This design comes from an exercise in tuning for small area on the open sky130 flow, not from production work.
Only simulation tests tie the RTL to the original design; equivalence was not proved.
The series may have gaps, and a smaller design here may also do less where the tests do not look.
The clock port is modelled as an ideal driver; clocking choices that lean on that would not hold on a real chip.
No activity file was given, so power comes from the tool's default toggle rates.

==> run_1/clock_map.png <==
Drawn at 4 px/um.
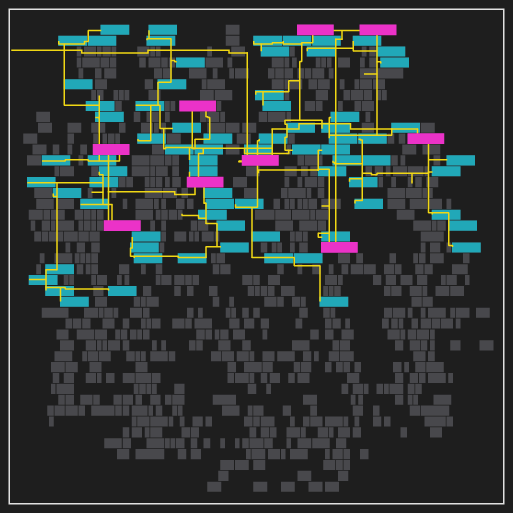
==> run_1/metal_stack.png <==
Drawn at 4 px/um.
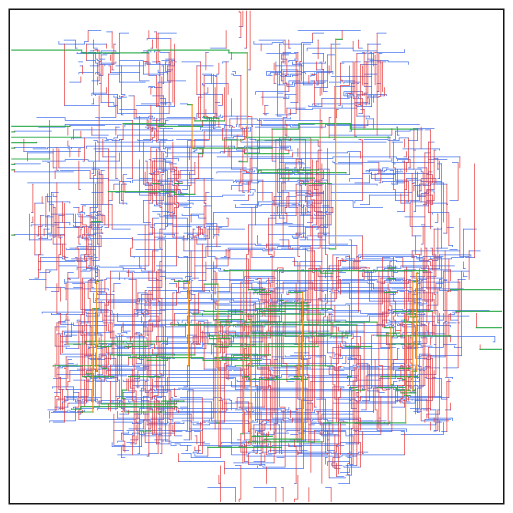
==> run_1/pdn.png <==
Drawn at 4 px/um. Pins as bars on the die edge. Tap cells in grey.
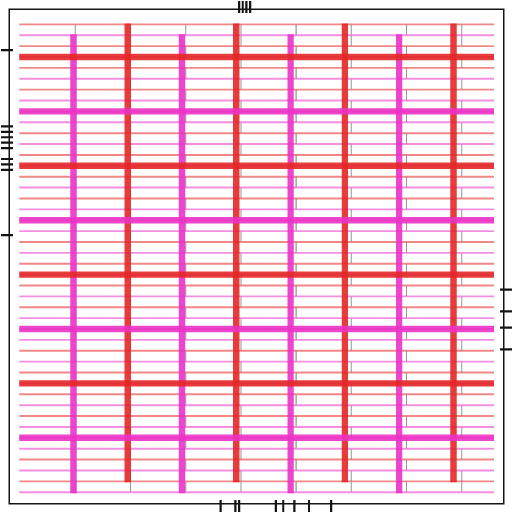
==> flow/design.v <==
`timescale 1ns / 1ps
module clk_div_disp(
    input clk,
    input rst,
    input reset,
    output slow_clk,
    output time_clk,
    output slow_tick,
    output time_tick
    );
    reg [9:0] slow;
    reg [12:0] time_count;
    reg slow_reg;
    reg time_c;
    assign slow_clk = slow_reg;
    assign time_clk = time_c;
    assign time_tick = !(time_count < 5000) && !time_c;
    assign slow_tick = !(slow < 1000) && !slow_reg;
    always @(posedge clk) begin
        if (rst) begin
            time_count <= 0;
            time_c <= 0;
          end
        else if (time_count < 5000) begin 
            time_count <= time_count + 1;
          end
        else begin
            time_c <= ~time_c;
            time_count <= 0;
          end
    end
    always @(posedge clk) begin
        if (rst) begin
            slow <= 0;
            slow_reg <= 0;
          end
        else if (slow < 1000) begin 
            slow <= slow + 1;
          end
        else begin
            slow_reg <= ~slow_reg;
            slow <= 0;
          end
    end
endmodule
`timescale 1ns / 1ps
module hexto7segment(
    input [3:0] x,
    output reg [6:0] r
    );
    always @(*)
        case(x)
            4'b0000: r = 7'b0000001;
            4'b0001: r = 7'b1001111;
            4'b0010: r = 7'b0010010;
            4'b0011: r = 7'b0000110;
            4'b0100: r = 7'b1001100;
            4'b0101: r = 7'b0100100;
            4'b0110: r = 7'b0100000;
            4'b0111: r = 7'b0001111;
            4'b1000: r = 7'b0000000;
            4'b1001: r = 7'b0000100;
            default: r = 7'b1111111;
        endcase
endmodule
`timescale 1ns / 1ps
module stopwatch(
    input clk,
    input rst,    
    input en,     
    input toggle,
    input reset,
    input [1:0] mode,
    input [7:0] sw,
    output reg [3:0] reg_d0,  
    output reg [3:0] reg_d1,  
    output reg [3:0] reg_d2,  
    output reg [3:0] reg_d3   
    );
    reg toggle_ff;
    reg ss;
    reg finish;
    reg idle;
always @ (posedge clk) begin
  if (rst) begin
    toggle_ff <= 0;
    ss <= 1;
  end
  else if (en) begin
    toggle_ff <= toggle;
    if( toggle_ff && !toggle)
        ss <= ~ss;
  end
end
always @ (posedge clk) begin
  if (rst) begin
    reg_d0 <= 0;
    reg_d1 <= 0;
    reg_d2 <= 0;
    reg_d3 <= 0;
    finish = 0;
    idle = 1;
  end
  else if (en) begin
    if (mode == 2'b00) begin
        if (ss == 1 && reset == 1)  
             begin 
                reg_d0 <= 0;  
                reg_d1 <= 0;  
                reg_d2 <= 0;  
                reg_d3 <= 0;  
                finish = 0;
            end
        else if (ss == 1 && reset != 0) 
           begin
           reg_d0 <= reg_d0;
           reg_d1 <= reg_d1;
           reg_d2 <= reg_d2;
           reg_d3 <= reg_d3;
           end
           else if (ss != 1 && finish != 1)
              begin
              if(reg_d0 == 9) begin           
                 reg_d0 <= 0;                          
                   if (reg_d1 == 9) begin          
                      reg_d1 <= 0;                  
                         if (reg_d2 == 9) begin
                           reg_d2 <= 0;       
                                if(reg_d3 == 9)begin
                                  reg_d2 <= 9;
                                  reg_d1 <= 9;
                                  reg_d0 <= 9;
                                  finish = 1;
                                end else
                                reg_d3 <= reg_d3 + 1; 
                          end else                      
                          reg_d2 <= reg_d2 + 1;
                        end else                             
                        reg_d1 <= reg_d1 + 1; 
                  end else                                    
                  reg_d0 <= reg_d0 + 1;
               end
     end
     if (mode == 2'b01) begin
         if(ss == 1 && reset == 0 && idle == 1) begin
              reg_d0 <= 0;  
              reg_d1 <= 0;  
              reg_d2 <= sw[3:0];  
              reg_d3 <= sw[7:4];  
              finish = 0;
              end
      if (ss == 1 && reset ==1)  
            begin 
              reg_d0 <= 0;  
              reg_d1 <= 0;  
              reg_d2 <= sw[3:0];  
              reg_d3 <= sw[7:4];  
              finish = 0;
              idle = 1;
            end
      else if (ss == 1 && reset != 0) 
           begin
             reg_d0 <= reg_d0;
             reg_d1 <= reg_d1;
             reg_d2 <= reg_d2;
             reg_d3 <= reg_d3;
             idle = 1;
           end
      else if (ss != 1 && finish != 1)
          begin
              idle = 0;
                if(reg_d0 == 9) begin              
                  reg_d0 <= 0;                          
                    if (reg_d1 == 9) begin          
                       reg_d1 <= 0;                  
                          if (reg_d2 == 9) begin     
                          reg_d2 <= 0;       
                          if(reg_d3 == 9)begin
                          reg_d2 <= 9;
                          reg_d1 <= 9;
                          reg_d0 <= 9;
                          finish = 1;
                          end else
                          reg_d3 <= reg_d3 + 1; 
                          end else                      
                          reg_d2 <= reg_d2 + 1;
                    end else                             
                    reg_d1 <= reg_d1 + 1; 
                end else                                    
                reg_d0 <= reg_d0 + 1;
          end
      end
    if (mode == 2'b10) begin
         if (ss == 1 && reset ==1)
         begin 
             reg_d0 <= 9;
             reg_d1 <= 9;
             reg_d2 <= 9;
             reg_d3 <= 9;
         end
         else if (ss == 1 && reset != 0) 
         begin
             reg_d0 <= reg_d0;  
             reg_d1 <= reg_d1;  
             reg_d2 <= reg_d2;  
             reg_d3 <= reg_d3;  
         end
         else if (ss != 1 && finish == 0) begin
           if(reg_d0 == 0) begin
              reg_d0 <= 9;
              if (reg_d1 == 0) begin
                     reg_d1 <= 9;
                     if (reg_d2 == 0) begin
                             reg_d2 <= 9; 
                             if(reg_d3 == 0) begin
                                 reg_d0 <= 0;
                                 reg_d1 <= 0;
                                 reg_d2 <= 0;
                                 reg_d3 <= 0;
                                 finish = 1;
                             end else
                                 reg_d3 <= reg_d3 - 1;
                         end else
                             reg_d2 <= reg_d2 - 1;
                  end else
                      reg_d1 <= reg_d1 - 1; 
           end else 
             reg_d0 <= reg_d0 - 1;
          end
    end
    if (mode == 2'b11) begin
      if (ss == 1 && reset == 0  && idle == 1) begin
          reg_d0 <= 0;
          reg_d1 <= 0;
          reg_d2 <= sw[3:0];
          reg_d3 <= sw[7:4];
      end
      else if (ss == 1 && reset != 0) begin
          reg_d0 <= reg_d0;  
          reg_d1 <= reg_d1;  
          reg_d2 <= reg_d2;  
          reg_d3 <= reg_d3;  
          idle = 1;
      end
      else if (ss != 1 && finish == 0) begin  
        idle = 0;
        if(reg_d0 == 0) begin
              reg_d0 <= 9;
              if (reg_d1 == 0) begin
                     reg_d1 <= 9;
                     if (reg_d2 == 0) begin
                             reg_d2 <= 9; 
                             if(reg_d3 == 0) begin
                                 reg_d0 <= 0;
                                 reg_d1 <= 0;
                                 reg_d2 <= 0;
                                 reg_d3 <= 0;
                                 finish = 1;
                             end else
                              reg_d3 <= reg_d3 - 1;
                     end else
                     reg_d2 <= reg_d2 - 1;
              end else
              reg_d1 <= reg_d1 - 1; 
        end else 
        reg_d0 <= reg_d0 - 1;
        end            
 end
end
  end
endmodule
`timescale 1ns / 1ps
module time_fsm(
    input clk,
    input rst,
    input en,
    input reset,
    input [6:0] in0,
    input [6:0] in1,
    input [6:0] in2,
    input [6:0] in3,
    output reg dp,
    output reg [3:0] an,
    output reg [6:0] sseg
    );
    reg [1:0] state;
    reg [1:0] next;
    always @ (*) begin
        case(state)
            2'b00: next = 2'b01;
            2'b01: next = 2'b10;
            2'b10: next = 2'b11;
            2'b11: next = 2'b00;
        endcase
    end
    always @ (*) begin
        case(state)
            2'b00: sseg = in0;
            2'b01: sseg = in1;
            2'b10: sseg = in2;
            2'b11: sseg = in3;
        endcase
        case(state)
            2'b00: begin 
                    an = 4'b1110;
                    dp =1;
                    end
            2'b01: begin 
                    an = 4'b1101;
                    dp =1;
                    end
            2'b10: begin 
                    an = 4'b1011;
                   dp = 0;
                   end
            2'b11: begin 
                    an = 4'b0111;
                   dp =1;
                   end
        endcase
    end
    always @ (posedge clk) begin
        if (rst || reset)
            state <= 2'b00;
        else if (en)
            state <= next;
    end
endmodule
`timescale 1ns / 1ps
module time_multiplex_main(
    input clk,
    input rst,
    input toggle,
    input reset,
    input [7:0] sw,
    input [1:0] mode,
    output dp,
    output [3:0] an,
    output [6:0] sseg
    );
    wire [6:0] in0, in1, in2, in3;
    wire slow_clk;
    wire time_clk;
    wire slow_tick;
    wire time_tick;
    wire [3:0] reg_d0;  
    wire [3:0] reg_d1;  
    wire [3:0] reg_d2;  
    wire [3:0] reg_d3;  
    hexto7segment c1 (.x(reg_d0), .r(in0));
    hexto7segment c2 (.x(reg_d1), .r(in1));
    hexto7segment c3 (.x(reg_d2), .r(in2));
    hexto7segment c4 (.x(reg_d3), .r(in3));
    clk_div_disp clock (.clk(clk), .rst(rst), .reset(reset), .slow_clk(slow_clk), .time_clk(time_clk),
        .slow_tick(slow_tick), .time_tick(time_tick));
    stopwatch stopwatch_a (
        .clk(clk),
        .rst(rst),
        .en(time_tick),
        .toggle(toggle),
        .reset(reset),
        .mode(mode[1:0]),
        .sw(sw[7:0]),
        .reg_d0(reg_d0),
        .reg_d1(reg_d1),
        .reg_d2(reg_d2),
        .reg_d3(reg_d3));
    time_fsm c6 (
        .clk(clk),
        .rst(rst),
        .en(slow_tick),
        .reset(reset),
        .in0(in0),
        .in1(in1),
        .in2(in2),
        .in3(in3),
        .dp(dp),
        .an(an),
        .sseg(sseg));   
endmodule
==> flow/run.sh <==
#!/bin/bash
# synth_recipe.tcl (not shown) runs the flow's synth.tcl, then flattens the netlist and writes it again
# the make line also repeats each setting of config.mk as NAME=value (left out here)
make -C /OpenROAD-flow-scripts/flow DESIGN_CONFIG=/design/flow/config.mk WORK_HOME=/design/flow/orfs CLKGATE_MAP_FILE= SYNTH_SCRIPT=/design/flow/synth_recipe.tcl finish
==> flow/config.mk <==
export PLATFORM = sky130hd
export DESIGN_NAME = time_multiplex_main
export DESIGN_NICKNAME = time_multiplex_main
export VERILOG_FILES = /design/flow/design.v
export SDC_FILE = /design/flow/constraint.sdc
export NUM_CORES = 4
export LEC_CHECK = 0
export CAP_MARGIN = 20
export CORE_MARGIN = 2
export CORE_UTILIZATION = 40
export SLEW_MARGIN = 20
==> flow/constraint.sdc <==
create_clock -name core_clock -period 10.0 [get_ports {clk}]
set_input_delay 2.0000 -clock core_clock [delete_from_list [all_inputs] [get_ports {clk}]]
set_output_delay 2.0000 -clock core_clock [all_outputs]
set_load 0.01 [all_outputs]
==> summary.txt, run 1 <==
Die ar. 0.0152 sq mm; power share of the sequential group 45.1%; drt pass-1 iters 5; slew margin rel. 37.3%; final setup TNS 0 ns; final cycle utilization of the critical path 55.2%; Post-Syn Nets 788; clk slew on worst S/H paths 0.06 ns; Crit path buffers/inverters 1; Int Pwr 0.000518 W; CP Class input pin to flip-flop; Vias 5,652; Final setup viols 0; Post-Synth XOR/XNOR Area 3.39%; area leader, netlist dfxtp_1; Lkg Pwr 2.48 nW; run status timing/DRC/antenna clean; Final WS setup 4.48 ns; mux cell area share after synthesis 3.45%; clock root buffer clkbuf_16; Slew Viols, Final 0; largest net degree at the start of global routing 48; crit path cell chain clkdlybuf4s50_1, or2_2, nor4_2, o21ai_0, a21o_1, a222oi_1, o21bai_1, a21oi_1, nand2b_1, ha_1, a311oi_1; top-count cell post-synth nor2_1; Hold Crit Start clock.slow[0]$_SDFF_PP0_; row cnt 43; WL final 17,300 um; Residual DRC 0; crit path max fanout 26; fmax 0.181 GHz; CTS tree yes; Required @ worst endpoint 10.24 ns; vias in the first global route 5,311; crit path launch type input pin; max reg flops 13; Avg Cell Area, Syn 7.75 sq um; register area share after synthesis 26.4%; FFs w/ async S/R, synth 0%; Post-Synth Adder-Cell Area 8.80%; layout cells sized above 1 7.04%; critical path startpoint mode[0]; WL/cell 18.9 um; initial antenna violation count 0; HPWL after DPL 12,900 um; CORE AREA 0.0139 sq mm; hold-fix buffers at CTS 0; Synth Instances 734; chip width 123 um; Sink Count 75; Routed Antenna Nets 0; Skew-Pair Late Insertion Delay 0.34 ns; Compound-Gate Fraction of Synth Area 25.5%; average vias per placed instance 6.15; GRT busiest layer met2; skew final 0.00951 ns; Worst VDD drop 0.0842 mV; global-route wire length before repair 28,200 um; die boundary height 123 um; H-tree levels 3; Synth area leaders dfxtp_1, ha_1, nor2_1; largest family of logic cells by synthesized area simple AND/OR/NAND/NOR gates; count of buffers from port buffering 25; Clk pwr share 47.7%; Max-cap violations 0; max incr delay on CP 0.90 ns; cts repair resizes 0; # diodes 0; Data arrival, critical path 5.76 ns; Initial DRC Count 529; Num CTS Buffers 9; Tot GR Track Use 23.7%; filler instances 1,392; switch share 22.9%; Hold Path Depth 1; RePlAce Congestion 0.966; Worst Tran Pin Value 0.938 ns; M3 GR Usage 4.34%; Synth Flop Type dfxtp_1; grt met2 use 35.7%; clock period minus worst slack 5.52 ns; Synth Register Bits 75; EDFF count, synth 0; total power 0.000671 W; critical path depth 11; register cell area after layout 0.00150 sq mm; CP max-delay cell clkdlybuf4s50_1
Back to the opening pictures, clock_map.png:
Cyan stands for flip-flops, count 75. Magenta stands for cells driving clock nets, count 9. Yellow stands for clock wires, length 1,030 um.
There are 10 routed clock nets.

Back to the opening pictures, metal_stack.png:
Red stands for met2, wire length 7,680 um. Orange stands for met4, wire length 406 um. Blue stands for met1, wire length 8,030 um. Green stands for met3, wire length 1,210 um.

Back to the opening pictures, pdn.png:
Magenta stands for VSS. Red stands for VDD.
8 straps on met5. 44 met1 rails follow the rows. 8 straps on met4. The core has 43 rows.

==> run 1: cell type report <==
class                      count  area share (%)
timing repair buffer          28            4.33
sequential                    75            23.9
multi-input combinational    576            61.0
clock buffer                  14            4.03
inverter                      44            2.62
clock inverter                 2           0.557
tap                          180            3.58
==> run 1: power by group through the flow <==
stage	Sequential [W]	Combinational (W)	Clock, W
global route	0.000303	0.0000527	0.000337
floorplan	0.000309	0.0000301	0
CTS	0.000303	0.0000473	0.000324
detailed placement	0.000309	0.0000471	0
global placement	0.000309	0.0000476	0
finish	0.000303	0.0000487	0.000320
==> run 1: cell usage in the layout, fill, tap and decap left out, types with 7 or more instances in the layout <==
| master | Yosys | layout |
|---|---|---|
| a211oi_1 | 8 | 8 |
| a21oi_1 | 55 | 55 |
| a222oi_1 | 8 | 8 |
| a31oi_1 | 16 | 16 |
| and3_1 | 9 | 9 |
| clkbuf_16 | 0 | 9 |
| clkdlybuf4s50_1 | 0 | 25 |
| dfxtp_1 | 75 | 75 |
| ha_1 | 40 | 40 |
| inv_1 | 41 | 41 |
| mux2i_1 | 14 | 14 |
| nand2_1 | 54 | 54 |
| nand2b_1 | 10 | 10 |
| nand3_1 | 24 | 24 |
| nor2_1 | 90 | 90 |
| nor3_1 | 22 | 22 |
| nor4_1 | 7 | 7 |
| o21ai_0 | 39 | 39 |
| o22ai_1 | 7 | 7 |
| o31ai_1 | 7 | 7 |
| xnor2_1 | 12 | 12 |
| xor2_1 | 10 | 10 |
==> run 1: through the flow <==
| step | hold WS (ns) | area [sq um] | util (%) |
|---|---|---|---|
| floorplan | 0.426 | 5690 | - |
| global placement | 0.439 | 6010 | 43.3 |
| detailed placement | 0.453 | 6010 | 43.3 |
| CTS | 0.463 | 6290 | 45.3 |
| global route | 0.496 | 6290 | 45.3 |
| finish | 0.463 | 6290 | 45.3 |
==> run 1: layer usage <==
metal,routed length (um),vias up,share of wire (%)
li1,-,2678,-
met1,8030,2721,46
met2,7680,222,44
met3,1210,31,7.0
met4,405,0,2.3
met5,0,-,0
==> run 1: path summary, 6_finish.rpt <==
check	to	slack (ns)
hold reg to reg	clock.slow[0]$_SDFF_PP0_	0.46
hold / removal	clock.slow[0]$_SDFF_PP0_	0.46
setup reg to reg	c6.in2[3]$_DFF_P_	6.35
setup / recovery	c6.in2[3]$_DFF_P_	4.48
--- run 2 (changed files replaced; the others as in run 1) ---
==> flow/design.v <==
`timescale 1ns / 1ps
module clk_div_disp(
    input clk,
    input rst,
    output slow_tick,
    output time_tick
    );
    reg [13:0] t;
    assign time_tick = ((t ^ 14'b10011000101010) & 14'b11111101111101) == 14'd0;
    always @(posedge clk) begin
        if (rst)
            t <= 14'b11101001100001;
        else if (time_tick)
            t <= 14'd0;
        else
            t <= {~t[12:0], t[0] ^ t[13]};
    end
    reg [10:0] s;
    assign slow_tick = ((s ^ 11'b11000000000) & 11'b01111111111) == 11'd0;
    always @(posedge clk) begin
        if (rst)
            s <= 11'b01010100110;
        else if (slow_tick)
            s <= 11'd0;
        else
            s <= {~s[9:0], ~(s[1] ^ s[10])};
    end
endmodule
`timescale 1ns / 1ps
module hexto7segment(
    input [3:0] x,
    output reg [6:0] r
    );
    always @(*)
        case(x)
            4'b0000: r = 7'b0000001;
            4'b0001: r = 7'b1001111;
            4'b0010: r = 7'b0010010;
            4'b0011: r = 7'b0000110;
            4'b0100: r = 7'b1001100;
            4'b0101: r = 7'b0100100;
            4'b0110: r = 7'b0100000;
            4'b0111: r = 7'b0001111;
            4'b1000: r = 7'b0000000;
            4'b1001: r = 7'b0000100;
            default: r = 7'b1111111;
        endcase
endmodule
`timescale 1ns / 1ps
module stopwatch(
    input clk,
    input rst,    
    input en,     
    input toggle,
    input reset,
    input [1:0] mode,
    input [7:0] sw,
    output reg [3:0] reg_d0,  
    output reg [3:0] reg_d1,  
    output reg [3:0] reg_d2,  
    output reg [3:0] reg_d3   
    );
    reg toggle_ff;
    reg ss;
    reg finish;
    reg idle;
    wire up  = ~mode[1];    
    wire lsw = mode[0];     
    wire cnt = ~ss & ~finish;
    wire m0 = up ? (reg_d0 == 4'd9) : (reg_d0 == 4'd0);
    wire m1 = up ? (reg_d1 == 4'd9) : (reg_d1 == 4'd0);
    wire m2 = up ? (reg_d2 == 4'd9) : (reg_d2 == 4'd0);
    wire m3 = up ? (reg_d3 == 4'd9) : (reg_d3 == 4'd0);
    wire last = m0 & m1 & m2 & m3;    
    wire c0 = cnt & ~last;
    wire c1 = c0 & m0;
    wire c2 = c1 & m1;
    wire c3 = c2 & m2;
    wire ld0  = ss & reset & ~mode[1] & ~mode[0];
    wire ld9  = ss & reset & mode[1] & ~mode[0];
    wire ldsw = ss & lsw & (up ? (reset | idle) : (~reset & idle));
    wire clrf = ss & up & (reset | (lsw & idle));
    function [3:0] step(input [3:0] d, input m, input u);
        step = m ? (u ? 4'd0 : 4'd9) : (u ? d + 4'd1 : d - 4'd1);
    endfunction
    always @(posedge clk) begin
        if (rst) begin
            toggle_ff <= 1'b0;
            ss <= 1'b1;
            finish <= 1'b0;
            idle <= 1'b1;
            reg_d0 <= 4'd0;
            reg_d1 <= 4'd0;
            reg_d2 <= 4'd0;
            reg_d3 <= 4'd0;
        end
        else if (en) begin
            toggle_ff <= toggle;
            if (toggle_ff && !toggle)
                ss <= ~ss;
            if (cnt & last)
                finish <= 1'b1;
            else if (clrf)
                finish <= 1'b0;
            if (lsw) begin
                if (ss & reset)
                    idle <= 1'b1;
                else if (cnt)
                    idle <= 1'b0;
            end
            if (ld0) begin
                reg_d0 <= 4'd0;
                reg_d1 <= 4'd0;
                reg_d2 <= 4'd0;
                reg_d3 <= 4'd0;
            end
            else if (ld9) begin
                reg_d0 <= 4'd9;
                reg_d1 <= 4'd9;
                reg_d2 <= 4'd9;
                reg_d3 <= 4'd9;
            end
            else if (ldsw) begin
                reg_d0 <= 4'd0;
                reg_d1 <= 4'd0;
                reg_d2 <= sw[3:0];
                reg_d3 <= sw[7:4];
            end
            else begin
                if (c0) reg_d0 <= step(reg_d0, m0, up);
                if (c1) reg_d1 <= step(reg_d1, m1, up);
                if (c2) reg_d2 <= step(reg_d2, m2, up);
                if (c3) reg_d3 <= step(reg_d3, m3, up);
            end
        end
    end
endmodule
`timescale 1ns / 1ps
module time_fsm(
    input clk,
    input rst,
    input en,
    input reset,
    input [3:0] d0,
    input [3:0] d1,
    input [3:0] d2,
    input [3:0] d3,
    output dp,
    output [3:0] an,
    output [6:0] sseg
    );
    reg [1:0] state;
    reg [3:0] x;
    always @(*)
        case (state)
            2'b00: x = d0;
            2'b01: x = d1;
            2'b10: x = d2;
            default: x = d3;
        endcase
    hexto7segment dec (.x(x), .r(sseg));
    assign an = ~(4'b0001 << state);
    assign dp = ~(state == 2'b10);
    always @(posedge clk) begin
        if (rst || reset)
            state <= 2'b00;
        else if (en)
            state <= state + 2'b01;
    end
endmodule
`timescale 1ns / 1ps
module time_multiplex_main(
    input clk,
    input rst,
    input toggle,
    input reset,
    input [7:0] sw,
    input [1:0] mode,
    output dp,
    output [3:0] an,
    output [6:0] sseg
    );
    wire slow_tick;
    wire time_tick;
    wire [3:0] reg_d0, reg_d1, reg_d2, reg_d3;
    clk_div_disp clock (.clk(clk), .rst(rst), .slow_tick(slow_tick), .time_tick(time_tick));
    stopwatch stopwatch_a (
        .clk(clk),
        .rst(rst),
        .en(time_tick),
        .toggle(toggle),
        .reset(reset),
        .mode(mode),
        .sw(sw),
        .reg_d0(reg_d0),
        .reg_d1(reg_d1),
        .reg_d2(reg_d2),
        .reg_d3(reg_d3));
    time_fsm c6 (
        .clk(clk),
        .rst(rst),
        .en(slow_tick),
        .reset(reset),
        .d0(reg_d0),
        .d1(reg_d1),
        .d2(reg_d2),
        .d3(reg_d3),
        .dp(dp),
        .an(an),
        .sseg(sseg));
endmodule
==> flow/config.mk <==
export PLATFORM = sky130hd
export DESIGN_NAME = time_multiplex_main
export DESIGN_NICKNAME = time_multiplex_main
export VERILOG_FILES = /design/flow/design.v
export SDC_FILE = /design/flow/constraint.sdc
export NUM_CORES = 4
export LEC_CHECK = 0
export ABC_AREA = 1
export CAP_MARGIN = 20
export CORE_MARGIN = 2
export CORE_UTILIZATION = 40
export SLEW_MARGIN = 20
==> run 2 against run 1 <==
Effect of this change: setup slack better by 0.64 ns; sequential power down 36%; global-route usage down 5.0 points; clock skew down 0.0035 ns; sequential share of layout area up 4.7 points; critical path depth down 2; clock power down 61%; final area down 48%; non-clock buffer count down 3; area after synthesis down 50%; core utilization up 2.6 points; count of clock-buffer cells in the layout down 9.
==> summary.txt, run 2 <==
power share of the sequential group 54.1% (+9.0 points); Synth Flop Type dfxtp_1; final setup TNS 0 ns (unchanged); Area Overhead vs Synth 15.2%; Clk pwr share 35.0% (-13 points); Largest Register clock.t; largest net degree at the start of global routing 22 (-54%); die boundary height 88.6 um (-28%); Routed Antenna Nets 0 (unchanged); fmax 0.205 GHz (+13%); HPWL after DPL 4980 um (-61%); clk slew on worst S/H paths 0.10 ns (+0.04 ns); Die ar. 0.00785 sq mm (-48%); RSZ-0062 raised after global routing false; final cycle utilization of the critical path 48.8% (-6.4 points); CP Class flip-flop to output port; slew margin rel. 34.6% (-2.7 points); Top Registers clock.t (14), clock.s (11); Hold Path Depth 1 (unchanged); row cnt 30 (-30%); area leader, netlist dfxtp_1; Yosys top cell area share 32.9%; skew final 0.00606 ns (-0.00345 ns); total of warnings raised by yosys 4; Avg Cell Area, Syn 7.42 sq um (-4.3%); global-route wire length before repair 11,400 um (-59%); Placed Instances 502; Lkg Pwr 1.41 nW (-43%); CORE AREA 0.00687 sq mm (-51%); chip width 88.6 um (-28%); average vias per placed instance 4.87 (-21%); hold-fix buffers at CTS 0 (unchanged); Initial DRC Count 165 (-69%); cts repair resizes 0 (unchanged); Post-CTS Setup Inserts 0; register cell area after layout 941 sq um (-37%); Synth area leaders dfxtp_1, nand2_1, ha_1; Required @ worst endpoint 8.00 ns (-2.24 ns); Residual DRC 0 (unchanged); Data arrival, critical path 2.88 ns (-2.88 ns); Nets 450; Int Pwr 0.000258 W (-50%); Final setup viols 0 (unchanged); crit path max fanout 6 (-77%); max reg flops 14 (+1); CP endpoint kind output port; Num CTS Buffers 5 (-4); Worst Tran Pin Value 0.979 ns (+0.0405 ns); FFs w/ async S/R, synth 0% (unchanged); H-tree levels 2 (-1); most frequent cells in the layout nand2_1, dfxtp_1, inv_1, nor2_1, o21ai_0; Worst setup endpoint sseg[5]; total gr overflow 0; vias in the first global route 2,360 (-56%); clock period minus worst slack 4.88 ns (-0.644 ns); Crit Reg-Reg Startpoint stopwatch_a.reg_d2[0]$_SDFFE_PP0P_; Tot GR Track Use 18.7% (-5.0 points); count of buffers from port buffering 25 (unchanged); Slew Viols, Final 0 (unchanged); register area share after synthesis 32.9% (+6.5 points); layout cells sized above 1 9.66% (+2.6 points); clock root buffer clkbuf_8; Worst VDD drop 0.0816 mV (-3.1%); cell depth of the worst flop-to-flop path 7; Synth Register Bits 47 (-37%); Hold Crit Start clock.t[1]$_SDFF_PP0_; RePlAce Congestion 0.922 (-4.6%); EDFF count, synth 0 (unchanged); Synth Instances 386 (-47%); Worst R2R Setup Slack 8.24 ns (+1.89 ns); Starting Density 41.7%; Sink Count 47 (-37%); top-count cell post-synth nand2_1; WL/cell 12.9 um (-31%); filler instances 713 (-49%); Worst Hold End clock.t[2]$_SDFF_PP0_; Vias 2,485 (-56%); critical path startpoint c6.state[0]$_SDFFE_PP0P_; run status timing/DRC/antenna clean; CTS tree yes; switch share 28.4% (+5.5 points); WL final 6600 um (-62%); initial antenna violation count 0 (unchanged); # diodes 0 (unchanged); Post-Syn Nets 423 (-46%); Top Ports 26; worst hold path class flip-flop to flip-flop; crit path launch type flip-flop; Skew-Pair Late Insertion Delay 0.31 ns (-0.03 ns); drt pass-1 iters 5 (unchanged); Reg-to-Reg End stopwatch_a.reg_d2[2]$_SDFFE_PP0P_; most common cell after layout, fill and taps aside nand2_1; Max-cap violations 0 (unchanged)
run 2: changes by cell type in the layout (fill, tap and decap cells not counted), moves of 9 or more:
cell / previous run / this run
a21oi_1: 55 / 21
a31oi_1: 16 / 0
nor2_1: 90 / 46
ha_1: 40 / 19
dfxtp_1: 75 / 47
clkbuf_16: 9 / 0
mux2i_1: 14 / 0
xnor2_1: 12 / 3
o21ai_0: 39 / 30
nor3_1: 22 / 5
nand2_1: 54 / 68
nand2b_1: 10 / 0
run 2: kinds of logic (layout without fill, tap and decap cells):
family	Yosys count	count (layout)	share of synthesized area [%]
AOI/OAI and AO/OA	72	72	14.6
adders and majority gates	23	23	11.1
DFF	47	47	32.9
xor gates and xnor gates	10	10	3.06
buffers and inverters	56	84	7.91
and+or+nand+nor	178	178	30.4
run 2: worst max-delay path, stage by stage (launching register included):
cell and delay (ns):
dfxtp_1 0.40, inv_1 0.10, ha_1 0.20, inv_1 0.14, o22ai_1 0.10, o22ai_1 0.37
inv_1 0.18, ha_1 0.32, o21ai_0 0.19, clkdlybuf4s50_1 0.57
run 2: area by class of cell:
cell class,instances,share of cell area [%]
tap,96,3.64
timing repair buffer,25,7.59
clock inverter,3,0.759
sequential,47,28.5
multi-input combinational,283,51.4
clock buffer,5,2.09
inverter,51,5.96
run 2: metrics by stage:
stage | instance area [sq um] | setup slack, ns | hold WS, ns | utilization (%) | total power, W
after global routing | 3300 | 4.85 | 0.395 | 48.0 | 0.000377
final | 3300 | 5.12 | 0.386 | 48.0 | 0.000360
after global placement | 3200 | 5.33 | 0.370 | 46.6 | 0.000238
after CTS | 3300 | 5.13 | 0.388 | 48.0 | 0.000364
after floorplan | 2860 | 6.13 | 0.367 | - | 0.000225
after detailed placement | 3200 | 5.30 | 0.372 | 46.6 | 0.000238
run 2: layer usage:
metal,GRT usage (%),vias up,share of wire (%)
met5,0,-,0
li1,-,1322,-
met2,29.1,33,45
met1,26.5,1123,50
met4,5.37,0,1.4
met3,3.54,7,3.4
run 2: power groups by stage:
stage	logic (W)	registers (W)	clock network, W
floorplan	0.0000266	0.000199	0
global placement	0.0000390	0.000199	0
finish	0.0000390	0.000195	0.000126
global route	0.0000440	0.000196	0.000137
CTS	0.0000390	0.000195	0.000130
detailed placement	0.0000388	0.000199	0
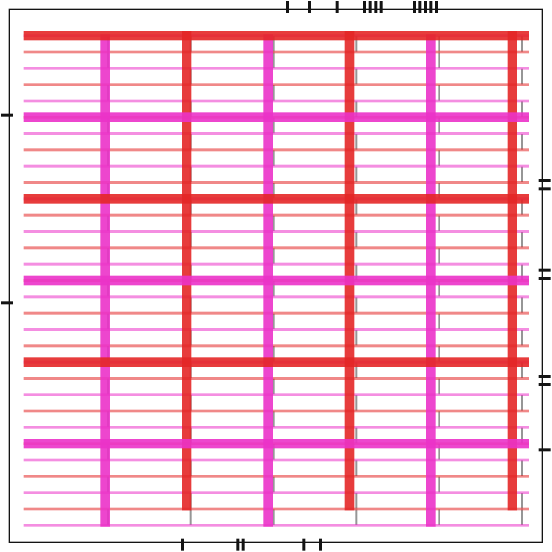
(run_2/pdn.png)
Drawn at 6 px/um. Pins as bars on the die edge. Tap cells in grey.
Magenta stands for VSS. Red stands for VDD.
96 tap cells. 6 straps on met5. 6 straps on met4. The core has 30 rows. 26 signal pins sit on the boundary.

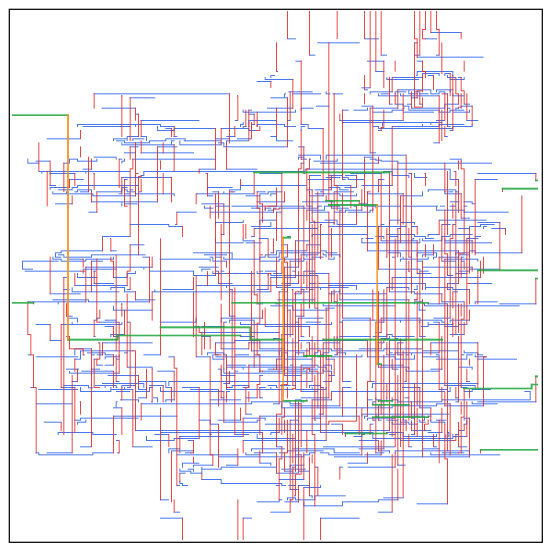
(run_2/metal_stack.png)
Drawn at 6 px/um.
Red stands for met2, wire length 2,990 um. Orange stands for met4, wire length 91.1 um. Green stands for met3, wire length 227 um. Blue stands for met1, wire length 3,290 um.

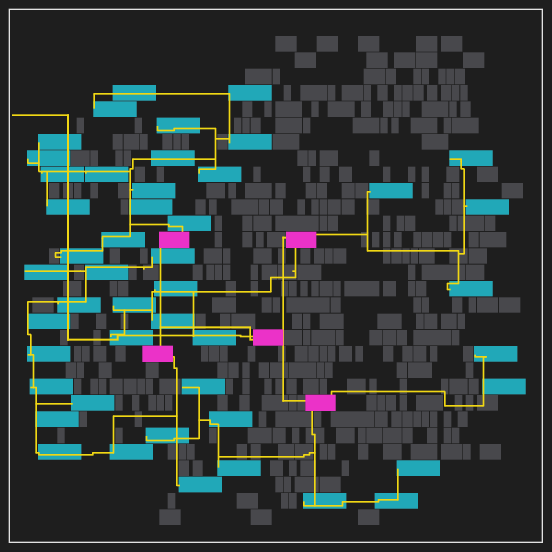
(run_2/clock_map.png)
Drawn at 6 px/um.
Cyan stands for flip-flops, count 47. Magenta stands for cells driving clock nets, count 5. Yellow stands for clock wires, length 681 um.
There are 6 routed clock nets.

--- run 3 (changed files replaced; the others as in run 2) ---
removed: flow/run.sh
==> flow/design.v <==
`timescale 1ns / 1ps
module clk_div_disp(
    input clk,
    input rst,
    output slow_tick,
    output time_tick
    );
    reg p;
    reg [12:0] a;    
    reg [9:0] b;     
    wire a_last = ((a ^ 13'b1001010000001) & 13'b1111101111100) == 13'd0;
    wire b_last = b == 10'b1100000001;
    assign time_tick = a_last & ~p;
    assign slow_tick = b_last & ~p;
    always @(posedge clk) begin
        if (rst)
            p <= 1'b0;
        else
            p <= ~p;
        if (rst || a_last)
            a <= 13'd0;
        else
            a <= {~a[11:0], a[2] ^ a[12]};
        if (rst || b_last)
            b <= 10'd0;
        else
            b <= {~b[8:0], b[2] ^ b[9]};
    end
endmodule
`timescale 1ns / 1ps
module hexto7segment(
    input [3:0] x,
    output reg [6:0] r
    );
    always @(*)
        case(x)
            4'b0000: r = 7'b0000001;
            4'b0001: r = 7'b1001111;
            4'b0010: r = 7'b0010010;
            4'b0011: r = 7'b0000110;
            4'b0100: r = 7'b1001100;
            4'b0101: r = 7'b0100100;
            4'b0110: r = 7'b0100000;
            4'b0111: r = 7'b0001111;
            4'b1000: r = 7'b0000000;
            4'b1001: r = 7'b0000100;
            default: r = 7'b1111111;
        endcase
endmodule
`timescale 1ns / 1ps
module stopwatch(
    input clk, input rst, input en, input toggle, input reset,
    input [1:0] mode, input [7:0] sw,
    output reg [3:0] reg_d0, output reg [3:0] reg_d1,
    output reg [3:0] reg_d2, output reg [3:0] reg_d3);
    reg toggle_ff, ss, finish, idle;
    wire up  = ~mode[1];
    wire lsw = mode[0];
    wire cnt = ~ss & ~finish;
    wire m0 = up ? (reg_d0 == 4'd9) : (reg_d0 == 4'd0);
    wire m1 = up ? (reg_d1 == 4'd9) : (reg_d1 == 4'd0);
    wire m2 = up ? (reg_d2 == 4'd9) : (reg_d2 == 4'd0);
    wire m3 = up ? (reg_d3 == 4'd9) : (reg_d3 == 4'd0);
    wire last = m0 & m1 & m2 & m3;
    wire ld9  = reset & mode[1] & ~mode[0];
    wire ldsw = lsw & (up ? (reset | idle) : (~reset & idle));
    wire ld0  = reset & ~mode[1] & ~mode[0];
    wire L  = en & ss & (ld0 | ld9 | ldsw) & ~rst;
    wire G0 = en & cnt & ~last & ~rst;
    wire G1 = G0 & m0;
    wire G2 = G1 & m1;
    wire G3 = G2 & m2;
    wire K  = ~(rst | L);           
    wire N9 = L & ld9;              
    wire [3:0] s0 = m0 ? (up ? 4'd0 : 4'd9) : (up ? reg_d0 + 4'd1 : reg_d0 - 4'd1);
    wire [3:0] s1 = m1 ? (up ? 4'd0 : 4'd9) : (up ? reg_d1 + 4'd1 : reg_d1 - 4'd1);
    wire [3:0] s2 = m2 ? (up ? 4'd0 : 4'd9) : (up ? reg_d2 + 4'd1 : reg_d2 - 4'd1);
    wire [3:0] s3 = m3 ? (up ? 4'd0 : 4'd9) : (up ? reg_d3 + 4'd1 : reg_d3 - 4'd1);
    wire LS = L & ldsw;
    wire [3:0] h0 = (reg_d0 & {4{K}}) | {N9, 1'b0, 1'b0, N9};
    wire [3:0] h1 = (reg_d1 & {4{K}}) | {N9, 1'b0, 1'b0, N9};
    wire [3:0] h2 = (reg_d2 & {4{K}}) | {N9, 1'b0, 1'b0, N9} | (sw[3:0] & {4{LS}});
    wire [3:0] h3 = (reg_d3 & {4{K}}) | {N9, 1'b0, 1'b0, N9} | (sw[7:4] & {4{LS}});
    always @(posedge clk) begin
        reg_d0 <= G0 ? s0 : h0;
        reg_d1 <= G1 ? s1 : h1;
        reg_d2 <= G2 ? s2 : h2;
        reg_d3 <= G3 ? s3 : h3;
        if (rst) begin
            toggle_ff <= 1'b0; ss <= 1'b1; finish <= 1'b0; idle <= 1'b1;
        end
        else if (en) begin
            toggle_ff <= toggle;
            if (toggle_ff && !toggle) ss <= ~ss;
            if (cnt & last) finish <= 1'b1;
            else if (ss & up & (reset | (lsw & idle))) finish <= 1'b0;
            if (lsw) begin
                if (ss & reset) idle <= 1'b1;
                else if (cnt) idle <= 1'b0;
            end
        end
    end
endmodule
`timescale 1ns / 1ps
module time_fsm(
    input clk,
    input rst,
    input en,
    input reset,
    input [3:0] d0,
    input [3:0] d1,
    input [3:0] d2,
    input [3:0] d3,
    output dp,
    output [3:0] an,
    output [6:0] sseg
    );
    reg [1:0] state;
    reg [3:0] x;
    always @(*)
        case (state)
            2'b00: x = d0;
            2'b01: x = d1;
            2'b10: x = d2;
            default: x = d3;
        endcase
    hexto7segment dec (.x(x), .r(sseg));
    assign an = ~(4'b0001 << state);
    assign dp = ~(state == 2'b10);
    always @(posedge clk) begin
        if (rst || reset)
            state <= 2'b00;
        else if (en)
            state <= state + 2'b01;
    end
endmodule
`timescale 1ns / 1ps
module time_multiplex_main(
    input clk,
    input rst,
    input toggle,
    input reset,
    input [7:0] sw,
    input [1:0] mode,
    output dp,
    output [3:0] an,
    output [6:0] sseg
    );
    wire slow_tick;
    wire time_tick;
    wire [3:0] reg_d0, reg_d1, reg_d2, reg_d3;
    clk_div_disp clock (.clk(clk), .rst(rst), .slow_tick(slow_tick), .time_tick(time_tick));
    stopwatch stopwatch_a (
        .clk(clk),
        .rst(rst),
        .en(time_tick),
        .toggle(toggle),
        .reset(reset),
        .mode(mode),
        .sw(sw),
        .reg_d0(reg_d0),
        .reg_d1(reg_d1),
        .reg_d2(reg_d2),
        .reg_d3(reg_d3));
    time_fsm c6 (
        .clk(clk),
        .rst(rst),
        .en(slow_tick),
        .reset(reset),
        .d0(reg_d0),
        .d1(reg_d1),
        .d2(reg_d2),
        .d3(reg_d3),
        .dp(dp),
        .an(an),
        .sseg(sseg));
endmodule
==> flow/flow/run.sh <==
#!/bin/bash
# Own layout flow: the standard synthesis, then an area re-mapping of the
# logic between the (unchanged) flip-flops, then the standard layout steps
# with smaller port buffers and a small clock tree.
set -euo pipefail
W=$(pwd)
F=$W/flow
R=$W/orfs/results/${FLOW_PLATFORM}/time_multiplex_main/base

# 1. standard synthesis, unchanged
bash standard.sh synth > $W/1_synth_std.log 2>&1
cp $R/1_2_yosys.v $W/1_2_yosys_std.v

# 2. re-map the combinational logic for area (flip-flops untouched)
export RESYNTH_IN=$W/1_2_yosys_std.v RESYNTH_OUT=$W/1_2_yosys_rs.v
export RESYNTH_ABC=$F/area.abc RESYNTH_STAT=$W/resynth_stat.txt
export RESYNTH_DONT_USE="$(grep -oE 'sky130_fd_sc_hd__(probe\w*|lpflow\w*)' $FLOW_HOME/platforms/sky130hd/config.mk | sort -u | tr '\n' ' ')"
yosys -c $F/resynth.tcl > $W/1_resynth.log 2>&1
diff <(grep -oE 'sky130_fd_sc_hd__df\w+ +\S+' $RESYNTH_IN | sort) \
     <(grep -oE 'sky130_fd_sc_hd__df\w+ +\S+' $RESYNTH_OUT | sort) > $W/ff_diff.txt
cp $RESYNTH_OUT $R/1_2_yosys.v
touch $R/1_2_yosys.v

# 3. the standard layout from the new netlist
export BUFFER_PORTS_ARGS="-buffer_cell sky130_fd_sc_hd__buf_1"
export CTS_ARGS="-sink_clustering_enable -repair_clock_nets -sink_clustering_size 100 -sink_clustering_max_diameter 500 -buf_list sky130_fd_sc_hd__clkbuf_8 -dont_use_dummy_load"
bash standard.sh > $W/2_layout.log 2>&1
==> flow/flow/area.abc <==
strash
&get -n
&deepsyn -T 20
&put
dch -f
amap
topo
==> flow/flow/resynth.tcl <==
# Re-map the combinational logic of the standard synthesis netlist for area.
# The flip-flops are kept as they are (same instances, names and cell type);
# only the logic between them is rebuilt by ABC.
yosys -import
set lib $::env(FLOW_HOME)/platforms/sky130hd/lib/sky130_fd_sc_hd__tt_025C_1v80.lib
set in  $::env(RESYNTH_IN)
set out $::env(RESYNTH_OUT)
set dont_use {}
foreach c $::env(RESYNTH_DONT_USE) { lappend dont_use -dont_use $c }

read_liberty -ignore_miss_func $lib
blackbox sky130_fd_sc_hd__dfxtp_1
read_verilog $in
hierarchy -top $::env(FLOW_TOP)
flatten
opt_clean -purge
# start again from the flattened logic with every library cell a black box,
# so the mapped netlist refers to plain library cells
write_verilog -noattr $out.generic.v
design -reset
read_liberty -lib $lib
read_verilog $out.generic.v
hierarchy -top $::env(FLOW_TOP)
simplemap
opt_clean -purge
abc -liberty $lib {*}$dont_use -script $::env(RESYNTH_ABC)
opt_clean -purge
hilomap -singleton -hicell sky130_fd_sc_hd__conb_1 HI -locell sky130_fd_sc_hd__conb_1 LO
insbuf -buf sky130_fd_sc_hd__buf_1 A X
splitnets
opt_clean -purge
tee -o $::env(RESYNTH_STAT) stat -liberty $lib
check -assert -mapped
write_verilog -noattr -nohex -nodec $out
==> flow/standard.sh <==
#!/bin/bash
# synth_recipe.tcl (not shown) runs the flow's synth.tcl, then flattens the netlist and writes it again
# the make line also repeats each setting of config.mk as NAME=value (left out here)
make -C /OpenROAD-flow-scripts/flow DESIGN_CONFIG=/design/flow/config.mk WORK_HOME=/design/flow/orfs CLKGATE_MAP_FILE= SYNTH_SCRIPT=/design/flow/synth_recipe.tcl "${@:-finish}"
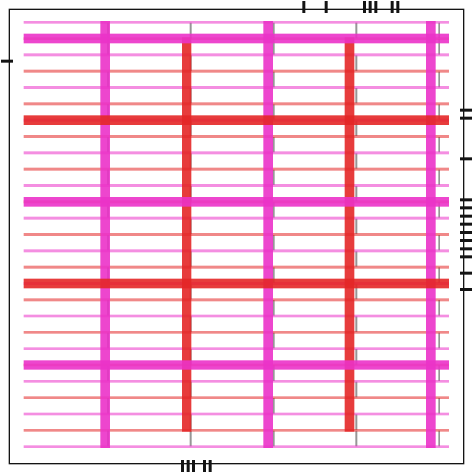
(run_3/pdn.png)
Drawn at 6 px/um. Pins as bars on the die edge. Tap cells in grey.
Red stands for VDD. Magenta stands for VSS.
27 met1 rails follow the rows. 5 straps on met4.

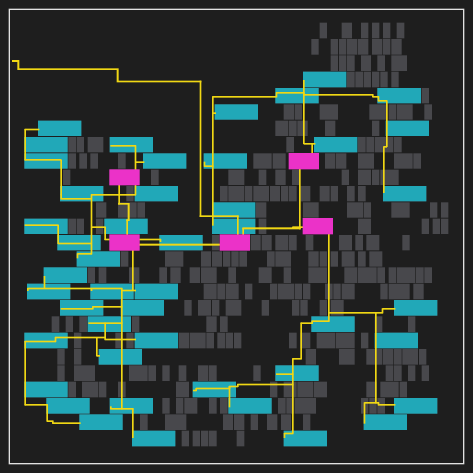
(run_3/clock_map.png)
Drawn at 6 px/um.
Yellow stands for clock wires, length 533 um. Cyan stands for flip-flops, count 46. Magenta stands for cells driving clock nets, count 5.
Position of the flops: spread over the die.

==> run 3 against run 2 <==
Effect of this change: sequential cell count down 1; combinational power down 44%; sequential power about the same; register-to-register slack worse by 1.5 ns; global-route usage down 1.6 points; first-iteration DRC count down 31%; setup slack better by 0.20 ns; highest routed layer unchanged.
==> summary.txt, run 3 <==
Top delay family on crit path simple AND/OR/NAND/NOR gates; HPWL after DPL 3530 um (-29%); Top Registers clock.a (13), clock.b (10); filler instances 548 (-23%); Die ar. 0.00570 sq mm (-27%); Lkg Pwr 0.809 nW (-43%); Skew-Pair Late Insertion Delay 0.29 ns (-0.02 ns); die boundary height 75.5 um (-15%); Starting Density 40.8% (-0.87 points); CP Class input pin to flip-flop; CORE AREA 0.00501 sq mm (-27%); Max-cap violations 0 (unchanged); Synth Instances 275 (-29%); vias in the first global route 1,630 (-31%); fin area 0.00227 sq mm (-31%); Placement Cell Area 0.00220 sq mm (-31%); largest net degree at the start of global routing 16 (-27%); total of warnings raised by yosys 4 (unchanged); Slew Viols, Final 0 (unchanged); Worst VDD drop 0.133 mV (+62%); max reg flops 13 (-1); max incr delay on CP 0.42 ns (-0.15 ns); crit path launch type input pin; Vias 1,907 (-23%); Largest Register clock.a; Crit path buffers/inverters 3 (-1); final core occ 45.3% (-2.7 points); cts repair resizes 0 (unchanged); average vias per placed instance 5.21 (+6.9%); Routed Antenna Nets 0 (unchanged); worst hold path class flip-flop to flip-flop; Residual DRC 0 (unchanged); total gr overflow 0 (unchanged); Num CTS Buffers 5 (unchanged); Worst Tran Pin Value 0.539 ns (-0.440 ns); crit path cell chain buf_1, clkinv_1, nor2_1, o22ai_1, nor2_1, clkinv_1, or3_1, o21bai_1, nor2_1, o21ai_0, or3_1, nor2_1, a2111oi_0, o22ai_1; CTS tree yes; CP endpoint kind flip-flop; register cell area after layout 921 sq um (-2.1%); Clock Path Buffers 2; global-route wire length before repair 7310 um (-36%); chip width 75.5 um (-15%); Initial DRC Count 114 (-31%); H-tree levels 2 (unchanged); run status timing/DRC/antenna clean; # diodes 0 (unchanged); skew final 0.0183 ns (+0.0122 ns); crit path max fanout 6 (unchanged); WL/cell 12.6 um (-2.8%); Final WS setup 5.32 ns (+0.196 ns); Required @ worst endpoint 10.13 ns (+2.13 ns); final cycle utilization of the critical path 46.8% (-2.0 points); fmax 0.214 GHz (+4.2%); Most common cell on crit path nor2_1; Post-CTS Setup Inserts 0 (unchanged); Tot GR Track Use 17.1% (-1.6 points); most common cell after layout, fill and taps aside nor2_1; Nets 312 (-31%); Top Ports 26 (unchanged); Post-Syn Nets 289 (-32%); slew margin rel. 63.1% (+29 points); final setup TNS 0 ns (unchanged); drt pass-1 iters 4 (-1); layout cells sized above 1 2.36% (-7.3 points); hold-fix buffers at CTS 0 (unchanged); initial antenna violation count 0 (unchanged); Area Overhead vs Synth 11.0%; clock root buffer clkbuf_8; most frequent cells in the layout nor2_1, dfxtp_1, clkinv_1, buf_1, o21ai_0; Avg Cell Area, Syn 7.43 sq um (+0.24%); RePlAce Congestion 0.926 (+0.47%); Placement Setup Slack 4.99 ns (-0.308 ns); WL final 4600 um (-30%); clk slew on worst S/H paths 0.07 ns (-0.03 ns); CP max-delay cell or3_1; Sink Count 46 (-2.1%); row cnt 26 (-13%); count of buffers from port buffering 25 (unchanged); Data arrival, critical path 4.81 ns (+1.93 ns); clock period minus worst slack 4.68 ns (-0.196 ns)
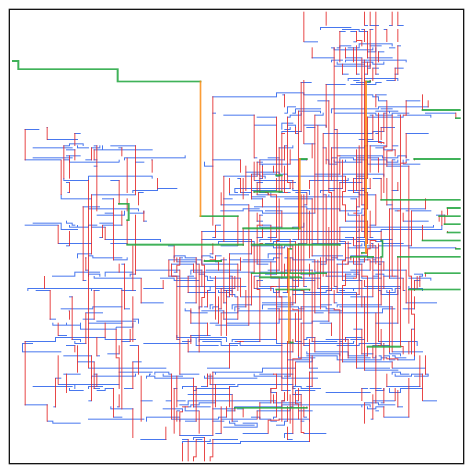
(run_3/metal_stack.png)
Drawn at 6 px/um.
Orange stands for met4, wire length 78.2 um. Red stands for met2, wire length 2,090 um. Green stands for met3, wire length 219 um. Blue stands for met1, wire length 2,210 um.

## run 3: cell types whose count changed in the layout (fill, tap and decap cells not counted), moves of 11 or more
| cell | delta |
|---|---|
| nand2_1 | -51 |
| a21oi_1 | -13 |
| clkinv_1 | +36 |
| inv_1 | -46 |
| ha_1 | -19 |
| nor2_1 | +25 |
| buf_1 | +25 |
| o21ai_0 | -11 |
| clkdlybuf4s50_1 | -25 |
| nand3_1 | -18 |
## run 3: report_power, final
part	switching, W	internal, W	total [W]	leakage (nW)
Sequential	0.00000378	0.000191	0.000194	0.379
Clock	0.0000540	0.0000451	0.0000991	0.0359
Combinational	0.0000136	0.00000805	0.0000217	0.395
## run 3: through the flow
step           power [W]  hold slack [ns]  instances
3_3_place_gp    0.000220            0.371        361
3_5_place_dp    0.000221            0.372        361
2_1_floorplan   0.000213            0.368        275
4_1_cts         0.000319            0.384        366
5_1_grt         0.000331            0.391        366
6_report        0.000315            0.383        366
## run 3: per-layer routing
metal	wire [um]	part of all wire [%]	GRT usage (%)	vias up
met5	0	0	0	-
met4	78	1.7	6.04	0
met3	219	4.8	4.37	8
met2	2090	45	28.1	48
met1	2210	48	21.7	864
li1	-	-	-	987
## run 3: worst paths after layout
path	from	endpoint	slack [ns]	cells after the start
setup reg to reg	clock.a[2]$_SDFF_PP0_	stopwatch_a.reg_d2[3]$_DFF_P_	6.73	15
setup / recovery	mode[1]	stopwatch_a.reg_d1[3]$_DFF_P_	5.32	14
hold reg to reg	clock.a[7]$_SDFF_PP0_	clock.a[8]$_SDFF_PP0_	0.38	1
hold / removal	clock.a[7]$_SDFF_PP0_	clock.a[8]$_SDFF_PP0_	0.38	1
## run 3: layout make-up
type                            count  share of cell area, %
Clock buffer                        5                   3.03
Inverter                           36                   5.95
Multi-Input combinational cell    182                   41.8
Sequential cell                    46                   40.6
Timing Repair Buffer               27                   4.80
Tap cell                           70                   3.86
==> run_3/final_worst_path.png <==
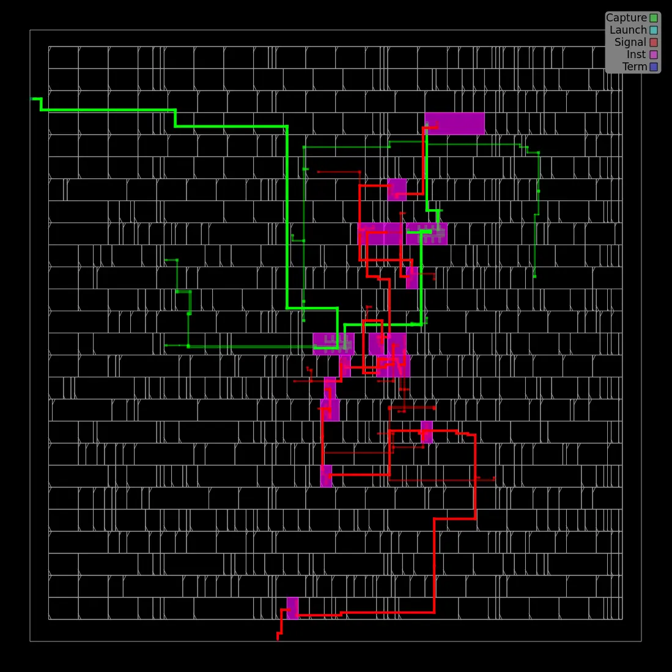

--- run 4 (diff from run 3) ---
==> flow/flow/run.sh (replaced) <==
#!/bin/bash
# Own layout flow: the standard synthesis, then an area re-mapping of the
# logic between the (unchanged) flip-flops, then the standard layout steps
# with smaller port buffers and a small clock tree.
set -euo pipefail
W=$(pwd)
F=$W/flow
R=$W/orfs/results/${FLOW_PLATFORM}/time_multiplex_main/base

# 1. standard synthesis, unchanged
bash standard.sh synth > $W/1_synth_std.log 2>&1
cp $R/1_2_yosys.v $W/1_2_yosys_std.v

# 2. re-map the combinational logic for area (flip-flops untouched), with a
# few ABC scripts side by side; keep the smallest result
export RESYNTH_IN=$W/1_2_yosys_std.v
export RESYNTH_DONT_USE="$(grep -oE 'sky130_fd_sc_hd__(probe\w*|lpflow\w*)' $FLOW_HOME/platforms/sky130hd/config.mk | sort -u | tr '\n' ' ')"
for s in $F/area*.abc; do
  n=$(basename $s .abc)
  RESYNTH_OUT=$W/1_2_yosys_$n.v RESYNTH_ABC=$s RESYNTH_STAT=$W/resynth_$n.txt \
    yosys -c $F/resynth.tcl > $W/1_resynth_$n.log 2>&1 &
done
wait
best=""; best_area=""
for s in $F/area*.abc; do
  n=$(basename $s .abc)
  a=$(awk '/Chip area/ {print $NF}' $W/resynth_$n.txt 2>/dev/null || true)
  [[ -n "$a" && -f $W/1_2_yosys_$n.v ]] || continue
  if [[ -z "$best" ]] || awk "BEGIN {exit !($a < $best_area)}"; then best=$n; best_area=$a; fi
done
echo "resynth: using $best ($best_area um2)" > $W/resynth_choice.txt
RESYNTH_OUT=$W/1_2_yosys_$best.v
diff <(grep -oE 'sky130_fd_sc_hd__df\w+ +\S+' $RESYNTH_IN | sort) \
     <(grep -oE 'sky130_fd_sc_hd__df\w+ +\S+' $RESYNTH_OUT | sort) > $W/ff_diff.txt
cp $RESYNTH_OUT $R/1_2_yosys.v
touch $R/1_2_yosys.v

# 3. the standard layout from the new netlist
export BUFFER_PORTS_ARGS="-buffer_cell sky130_fd_sc_hd__buf_1"
# clock tree: a root buffer and a few leaf buffers, each leaf driving the
# clock pins of one group of nearby registers (flow/clock_tree.tcl)
export PRE_CTS_TCL=$F/clock_tree.tcl
export OWN_CLK_ROOT=${OWN_CLK_ROOT:-sky130_fd_sc_hd__clkbuf_2}
export OWN_CLK_LEAF=${OWN_CLK_LEAF:-sky130_fd_sc_hd__clkbuf_8}
export OWN_CLK_LEAVES=${OWN_CLK_LEAVES:-3}
export CTS_ARGS="-clk_nets clk -buf_list sky130_fd_sc_hd__clkbuf_8 -dont_use_dummy_load"
bash standard.sh > $W/2_layout.log 2>&1
==> flow/flow/area1.abc (new file) <==
strash
&get -n
&deepsyn -T 20
&put
dch -f
amap
topo
==> flow/flow/area2.abc (new file) <==
strash
&get -n
&deepsyn -T 20 -S 1
&put
dch -f
amap
topo
==> flow/flow/area3.abc (new file) <==
strash
&get -n
&deepsyn -T 20 -S 2
&put
dch -f
amap
topo
==> flow/flow/area4.abc (new file) <==
strash
dc2
dc2
&get -n
&deepsyn -T 20
&put
dch -f
amap
topo
==> flow/flow/clock_tree.tcl (new file) <==
# A two-level clock tree by hand: one root buffer at the clock port's net,
# driving k leaf buffers, each at the centre of a group of clock pins
# (groups split by position along the longer side of the sink region).
proc my_clock_tree { root_master leaf_master k } {
  set block [ord::get_db_block]
  set db [ord::get_db]
  set clknet [$block findNet clk]
  $clknet setSigType CLOCK
  set sinks {}
  foreach it [$clknet getITerms] {
    set loc [[$it getInst] getLocation]
    lappend sinks [list $it [lindex $loc 0] [lindex $loc 1]]
  }
  set xs [lmap s $sinks {lindex $s 1}]; set ys [lmap s $sinks {lindex $s 2}]
  set w [expr {[tcl::mathfunc::max {*}$xs] - [tcl::mathfunc::min {*}$xs]}]
  set h [expr {[tcl::mathfunc::max {*}$ys] - [tcl::mathfunc::min {*}$ys]}]
  set key [expr {$w >= $h ? 1 : 2}]
  set sinks [lsort -integer -index $key $sinks]
  set n [llength $sinks]
  set root [odb::dbInst_create $block [$db findMaster $root_master] clkbuf_root]
  set rootnet [odb::dbNet_create $block clknet_root]
  $rootnet setSigType CLOCK
  foreach s $sinks { [lindex $s 0] disconnect }
  [$root findITerm A] connect $clknet
  [$root findITerm X] connect $rootnet
  set rx 0; set ry 0
  for {set g 0} {$g < $k} {incr g} {
    set lo [expr {$g * $n / $k}]; set hi [expr {($g + 1) * $n / $k - 1}]
    set leaf [odb::dbInst_create $block [$db findMaster $leaf_master] clkbuf_leaf_$g]
    set net [odb::dbNet_create $block clknet_leaf_$g]
    $net setSigType CLOCK
    [$leaf findITerm A] connect $rootnet
    [$leaf findITerm X] connect $net
    set sx 0; set sy 0
    foreach s [lrange $sinks $lo $hi] {
      [lindex $s 0] connect $net
      set sx [expr {$sx + [lindex $s 1]}]; set sy [expr {$sy + [lindex $s 2]}]
    }
    set m [expr {$hi - $lo + 1}]
    $leaf setLocation [expr {$sx / $m}] [expr {$sy / $m}]
    $leaf setPlacementStatus PLACED
    set rx [expr {$rx + $sx / $m}]; set ry [expr {$ry + $sy / $m}]
  }
  $root setLocation [expr {$rx / $k}] [expr {$ry / $k}]
  $root setPlacementStatus PLACED
}

# Run as ORFS's PRE_CTS_TCL hook: build the tree here; TritonCTS, limited to
# the port net (-clk_nets clk), then finds a single sink there and leaves it.
my_clock_tree $::env(OWN_CLK_ROOT) $::env(OWN_CLK_LEAF) $::env(OWN_CLK_LEAVES)
--- a/flow/flow/resynth.tcl
+++ b/flow/flow/resynth.tcl
@@ -23,4 +23,9 @@
 hierarchy -top $::env(FLOW_TOP)
 simplemap
+# internal nets get private names, so that none is kept beside a port's
+# name; the ports and the registers' output nets keep theirs
+select -set keep t:sky130_fd_sc_hd__dfxtp_1 %x:+\[Q\] w:* %i
+yosys rename -hide w:* i:* o:* %u @keep %u %d
+select -clear
 opt_clean -purge
 abc -liberty $lib {*}$dont_use -script $::env(RESYNTH_ABC)
removed: flow/flow/area.abc
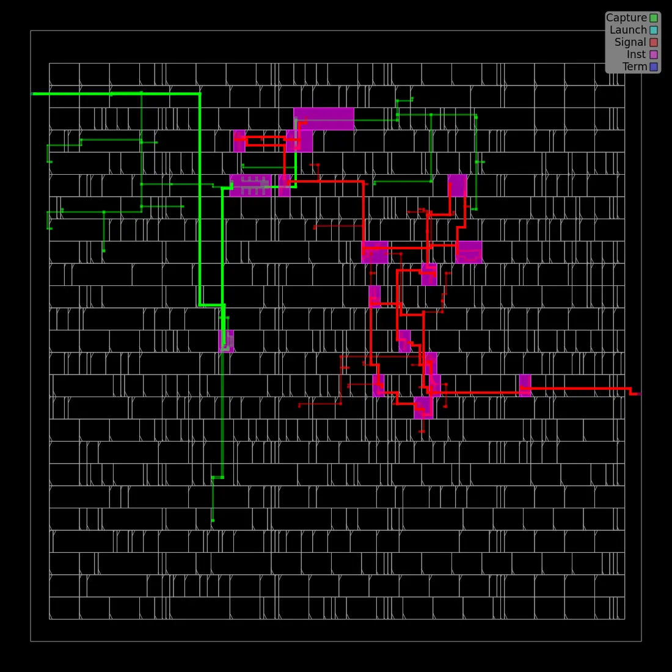
(run_4/final_worst_path.png)
final core occ: 46.7%
clock period minus worst slack: 4.88 ns
post-route non-filler standard cell count: 358
final setup TNS: 0 ns

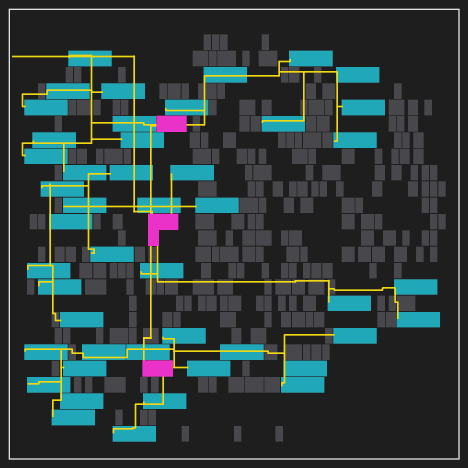
(run_4/clock_map.png)
Drawn at 6 px/um.
Cyan stands for flip-flops, count 46. Yellow stands for clock wires, length 519 um. Magenta stands for cells driving clock nets, count 4.
Position of the flops: spread over the die.

==> run 4 against run 3 <==
Effect of this change: register-to-register slack lost 0.24 ns; final cell count fell by 2.2%; clock skew decreased by 0.0084 ns; still clean on timing, DRC and antenna; fmax down 4.0%; sequential share of layout area is 0.59 points higher; largest power group unchanged; die area down 2.0%.
==> summary.txt, run 4 <==
total of warnings raised by yosys 4 (unchanged); Initial DRC Count 130 (+14%); chip width 74.7 um (-1.0%); total power 0.000300 W (-4.7%); largest net degree at the start of global routing 17 (+1); Worst VDD drop 0.114 mV (-14%); die boundary height 74.7 um (-1.0%); WL final 4540 um (-1.3%); Int Pwr 0.000229 W (-6.2%); Hold Path Depth 1 (unchanged); Die ar. 0.00558 sq mm (-2.0%); hold-fix buffers at CTS 0 (unchanged); Skew-Pair Late Insertion Delay 0.34 ns (+0.05 ns); final cycle utilization of the critical path 48.8% (+1.9 points); skew final 0.00989 ns (-0.00838 ns); count of buffers from port buffering 25 (unchanged); filler instances 510 (-6.9%); CP endpoint kind flip-flop; total gr overflow 0 (unchanged); global-route wire length before repair 7670 um (+4.9%); Routed Antenna Nets 0 (unchanged); Starting Density 41.8% (+0.99 points); Largest Register clock.a; Max-cap violations 0 (unchanged); Avg Cell Area, Syn 7.67 sq um (+3.1%); Synth Instances 261 (-5.1%); Clk pwr share 27.8% (-3.6 points); average vias per placed instance 5.19 (-0.45%); Required @ worst endpoint 10.25 ns (+0.12 ns); crit path launch type input pin; Residual DRC 0 (unchanged); Area Overhead vs Synth 11.8%; vias in the first global route 1,692 (+3.8%); CORE AREA 0.00479 sq mm (-4.5%); Slew Viols, Final 0 (unchanged); run status timing/DRC/antenna clean; clk slew on worst S/H paths 0.10 ns (+0.03 ns); RePlAce Congestion 0.867 (-6.4%); Post-CTS Setup Inserts 0 (unchanged); row cnt 25 (-3.8%); cts repair resizes 0 (unchanged); # diodes 0 (unchanged); WL/cell 12.7 um (+0.86%)
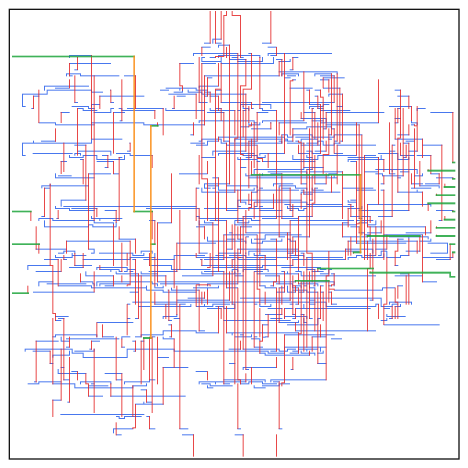
(run_4/metal_stack.png)
Drawn at 6 px/um.
Orange stands for met4, wire length 74.1 um. Red stands for met2, wire length 2,010 um. Blue stands for met1, wire length 2,330 um. Green stands for met3, wire length 116 um.

==> run 4: power groups by stage <==
stage	clock network [W]	registers, W	logic [W]
floorplan	0	0.000198	0.0000145
global placement	0	0.000199	0.0000219
detailed placement	0	0.000199	0.0000222
CTS	0.0000621	0.000199	0.0000223
global route	0.0000916	0.000196	0.0000255
finish	0.0000836	0.000195	0.0000222
==> run 4: critical path, stage by stage <==
cell,delay [ns]
buf_1,0.29
clkinv_1,0.23
nor2_1,0.23
o22ai_1,0.10
nor2_1,0.17
clkinv_1,0.11
nor2_1,0.19
o21ai_0,0.19
or3_1,0.36
a221oi_1,0.39
o221ai_1,0.33
nor2_1,0.23
clkinv_1,0.10
o32ai_1,0.21
==> run 4: through the flow <==
stage	hold WS (ns)	cells	instance area [sq um]	worst slack (ns)	utilization (%)
5_1_grt	0.412	358	2240	4.68	46.7
6_report	0.389	358	2240	5.12	46.7
3_5_place_dp	0.372	354	2190	4.82	45.8
2_1_floorplan	0.368	261	2000	5.39	-
4_1_cts	0.377	358	2240	4.80	46.7
3_3_place_gp	0.371	354	2190	4.94	45.8
==> run 4: area by class of cell <==
| type | count | area, sq um | area share, % |
|---|---|---|---|
| inverters | 34 | 128 | 5.70 |
| plain buffers | 4 | 46.3 | 2.07 |
| repair buffers | 27 | 109 | 4.87 |
| flip-flops and latches | 46 | 921 | 41.2 |
| multi-input cells | 180 | 950 | 42.4 |
| well taps | 67 | 83.8 | 3.75 |
==> run 4: layer usage <==
| layer | GRT usage, % | part of all wire [%] | wire length, um | up-vias |
|---|---|---|---|---|
| met4 | 2.38 | 1.6 | 74 | 0 |
| li1 | - | - | - | 983 |
| met2 | 28.5 | 44 | 2010 | 28 |
| met5 | 0 | 0 | 0 | - |
| met3 | 0.937 | 2.6 | 116 | 7 |
| met1 | 24.5 | 51 | 2330 | 839 |
==> run 4: final timing paths <==
kind                         startpoint                             to  slack, ns
setup reg to reg  clock.a[2]$_SDFF_PP0_  stopwatch_a.reg_d2[3]$_DFF_P_       6.49
hold reg to reg   clock.a[7]$_SDFF_PP0_          clock.a[8]$_SDFF_PP0_       0.39
hold / removal    clock.a[7]$_SDFF_PP0_          clock.a[8]$_SDFF_PP0_       0.39
setup / recovery                mode[1]  stopwatch_a.reg_d2[3]$_DFF_P_       5.12
==> run_4/pdn.png <==
Drawn at 6 px/um. Pins as bars on the die edge. Tap cells in grey.
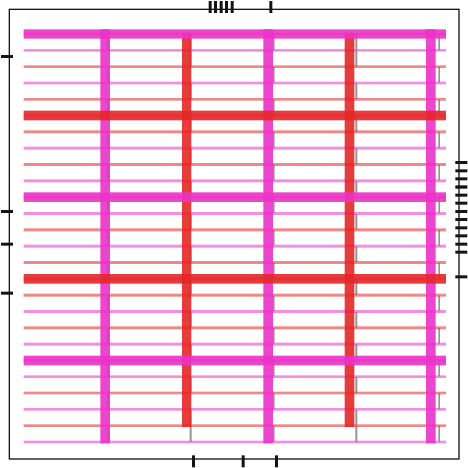

--- run 5 (diff from run 4) ---
--- a/flow/flow/run.sh
+++ b/flow/flow/run.sh
@@ -16,8 +16,11 @@
 export RESYNTH_IN=$W/1_2_yosys_std.v
 export RESYNTH_DONT_USE="$(grep -oE 'sky130_fd_sc_hd__(probe\w*|lpflow\w*)' $FLOW_HOME/platforms/sky130hd/config.mk | sort -u | tr '\n' ' ')"
+i=0
 for s in $F/area*.abc; do
   n=$(basename $s .abc)
   RESYNTH_OUT=$W/1_2_yosys_$n.v RESYNTH_ABC=$s RESYNTH_STAT=$W/resynth_$n.txt \
     yosys -c $F/resynth.tcl > $W/1_resynth_$n.log 2>&1 &
+  i=$((i + 1))
+  if (( i % ${NUM_CORES:-4} == 0 )); then wait; fi
 done
 wait
==> flow/flow/area3.abc (replaced) <==
strash
&get -n
&deepsyn -T 20
&put
dch -f -p
amap
topo
==> flow/flow/area5.abc (new file) <==
strash
&get -n
&deepsyn -T 20
&put
dch -f
amap -F 4 -A 10
topo
==> flow/flow/area6.abc (new file) <==
strash
&get -n
&deepsyn -T 20 -S 2
&put
dch -f -p
amap
topo
==> flow/flow/area7.abc (new file) <==
strash
&get -n
&deepsyn -T 20 -S 3
&put
dch -f
amap
topo
==> flow/flow/area8.abc (new file) <==
strash
dc2
&get -n
&deepsyn -T 20 -S 4
&put
dch -f -p
amap
topo
--- a/flow/flow/clock_tree.tcl
+++ b/flow/flow/clock_tree.tcl
@@ -18,10 +18,15 @@
   set sinks [lsort -integer -index $key $sinks]
   set n [llength $sinks]
-  set root [odb::dbInst_create $block [$db findMaster $root_master] clkbuf_root]
-  set rootnet [odb::dbNet_create $block clknet_root]
-  $rootnet setSigType CLOCK
   foreach s $sinks { [lindex $s 0] disconnect }
-  [$root findITerm A] connect $clknet
-  [$root findITerm X] connect $rootnet
+  if { $root_master eq "none" } {
+    # the leaves hang on the port's net itself
+    set rootnet $clknet
+  } else {
+    set root [odb::dbInst_create $block [$db findMaster $root_master] clkbuf_root]
+    set rootnet [odb::dbNet_create $block clknet_root]
+    $rootnet setSigType CLOCK
+    [$root findITerm A] connect $clknet
+    [$root findITerm X] connect $rootnet
+  }
   set rx 0; set ry 0
   for {set g 0} {$g < $k} {incr g} {
@@ -42,6 +47,8 @@
     set rx [expr {$rx + $sx / $m}]; set ry [expr {$ry + $sy / $m}]
   }
-  $root setLocation [expr {$rx / $k}] [expr {$ry / $k}]
-  $root setPlacementStatus PLACED
+  if { $root_master ne "none" } {
+    $root setLocation [expr {$rx / $k}] [expr {$ry / $k}]
+    $root setPlacementStatus PLACED
+  }
 }
 
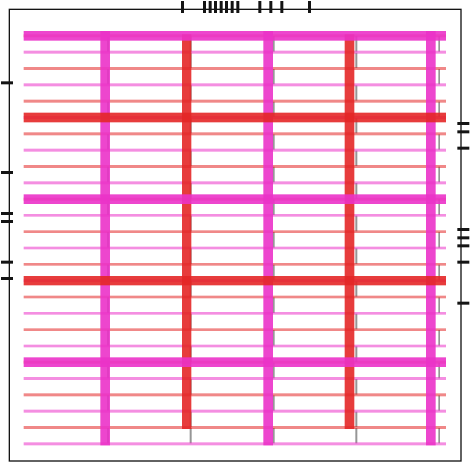
(run_5/pdn.png)
Drawn at 6 px/um. Pins as bars on the die edge. Tap cells in grey.
Magenta stands for VSS. Red stands for VDD.
The core has 25 rows. 5 straps on met4. 26 met1 rails follow the rows.

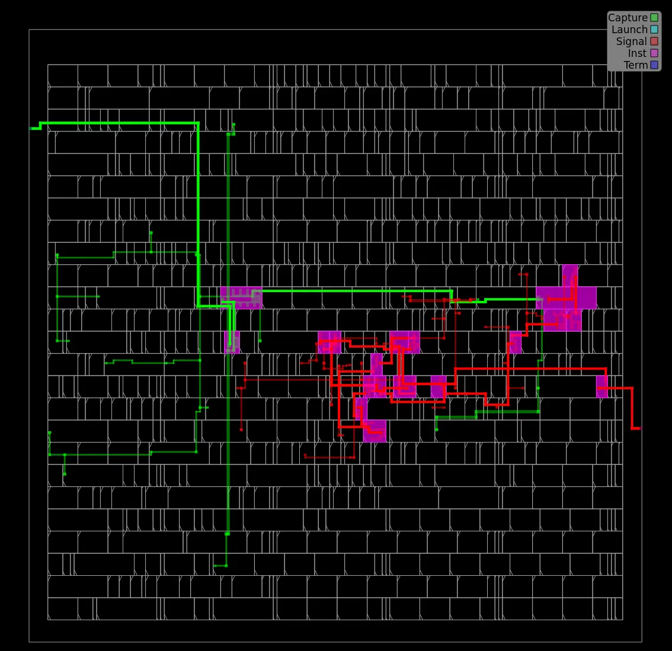
(run_5/final_worst_path.png)
clock period minus worst slack: 5.02 ns
post-route non-filler standard cell count: 366
final core occ: 47.1%
Final WS setup: 4.98 ns

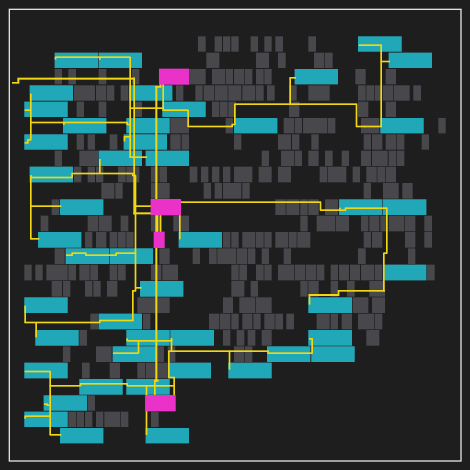
(run_5/clock_map.png)
Drawn at 6 px/um.
Cyan stands for flip-flops, count 46. Magenta stands for cells driving clock nets, count 4. Yellow stands for clock wires, length 549 um.
There are 5 routed clock nets.

==> run 5 against run 4 <==
Effect of this change: area after synthesis up 0.88%; core utilization up 0.31 points; final area grew 0.67%; fmax shrank 2.9%; global-route usage is 0.48 points lower.
==> summary.txt, run 5 <==
run status timing/DRC/antenna clean; final setup TNS 0 ns (unchanged); max reg flops 13; Residual DRC 0 (unchanged); initial antenna violation count 0; Slew Viols, Final 0 (unchanged); Die ar. 0.00563 sq mm (+0.83%); RSZ-0062 raised after global routing false; die boundary height 75.0 um (+0.41%); fin area 0.00225 sq mm (+0.67%); cts repair resizes 0 (unchanged); Top Registers clock.a (13), clock.b (10); GRT busiest layer met2; Worst R2R Setup Slack 6.65 ns (+0.16 ns); CORE AREA 0.00479 sq mm (unchanged); total gr overflow 0 (unchanged); Nets 315; grt met2 use 27.7% (-0.83 points); layout cells sized above 1 2.01%; clk slew on worst S/H paths 0.11 ns (about the same); total power 0.000294 W (-2.0%); WL final 4540 um (about the same); HPWL after DPL 3440 um; global-route wire length before repair 7440 um (-3.1%); # diodes 0 (unchanged); most frequent cells in the layout nor2_1, dfxtp_1, clkinv_1, buf_1; Starting Density 42.2% (+0.37 points); Avg Cell Area, Syn 7.47 sq um (-2.5%); Max-cap violations 0 (unchanged); Crit Reg-Reg Startpoint clock.a[8]$_SDFF_PP0_; hold-fix buffers at CTS 0 (unchanged); total of warnings raised by yosys 4 (unchanged); largest net degree at the start of global routing 17 (unchanged); Worst setup endpoint stopwatch_a.reg_d2[3]$_DFF_P_; Worst Tran Pin Value 1.05 ns; M3 GR Usage 0.937% (unchanged); Area Overhead vs Synth 11.6%; met1 Use GR 23.0% (-1.4 points); average vias per placed instance 5.28 (+1.7%); Skew-Pair Late Insertion Delay 0.35 ns (about the same); Largest Register clock.a; Top Ports 26; RePlAce Congestion 0.867 (about the same); count of buffers from port buffering 25 (unchanged); chip width 75.0 um (+0.41%); Data arrival, critical path 5.31 ns; Final setup viols 0; Required @ worst endpoint 10.29 ns (+0.04 ns); vias in the first global route 1,711 (+1.1%); hold slack final 0.385 ns (-0.00379 ns); Routed Antenna Nets 0 (unchanged); skew final 0.0156 ns (+0.00569 ns); Placement Cell Area 0.00221 sq mm (+0.69%); final hold violations 0; PD cells 131 mW/mm^2; drt pass-1 iters 4; critical path startpoint mode[1]; most common cell after layout, fill and taps aside nor2_1; Tot GR Track Use 16.4%; worst hold path class flip-flop to flip-flop; Reg-to-Reg End stopwatch_a.reg_d2[2]$_DFF_P_; row cnt 25 (unchanged); CP endpoint kind flip-flop; WL/cell 12.4 um (-2.2%); fmax 0.199 GHz; Worst VDD drop 0.0860 mV (-24%); Post-CTS Setup Inserts 0 (unchanged); crit path launch type input pin; crit path max fanout 9; Initial DRC Count 102 (-22%); synthesized area 0.00202 sq mm; slew margin rel. 29.6%; Synth Instances 270 (+3.4%); final cycle utilization of the critical path 50.2% (+1.5 points)
[run 5: cell types whose count changed in the layout (fill, tap and decap cells not counted), moves of 3 or more]
cell      before  now
or3_1          4    0
nor3_1         5   10
a221oi_1       6    0
a21oi_1        7   14
nand2_1       16   19
nor2_1        64   67
o31ai_1        4    0
[run 5: routing by layer]
layer  part of all wire [%]  vias to the layer above
met3                    4.0                        5
met1                     50                      889
met2                     45                       38
met5                      0                        -
met4                    1.6                        0
li1                       -                      999
[run 5: worst max-delay path: stages]
cell and delay (ns):
buf_1 0.35, clkinv_1 0.22, nor2_1 0.23, a22oi_1 0.12, nor2_1 0.19, clkinv_1 0.11, or4_1 0.55, nor4_1 0.34
nor2_1 0.12, clkinv_1 0.11, nor2_1 0.07, o21ai_0 0.25, nor2_1 0.18, a211oi_1 0.30, nand3_1 0.10, o21ai_0 0.08
[run 5: worst min-delay path by stage]
| stage | startpoint | slack, ns | to | cells past startpoint |
|---|---|---|---|---|
| after floorplan | clock.a[0]$_SDFF_PP0_ | 0.37 | clock.a[1]$_SDFF_PP0_ | 1 |
| final | clock.a[1]$_SDFF_PP0_ | 0.39 | clock.a[2]$_SDFF_PP0_ | 1 |
| after global placement | clock.a[1]$_SDFF_PP0_ | 0.37 | clock.a[2]$_SDFF_PP0_ | 1 |
| after detailed placement | clock.a[1]$_SDFF_PP0_ | 0.37 | clock.a[2]$_SDFF_PP0_ | 1 |
| after CTS | clock.a[1]$_SDFF_PP0_ | 0.37 | clock.a[2]$_SDFF_PP0_ | 1 |
| after global routing | clock.a[1]$_SDFF_PP0_ | 0.41 | clock.a[2]$_SDFF_PP0_ | 1 |
[run 5: final cells by class]
type	instances	area (sq um)
flip-flops and latches	46	921
repair buffers	26	101
fillers	509	2530
plain buffers	4	46.3
multi-input cells	188	968
well taps	67	83.8
inverters	35	131
[run 5: power by group]
group | switching [W] | internal [W] | leakage [nW]
registers | 0.00000326 | 0.000190 | 0.378
clock network | 0.0000550 | 0.0000299 | 0.0257
logic | 0.00000995 | 0.00000592 | 0.402
total | 0.0000682 | 0.000226 | 0.806
[run 5: through the flow]
step | cells | worst slack, ns
after detailed placement | 362 | 4.68
final | 366 | 4.98
after floorplan | 270 | 5.55
after global placement | 362 | 4.84
after global routing | 366 | 4.60
after CTS | 366 | 4.65
==> run_5/cell_classes.png <==
Drawn at 8 px/um.
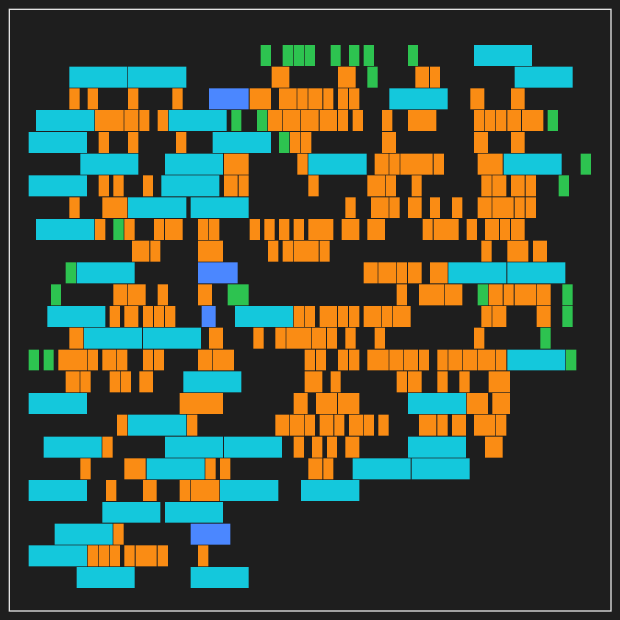

--- run 6 (diff from run 5) ---
--- a/flow/design.v
+++ b/flow/design.v
@@ -117,15 +117,8 @@
     );
     reg [1:0] state;
-    reg [3:0] x;
-    always @(*)
-        case (state)
-            2'b00: x = d0;
-            2'b01: x = d1;
-            2'b10: x = d2;
-            default: x = d3;
-        endcase
-    hexto7segment dec (.x(x), .r(sseg));
     assign an = ~(4'b0001 << state);
     assign dp = ~(state == 2'b10);
+    wire [3:0] x = (d0 | {4{an[0]}}) & (d1 | {4{an[1]}}) & (d2 | {4{an[2]}}) & (d3 | {4{an[3]}});
+    hexto7segment dec (.x(x), .r(sseg));
     always @(posedge clk) begin
         if (rst || reset)
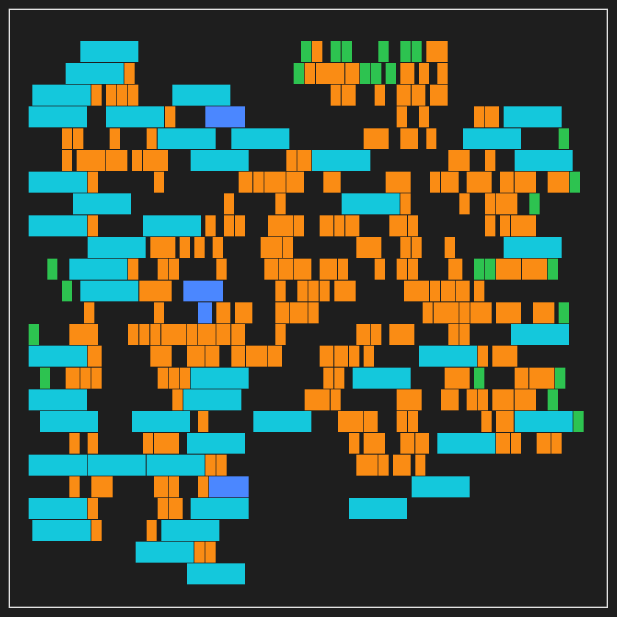
(run_6/cell_classes.png)
Drawn at 8 px/um.
Cyan stands for flip-flops, cells 46, share of their area 43%. Green stands for other buffers and delay cells, cells 25, share of their area 4.4%. Blue stands for cells driving clock nets, cells 4, share of their area 2.2%. Orange stands for all other logic, cells 208, share of their area 50%.

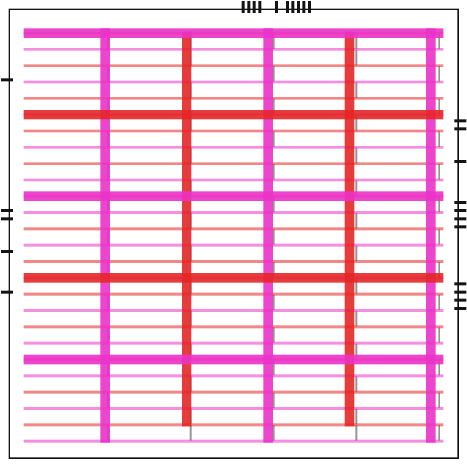
(run_6/pdn.png)
Drawn at 6 px/um. Pins as bars on the die edge. Tap cells in grey.
Red stands for VDD. Magenta stands for VSS.
67 tap cells. 26 signal pins sit on the boundary. 5 straps on met4. The core has 25 rows. 5 straps on met5.

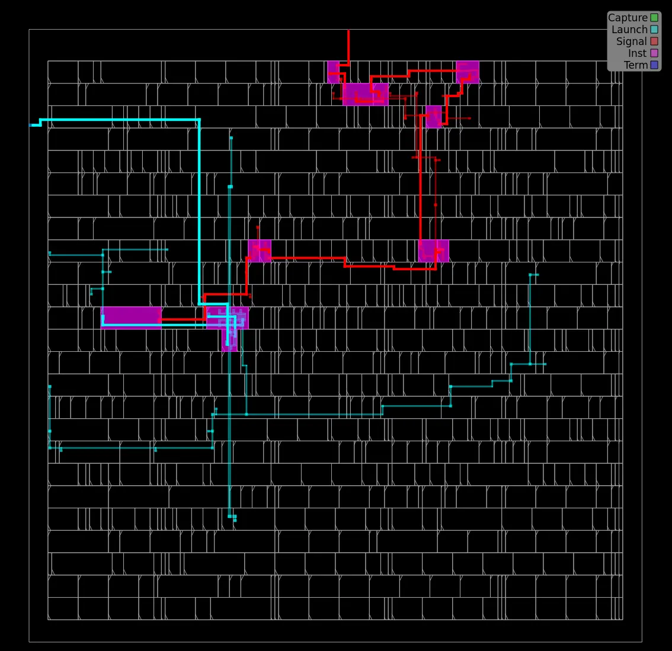
(run_6/final_worst_path.png)
post-route non-filler standard cell count: 350
final core occ: 46.5%
Final WS setup: 5.08 ns

==> run 6 against run 5 <==
Effect of this change: first-iteration DRC count decreased by 8.8%; sequential power is essentially flat; routed wire length decreased by 5.6%; core utilization shrank 0.53 points; register-to-register slack lost 0.57 ns; global-route usage shrank 0.63 points; clock power shrank 2%; synthesized cell count fell by 5.6%; critical path depth shrank 7; critical path type is now flip-flop to output port; largest power group unchanged.
==> summary.txt, run 6 <==
run status timing/DRC/antenna clean; Crit Reg-Reg Startpoint clock.a[3]$_SDFF_PP0_; chip width 74.6 um (-0.62%); cts repair resizes 0 (unchanged); most frequent cells in the layout nor2_1, dfxtp_1, clkinv_1, buf_1; Top Registers clock.a (13), clock.b (10); row cnt 25 (unchanged); synthesized area 0.00199 sq mm (-1.3%); Skew-Pair Late Insertion Delay 0.34 ns (about the same); Avg Cell Area, Syn 7.81 sq um (+4.5%); Synth Instances 255 (-5.6%); Worst Hold End clock.a[1]$_SDFF_PP0_; max reg flops 13 (unchanged); RSZ-0062 raised after global routing false; worst hold path class flip-flop to flip-flop; PD cells 132 mW/mm^2 (+1.2%); Placement Setup Slack 4.86 ns (+0.176 ns); layout cells sized above 1 1.41% (-0.59 points); Reg-to-Reg End stopwatch_a.reg_d3[3]$_DFF_P_; hold-fix buffers at CTS 0 (unchanged); fmax 0.203 GHz (+2.1%); Required @ worst endpoint 8.00 ns (-2.29 ns); Max-cap violations 0 (unchanged); register cell area after layout 921 sq um (unchanged); crit path launch type flip-flop; crit path cell chain clkinv_1, nand2_1, nor2_1, nor4_1, o21ai_0, a22oi_1, o21ai_0, o311a_1, buf_1; skew final 0.00770 ns (-0.00788 ns); initial antenna violation count 0 (unchanged); Initial DRC Count 93 (-8.8%); drt pass-1 iters 4 (unchanged); Most common cell on crit path o21ai_0; Data arrival, critical path 2.92 ns (-2.39 ns); Residual DRC 0 (unchanged); hold slack final 0.388 ns (+0.00242 ns); average vias per placed instance 5.17 (-2.1%); WL final 4280 um (-5.6%); total gr overflow 0 (unchanged); final setup TNS 0 ns (unchanged); CP endpoint kind output port; total of warnings raised by yosys 4 (unchanged)
## run 6: cell types whose count changed in the layout (fill, tap and decap cells not counted), moves of 3 or more
cell,before,now
clkinv_1,35,29
nand3_1,6,2
a221oi_1,0,3
nand2_1,19,14
o22ai_1,13,3
nor2_1,67,70
o221ai_1,2,8
o21ai_0,19,14
xnor2_1,0,3
## run 6: critical path: cells and delay by family, from the launching register on
family / cells / cell delay (ns)
flops: 1 / 0.40
compound gates: 4 / 1.07
simple gates: 3 / 0.89
buf+inv: 2 / 0.23
## run 6: metal layers
metal	part of all wire (%)	wire [um]	GRT usage, %
met1	49	2100	22.9
met2	44	1880	25.9
met3	5.1	220	1.22
met4	1.9	83	2.98
met5	0	0	0
## run 6: worst max path at each step
stage	start	end	slack, ns
6_report	c6.state[0]$_SDFFE_PP0P_	sseg[5]	5.08
5_1_grt	mode[1]	stopwatch_a.reg_d2[3]$_DFF_P_	4.71
4_1_cts	mode[1]	stopwatch_a.reg_d2[3]$_DFF_P_	4.85
3_5_place_dp	mode[1]	stopwatch_a.reg_d2[3]$_DFF_P_	4.86
3_3_place_gp	mode[1]	stopwatch_a.reg_d2[3]$_DFF_P_	5.03
2_1_floorplan	c6.state[0]$_SDFFE_PP0P_	sseg[5]	5.66
## run 6: layout make-up
class | count | share of cell area (%)
timing repair buffer | 25 | 4.24
tap | 67 | 3.79
multi-input combinational | 179 | 43.3
buffer | 4 | 2.09
inverter | 29 | 4.92
sequential | 46 | 41.6
## run 6: stage by stage
| stage | utilization, % | area (sq um) |
|---|---|---|
| floorplan | - | 1990 |
| global placement | 45.6 | 2170 |
| detailed placement | 45.6 | 2170 |
| CTS | 46.5 | 2210 |
| global route | 46.5 | 2210 |
| finish | 46.5 | 2210 |
## run 6: report_power, final
group | internal (W) | leakage [nW] | total, W | switching [W]
Combinational | 0.00000588 | 0.387 | 0.0000158 | 0.00000993
Sequential | 0.000190 | 0.378 | 0.000194 | 0.00000339
Clock | 0.0000299 | 0.0257 | 0.0000830 | 0.0000531
Total | 0.000226 | 0.791 | 0.000293 | 0.0000665
--- run 7 (diff from run 6) ---
==> flow/flow/area1.abc (replaced) <==
strash
&get -n
&deepsyn -T 40
&put
dch -f
amap
topo
==> flow/flow/area2.abc (replaced) <==
strash
&get -n
&deepsyn -T 40 -S 1
&put
dch -f
amap
topo
==> flow/flow/area3.abc (replaced) <==
strash
&get -n
&deepsyn -T 40
&put
dch -f -p
amap
topo
==> flow/flow/area4.abc (replaced) <==
strash
dc2
dc2
&get -n
&deepsyn -T 40
&put
dch -f
amap
topo
==> flow/flow/area5.abc (replaced) <==
strash
&get -n
&deepsyn -T 40
&put
dch -f
amap -F 4 -A 10
topo
==> flow/flow/area6.abc (replaced) <==
strash
&get -n
&deepsyn -T 40 -S 2
&put
dch -f -p
amap
topo
==> flow/flow/area7.abc (replaced) <==
strash
&get -n
&deepsyn -T 40 -S 3
&put
dch -f
amap
topo
==> flow/flow/area8.abc (replaced) <==
strash
dc2
&get -n
&deepsyn -T 40 -S 4
&put
dch -f -p
amap
topo
==> run 7 against run 6 <==
Effect of this change: final cell count did not move; combinational power barely moved; setup slack did not move; register-to-register slack barely moved; area after synthesis did not move; clock power barely moved; critical path type unchanged; largest power group unchanged.
==> summary.txt, run 7 <==
WL/cell 12.2 um; Initial DRC Count 93 (unchanged); Nets 299; Post-CTS Setup Inserts 0; run status timing/DRC/antenna clean; Die ar. 0.00556 sq mm; Required @ worst endpoint 8.00 ns (about the same); worst hold path class flip-flop to flip-flop; largest net degree at the start of global routing 17; Synth Instances 255 (unchanged); Data arrival, critical path 2.92 ns (about the same); Worst Tran Pin Value 0.967 ns; Residual DRC 0 (unchanged); critical path startpoint c6.state[0]$_SDFFE_PP0P_; skew final 0.00770 ns (unchanged); global-route wire length before repair 7120 um; CP max-delay cell nor4_1; WL final 4280 um (unchanged); clock period minus worst slack 4.92 ns; Tot GR Track Use 15.7%; Int Pwr 0.000226 W (unchanged); Crit path buffers/inverters 2 (unchanged); average vias per placed instance 5.17 (unchanged); Worst R2R Setup Slack 6.08 ns; Top delay family on crit path compound AO/OA/AOI/OAI gates; count of buffers from port buffering 25; Avg Cell Area, Syn 7.81 sq um (unchanged); crit path launch type flip-flop; CP endpoint kind output port; crit path cell chain clkinv_1, nand2_1, nor2_1, nor4_1, o21ai_0, a22oi_1, o21ai_0, o311a_1, buf_1; Top Ports 26; final setup TNS 0 ns (unchanged); drt pass-1 iters 4 (unchanged); Reg-to-Reg End stopwatch_a.reg_d3[3]$_DFF_P_; sw power 0.0000665 W (unchanged); fmax 0.203 GHz (unchanged); Worst setup endpoint sseg[5]; Crit Reg-Reg Startpoint clock.a[3]$_SDFF_PP0_; clk slew on worst S/H paths 0.10 ns; Slew Viols, Final 0; switch share 22.7% (unchanged); HPWL after DPL 3360 um; slew margin rel. 35.0%; met1 Use GR 22.9% (unchanged); most common cell after layout, fill and taps aside nor2_1; die boundary height 74.6 um; cts repair resizes 0 (unchanged); hold slack final 0.388 ns (unchanged); Most common cell on crit path o21ai_0; Vias 1,808; vias in the first global route 1,583; row cnt 25 (unchanged); chip width 74.6 um (unchanged); part of the power in combinational logic 5.4% (about the same); total of warnings raised by yosys 4 (unchanged); max reg flops 13 (unchanged); Skew-Pair Late Insertion Delay 0.34 ns (about the same); hold-fix buffers at CTS 0 (unchanged); Final setup viols 0; # diodes 0; power share of the sequential group 66.2% (about the same); GRT busiest layer met2; crit path max fanout 6; final hold violations 0; Post-Syn Nets 269; most frequent cells in the layout nor2_1, dfxtp_1, clkinv_1, buf_1; RePlAce Congestion 0.943; Max-cap violations 0 (unchanged); synthesized area 0.00199 sq mm (unchanged); initial antenna violation count 0 (unchanged); grt met2 use 25.9% (unchanged); CP Class flip-flop to output port; max incr delay on CP 0.64 ns; PD cells 132 mW/mm^2 (unchanged); layout cells sized above 1 1.41% (unchanged); total gr overflow 0 (unchanged); cell depth of the worst flop-to-flop path 16; Area Overhead vs Synth 11.1%; critical path depth 9 (unchanged); M3 GR Usage 1.22% (unchanged); RSZ-0062 raised after global routing false; Top Registers clock.a (13), clock.b (10); final cycle utilization of the critical path 49.2%; Starting Density 41.9%; Largest Register clock.a; Routed Antenna Nets 0; Worst VDD drop 0.0826 mV; Lkg Pwr 0.791 nW; CORE AREA 0.00475 sq mm; Clk pwr share 28.4% (about the same)
[run 7: cell counts in the layout (fill, tap and decap cells not counted)]
No cell type changed its count.
[run 7: how the worst min path moves through the flow]
| stage | from | end | depth (start not counted) |
|---|---|---|---|
| after floorplan | clock.a[0]$_SDFF_PP0_ | clock.a[1]$_SDFF_PP0_ | 1 |
| after global placement | clock.a[0]$_SDFF_PP0_ | clock.a[1]$_SDFF_PP0_ | 1 |
| after detailed placement | clock.a[0]$_SDFF_PP0_ | clock.a[1]$_SDFF_PP0_ | 1 |
| after CTS | clock.a[0]$_SDFF_PP0_ | clock.a[1]$_SDFF_PP0_ | 1 |
| after global routing | clock.a[7]$_SDFF_PP0_ | clock.a[8]$_SDFF_PP0_ | 1 |
| final | clock.a[0]$_SDFF_PP0_ | clock.a[1]$_SDFF_PP0_ | 1 |
[run 7: power groups by stage]
| stage | Sequential, W | Combinational, W | Clock [W] |
|---|---|---|---|
| CTS | 0.000198 | 0.0000160 | 0.0000621 |
| finish | 0.000194 | 0.0000158 | 0.0000830 |
| global route | 0.000195 | 0.0000184 | 0.0000923 |
| detailed placement | 0.000198 | 0.0000159 | 0 |
| global placement | 0.000198 | 0.0000158 | 0 |
| floorplan | 0.000197 | 0.0000106 | 0 |
[run 7: routing by layer]
layer  share of wire, %  vias to the layer above
met1                 49                      808
met3                5.1                        7
li1                   -                      953
met5                  0                        -
met4                1.9                        0
met2                 44                       40
[run 7: metrics by stage]
step / std cells / cell area, sq um / worst slack [ns] / utilization [%] / power [W]
3_5_place_dp: 346 / 2170 / 4.86 / 45.6 / 0.000214
6_report: 350 / 2210 / 5.08 / 46.5 / 0.000293
3_3_place_gp: 346 / 2170 / 5.03 / 45.6 / 0.000214
4_1_cts: 350 / 2210 / 4.85 / 46.5 / 0.000276
2_1_floorplan: 255 / 1990 / 5.66 / - / 0.000208
5_1_grt: 350 / 2210 / 4.71 / 46.5 / 0.000305
[run 7: final cells by class]
| type | count | area [sq um] |
|---|---|---|
| Tap cell | 67 | 83.8 |
| Buffer | 4 | 46.3 |
| Multi-Input combinational cell | 179 | 958 |
| Timing Repair Buffer | 25 | 93.8 |
| Inverter | 29 | 109 |
| Fill cell | 511 | 2540 |
| Sequential cell | 46 | 921 |
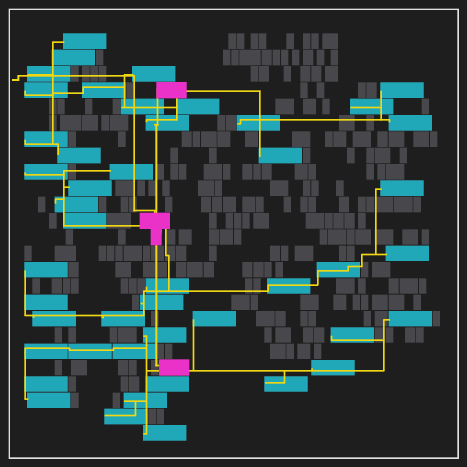
(run_7/clock_map.png)
Drawn at 6 px/um.
Magenta stands for cells driving clock nets, count 4. Cyan stands for flip-flops, count 46. Yellow stands for clock wires, length 521 um.
There are 5 routed clock nets. Position of the flops: spread over the die.

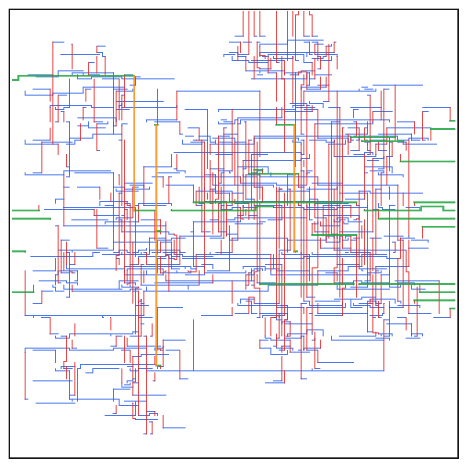
(run_7/metal_stack.png)
Drawn at 6 px/um.
Orange stands for met4, wire length 83.6 um. Red stands for met2, wire length 1,880 um. Blue stands for met1, wire length 2,100 um. Green stands for met3, wire length 221 um.


==> notes/layouts.md <==
Pictures saved along the way, in no particular order.

Cells coloured by class.
picture 1
Drawn at 8 px/um.
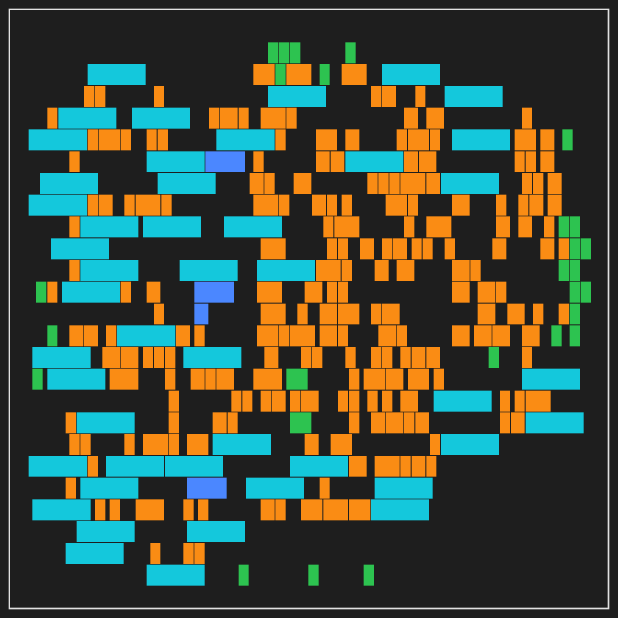
picture 2
Drawn at 8 px/um.
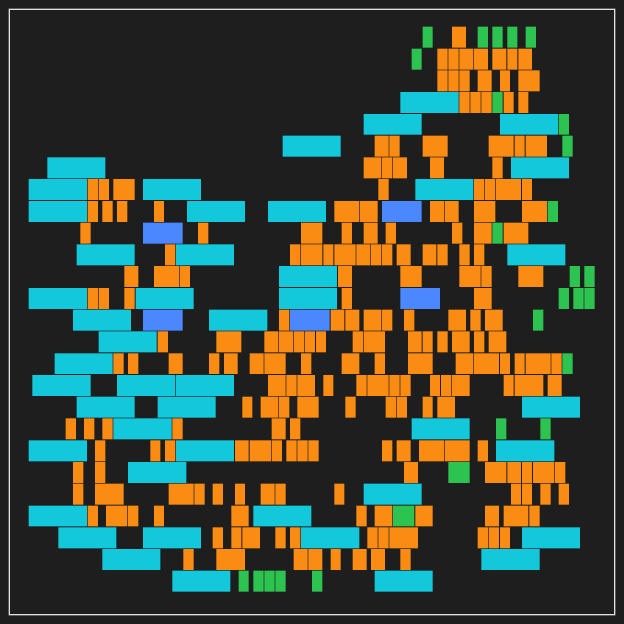
picture 3
Drawn at 6 px/um.
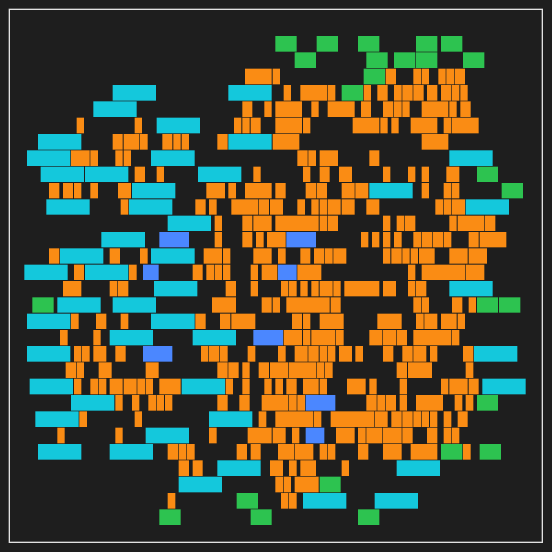
picture 4
Drawn at 4 px/um.
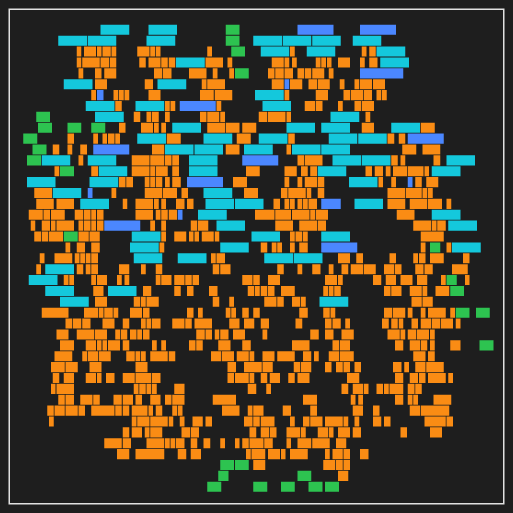
Picture 2 comes from run 3.
Picture 3 comes from run 2.
Picture 1 comes from run 4.
Picture 4 comes from run 1.
Of these, largest die: picture 4
Of these, most sequential cells: picture 4

Key to picture 4:
Green stands for other buffers and delay cells, cells 28, share of their area 4.5%. Orange stands for all other logic, cells 620, share of their area 66%. Blue stands for clock drivers and dummy loads, cells 16, share of their area 4.8%. Cyan stands for flip-flops, cells 75, share of their area 25%.

[separate check: timing with driven ports]
The flow's constraints put no driver on any port. The routed layouts listed below were extracted and timed again, unchanged, in two steps. Step 1 (the two cells are an assumption about what drives the block):
set clk [get_ports {clk}]
set_driving_cell -lib_cell sky130_fd_sc_hd__clkbuf_16 $clk
set_driving_cell -lib_cell sky130_fd_sc_hd__buf_2 [delete_from_list [all_inputs] $clk]
Step 2 times the ports against the registers' clock, not the clock port: input delays grow and output delays shrink by t, the midpoint of the rising clock arrivals with the driver on. Three values: ideal ports, drivers, drivers and shift; two values: the first two.
run | t (ns) | setup slack, ns | hold slack, ns | worst register clock-pin slew, ns | pins driven straight from the clock port
run 1 | 0.369 | 4.478 / 4.489 / 4.119 | 0.463 / 0.463 / 0.463 | 0.06 / 0.06 | 1
run 2 | 0.335 | 5.122 / 5.093 / 5.265 | 0.386 / 0.386 / 0.386 | 0.10 / 0.10 | 1
run 3 | 0.311 | 5.317 / 5.292 / 5.010 | 0.383 / 0.383 / 0.383 | 0.09 / 0.09 | 1
run 4 | 0.352 | 5.123 / 5.113 / 4.761 | 0.389 / 0.389 / 0.389 | 0.10 / 0.10 | 1
run 5 | 0.368 | 4.978 / 4.976 / 4.608 | 0.385 / 0.385 / 0.385 | 0.11 / 0.11 | 1
run 6 | 0.355 | 5.080 / 5.057 / 4.834 | 0.388 / 0.388 / 0.388 | 0.10 / 0.10 | 1
run 7 | 0.355 | 5.080 / 5.057 / 4.834 | 0.388 / 0.388 / 0.388 | 0.10 / 0.10 | 1
After both steps setup and hold are still met in every run listed. For run 5, which loses most, drivers alone change the setup slack by -0.002 ns; drivers and shift together by -0.370 ns.
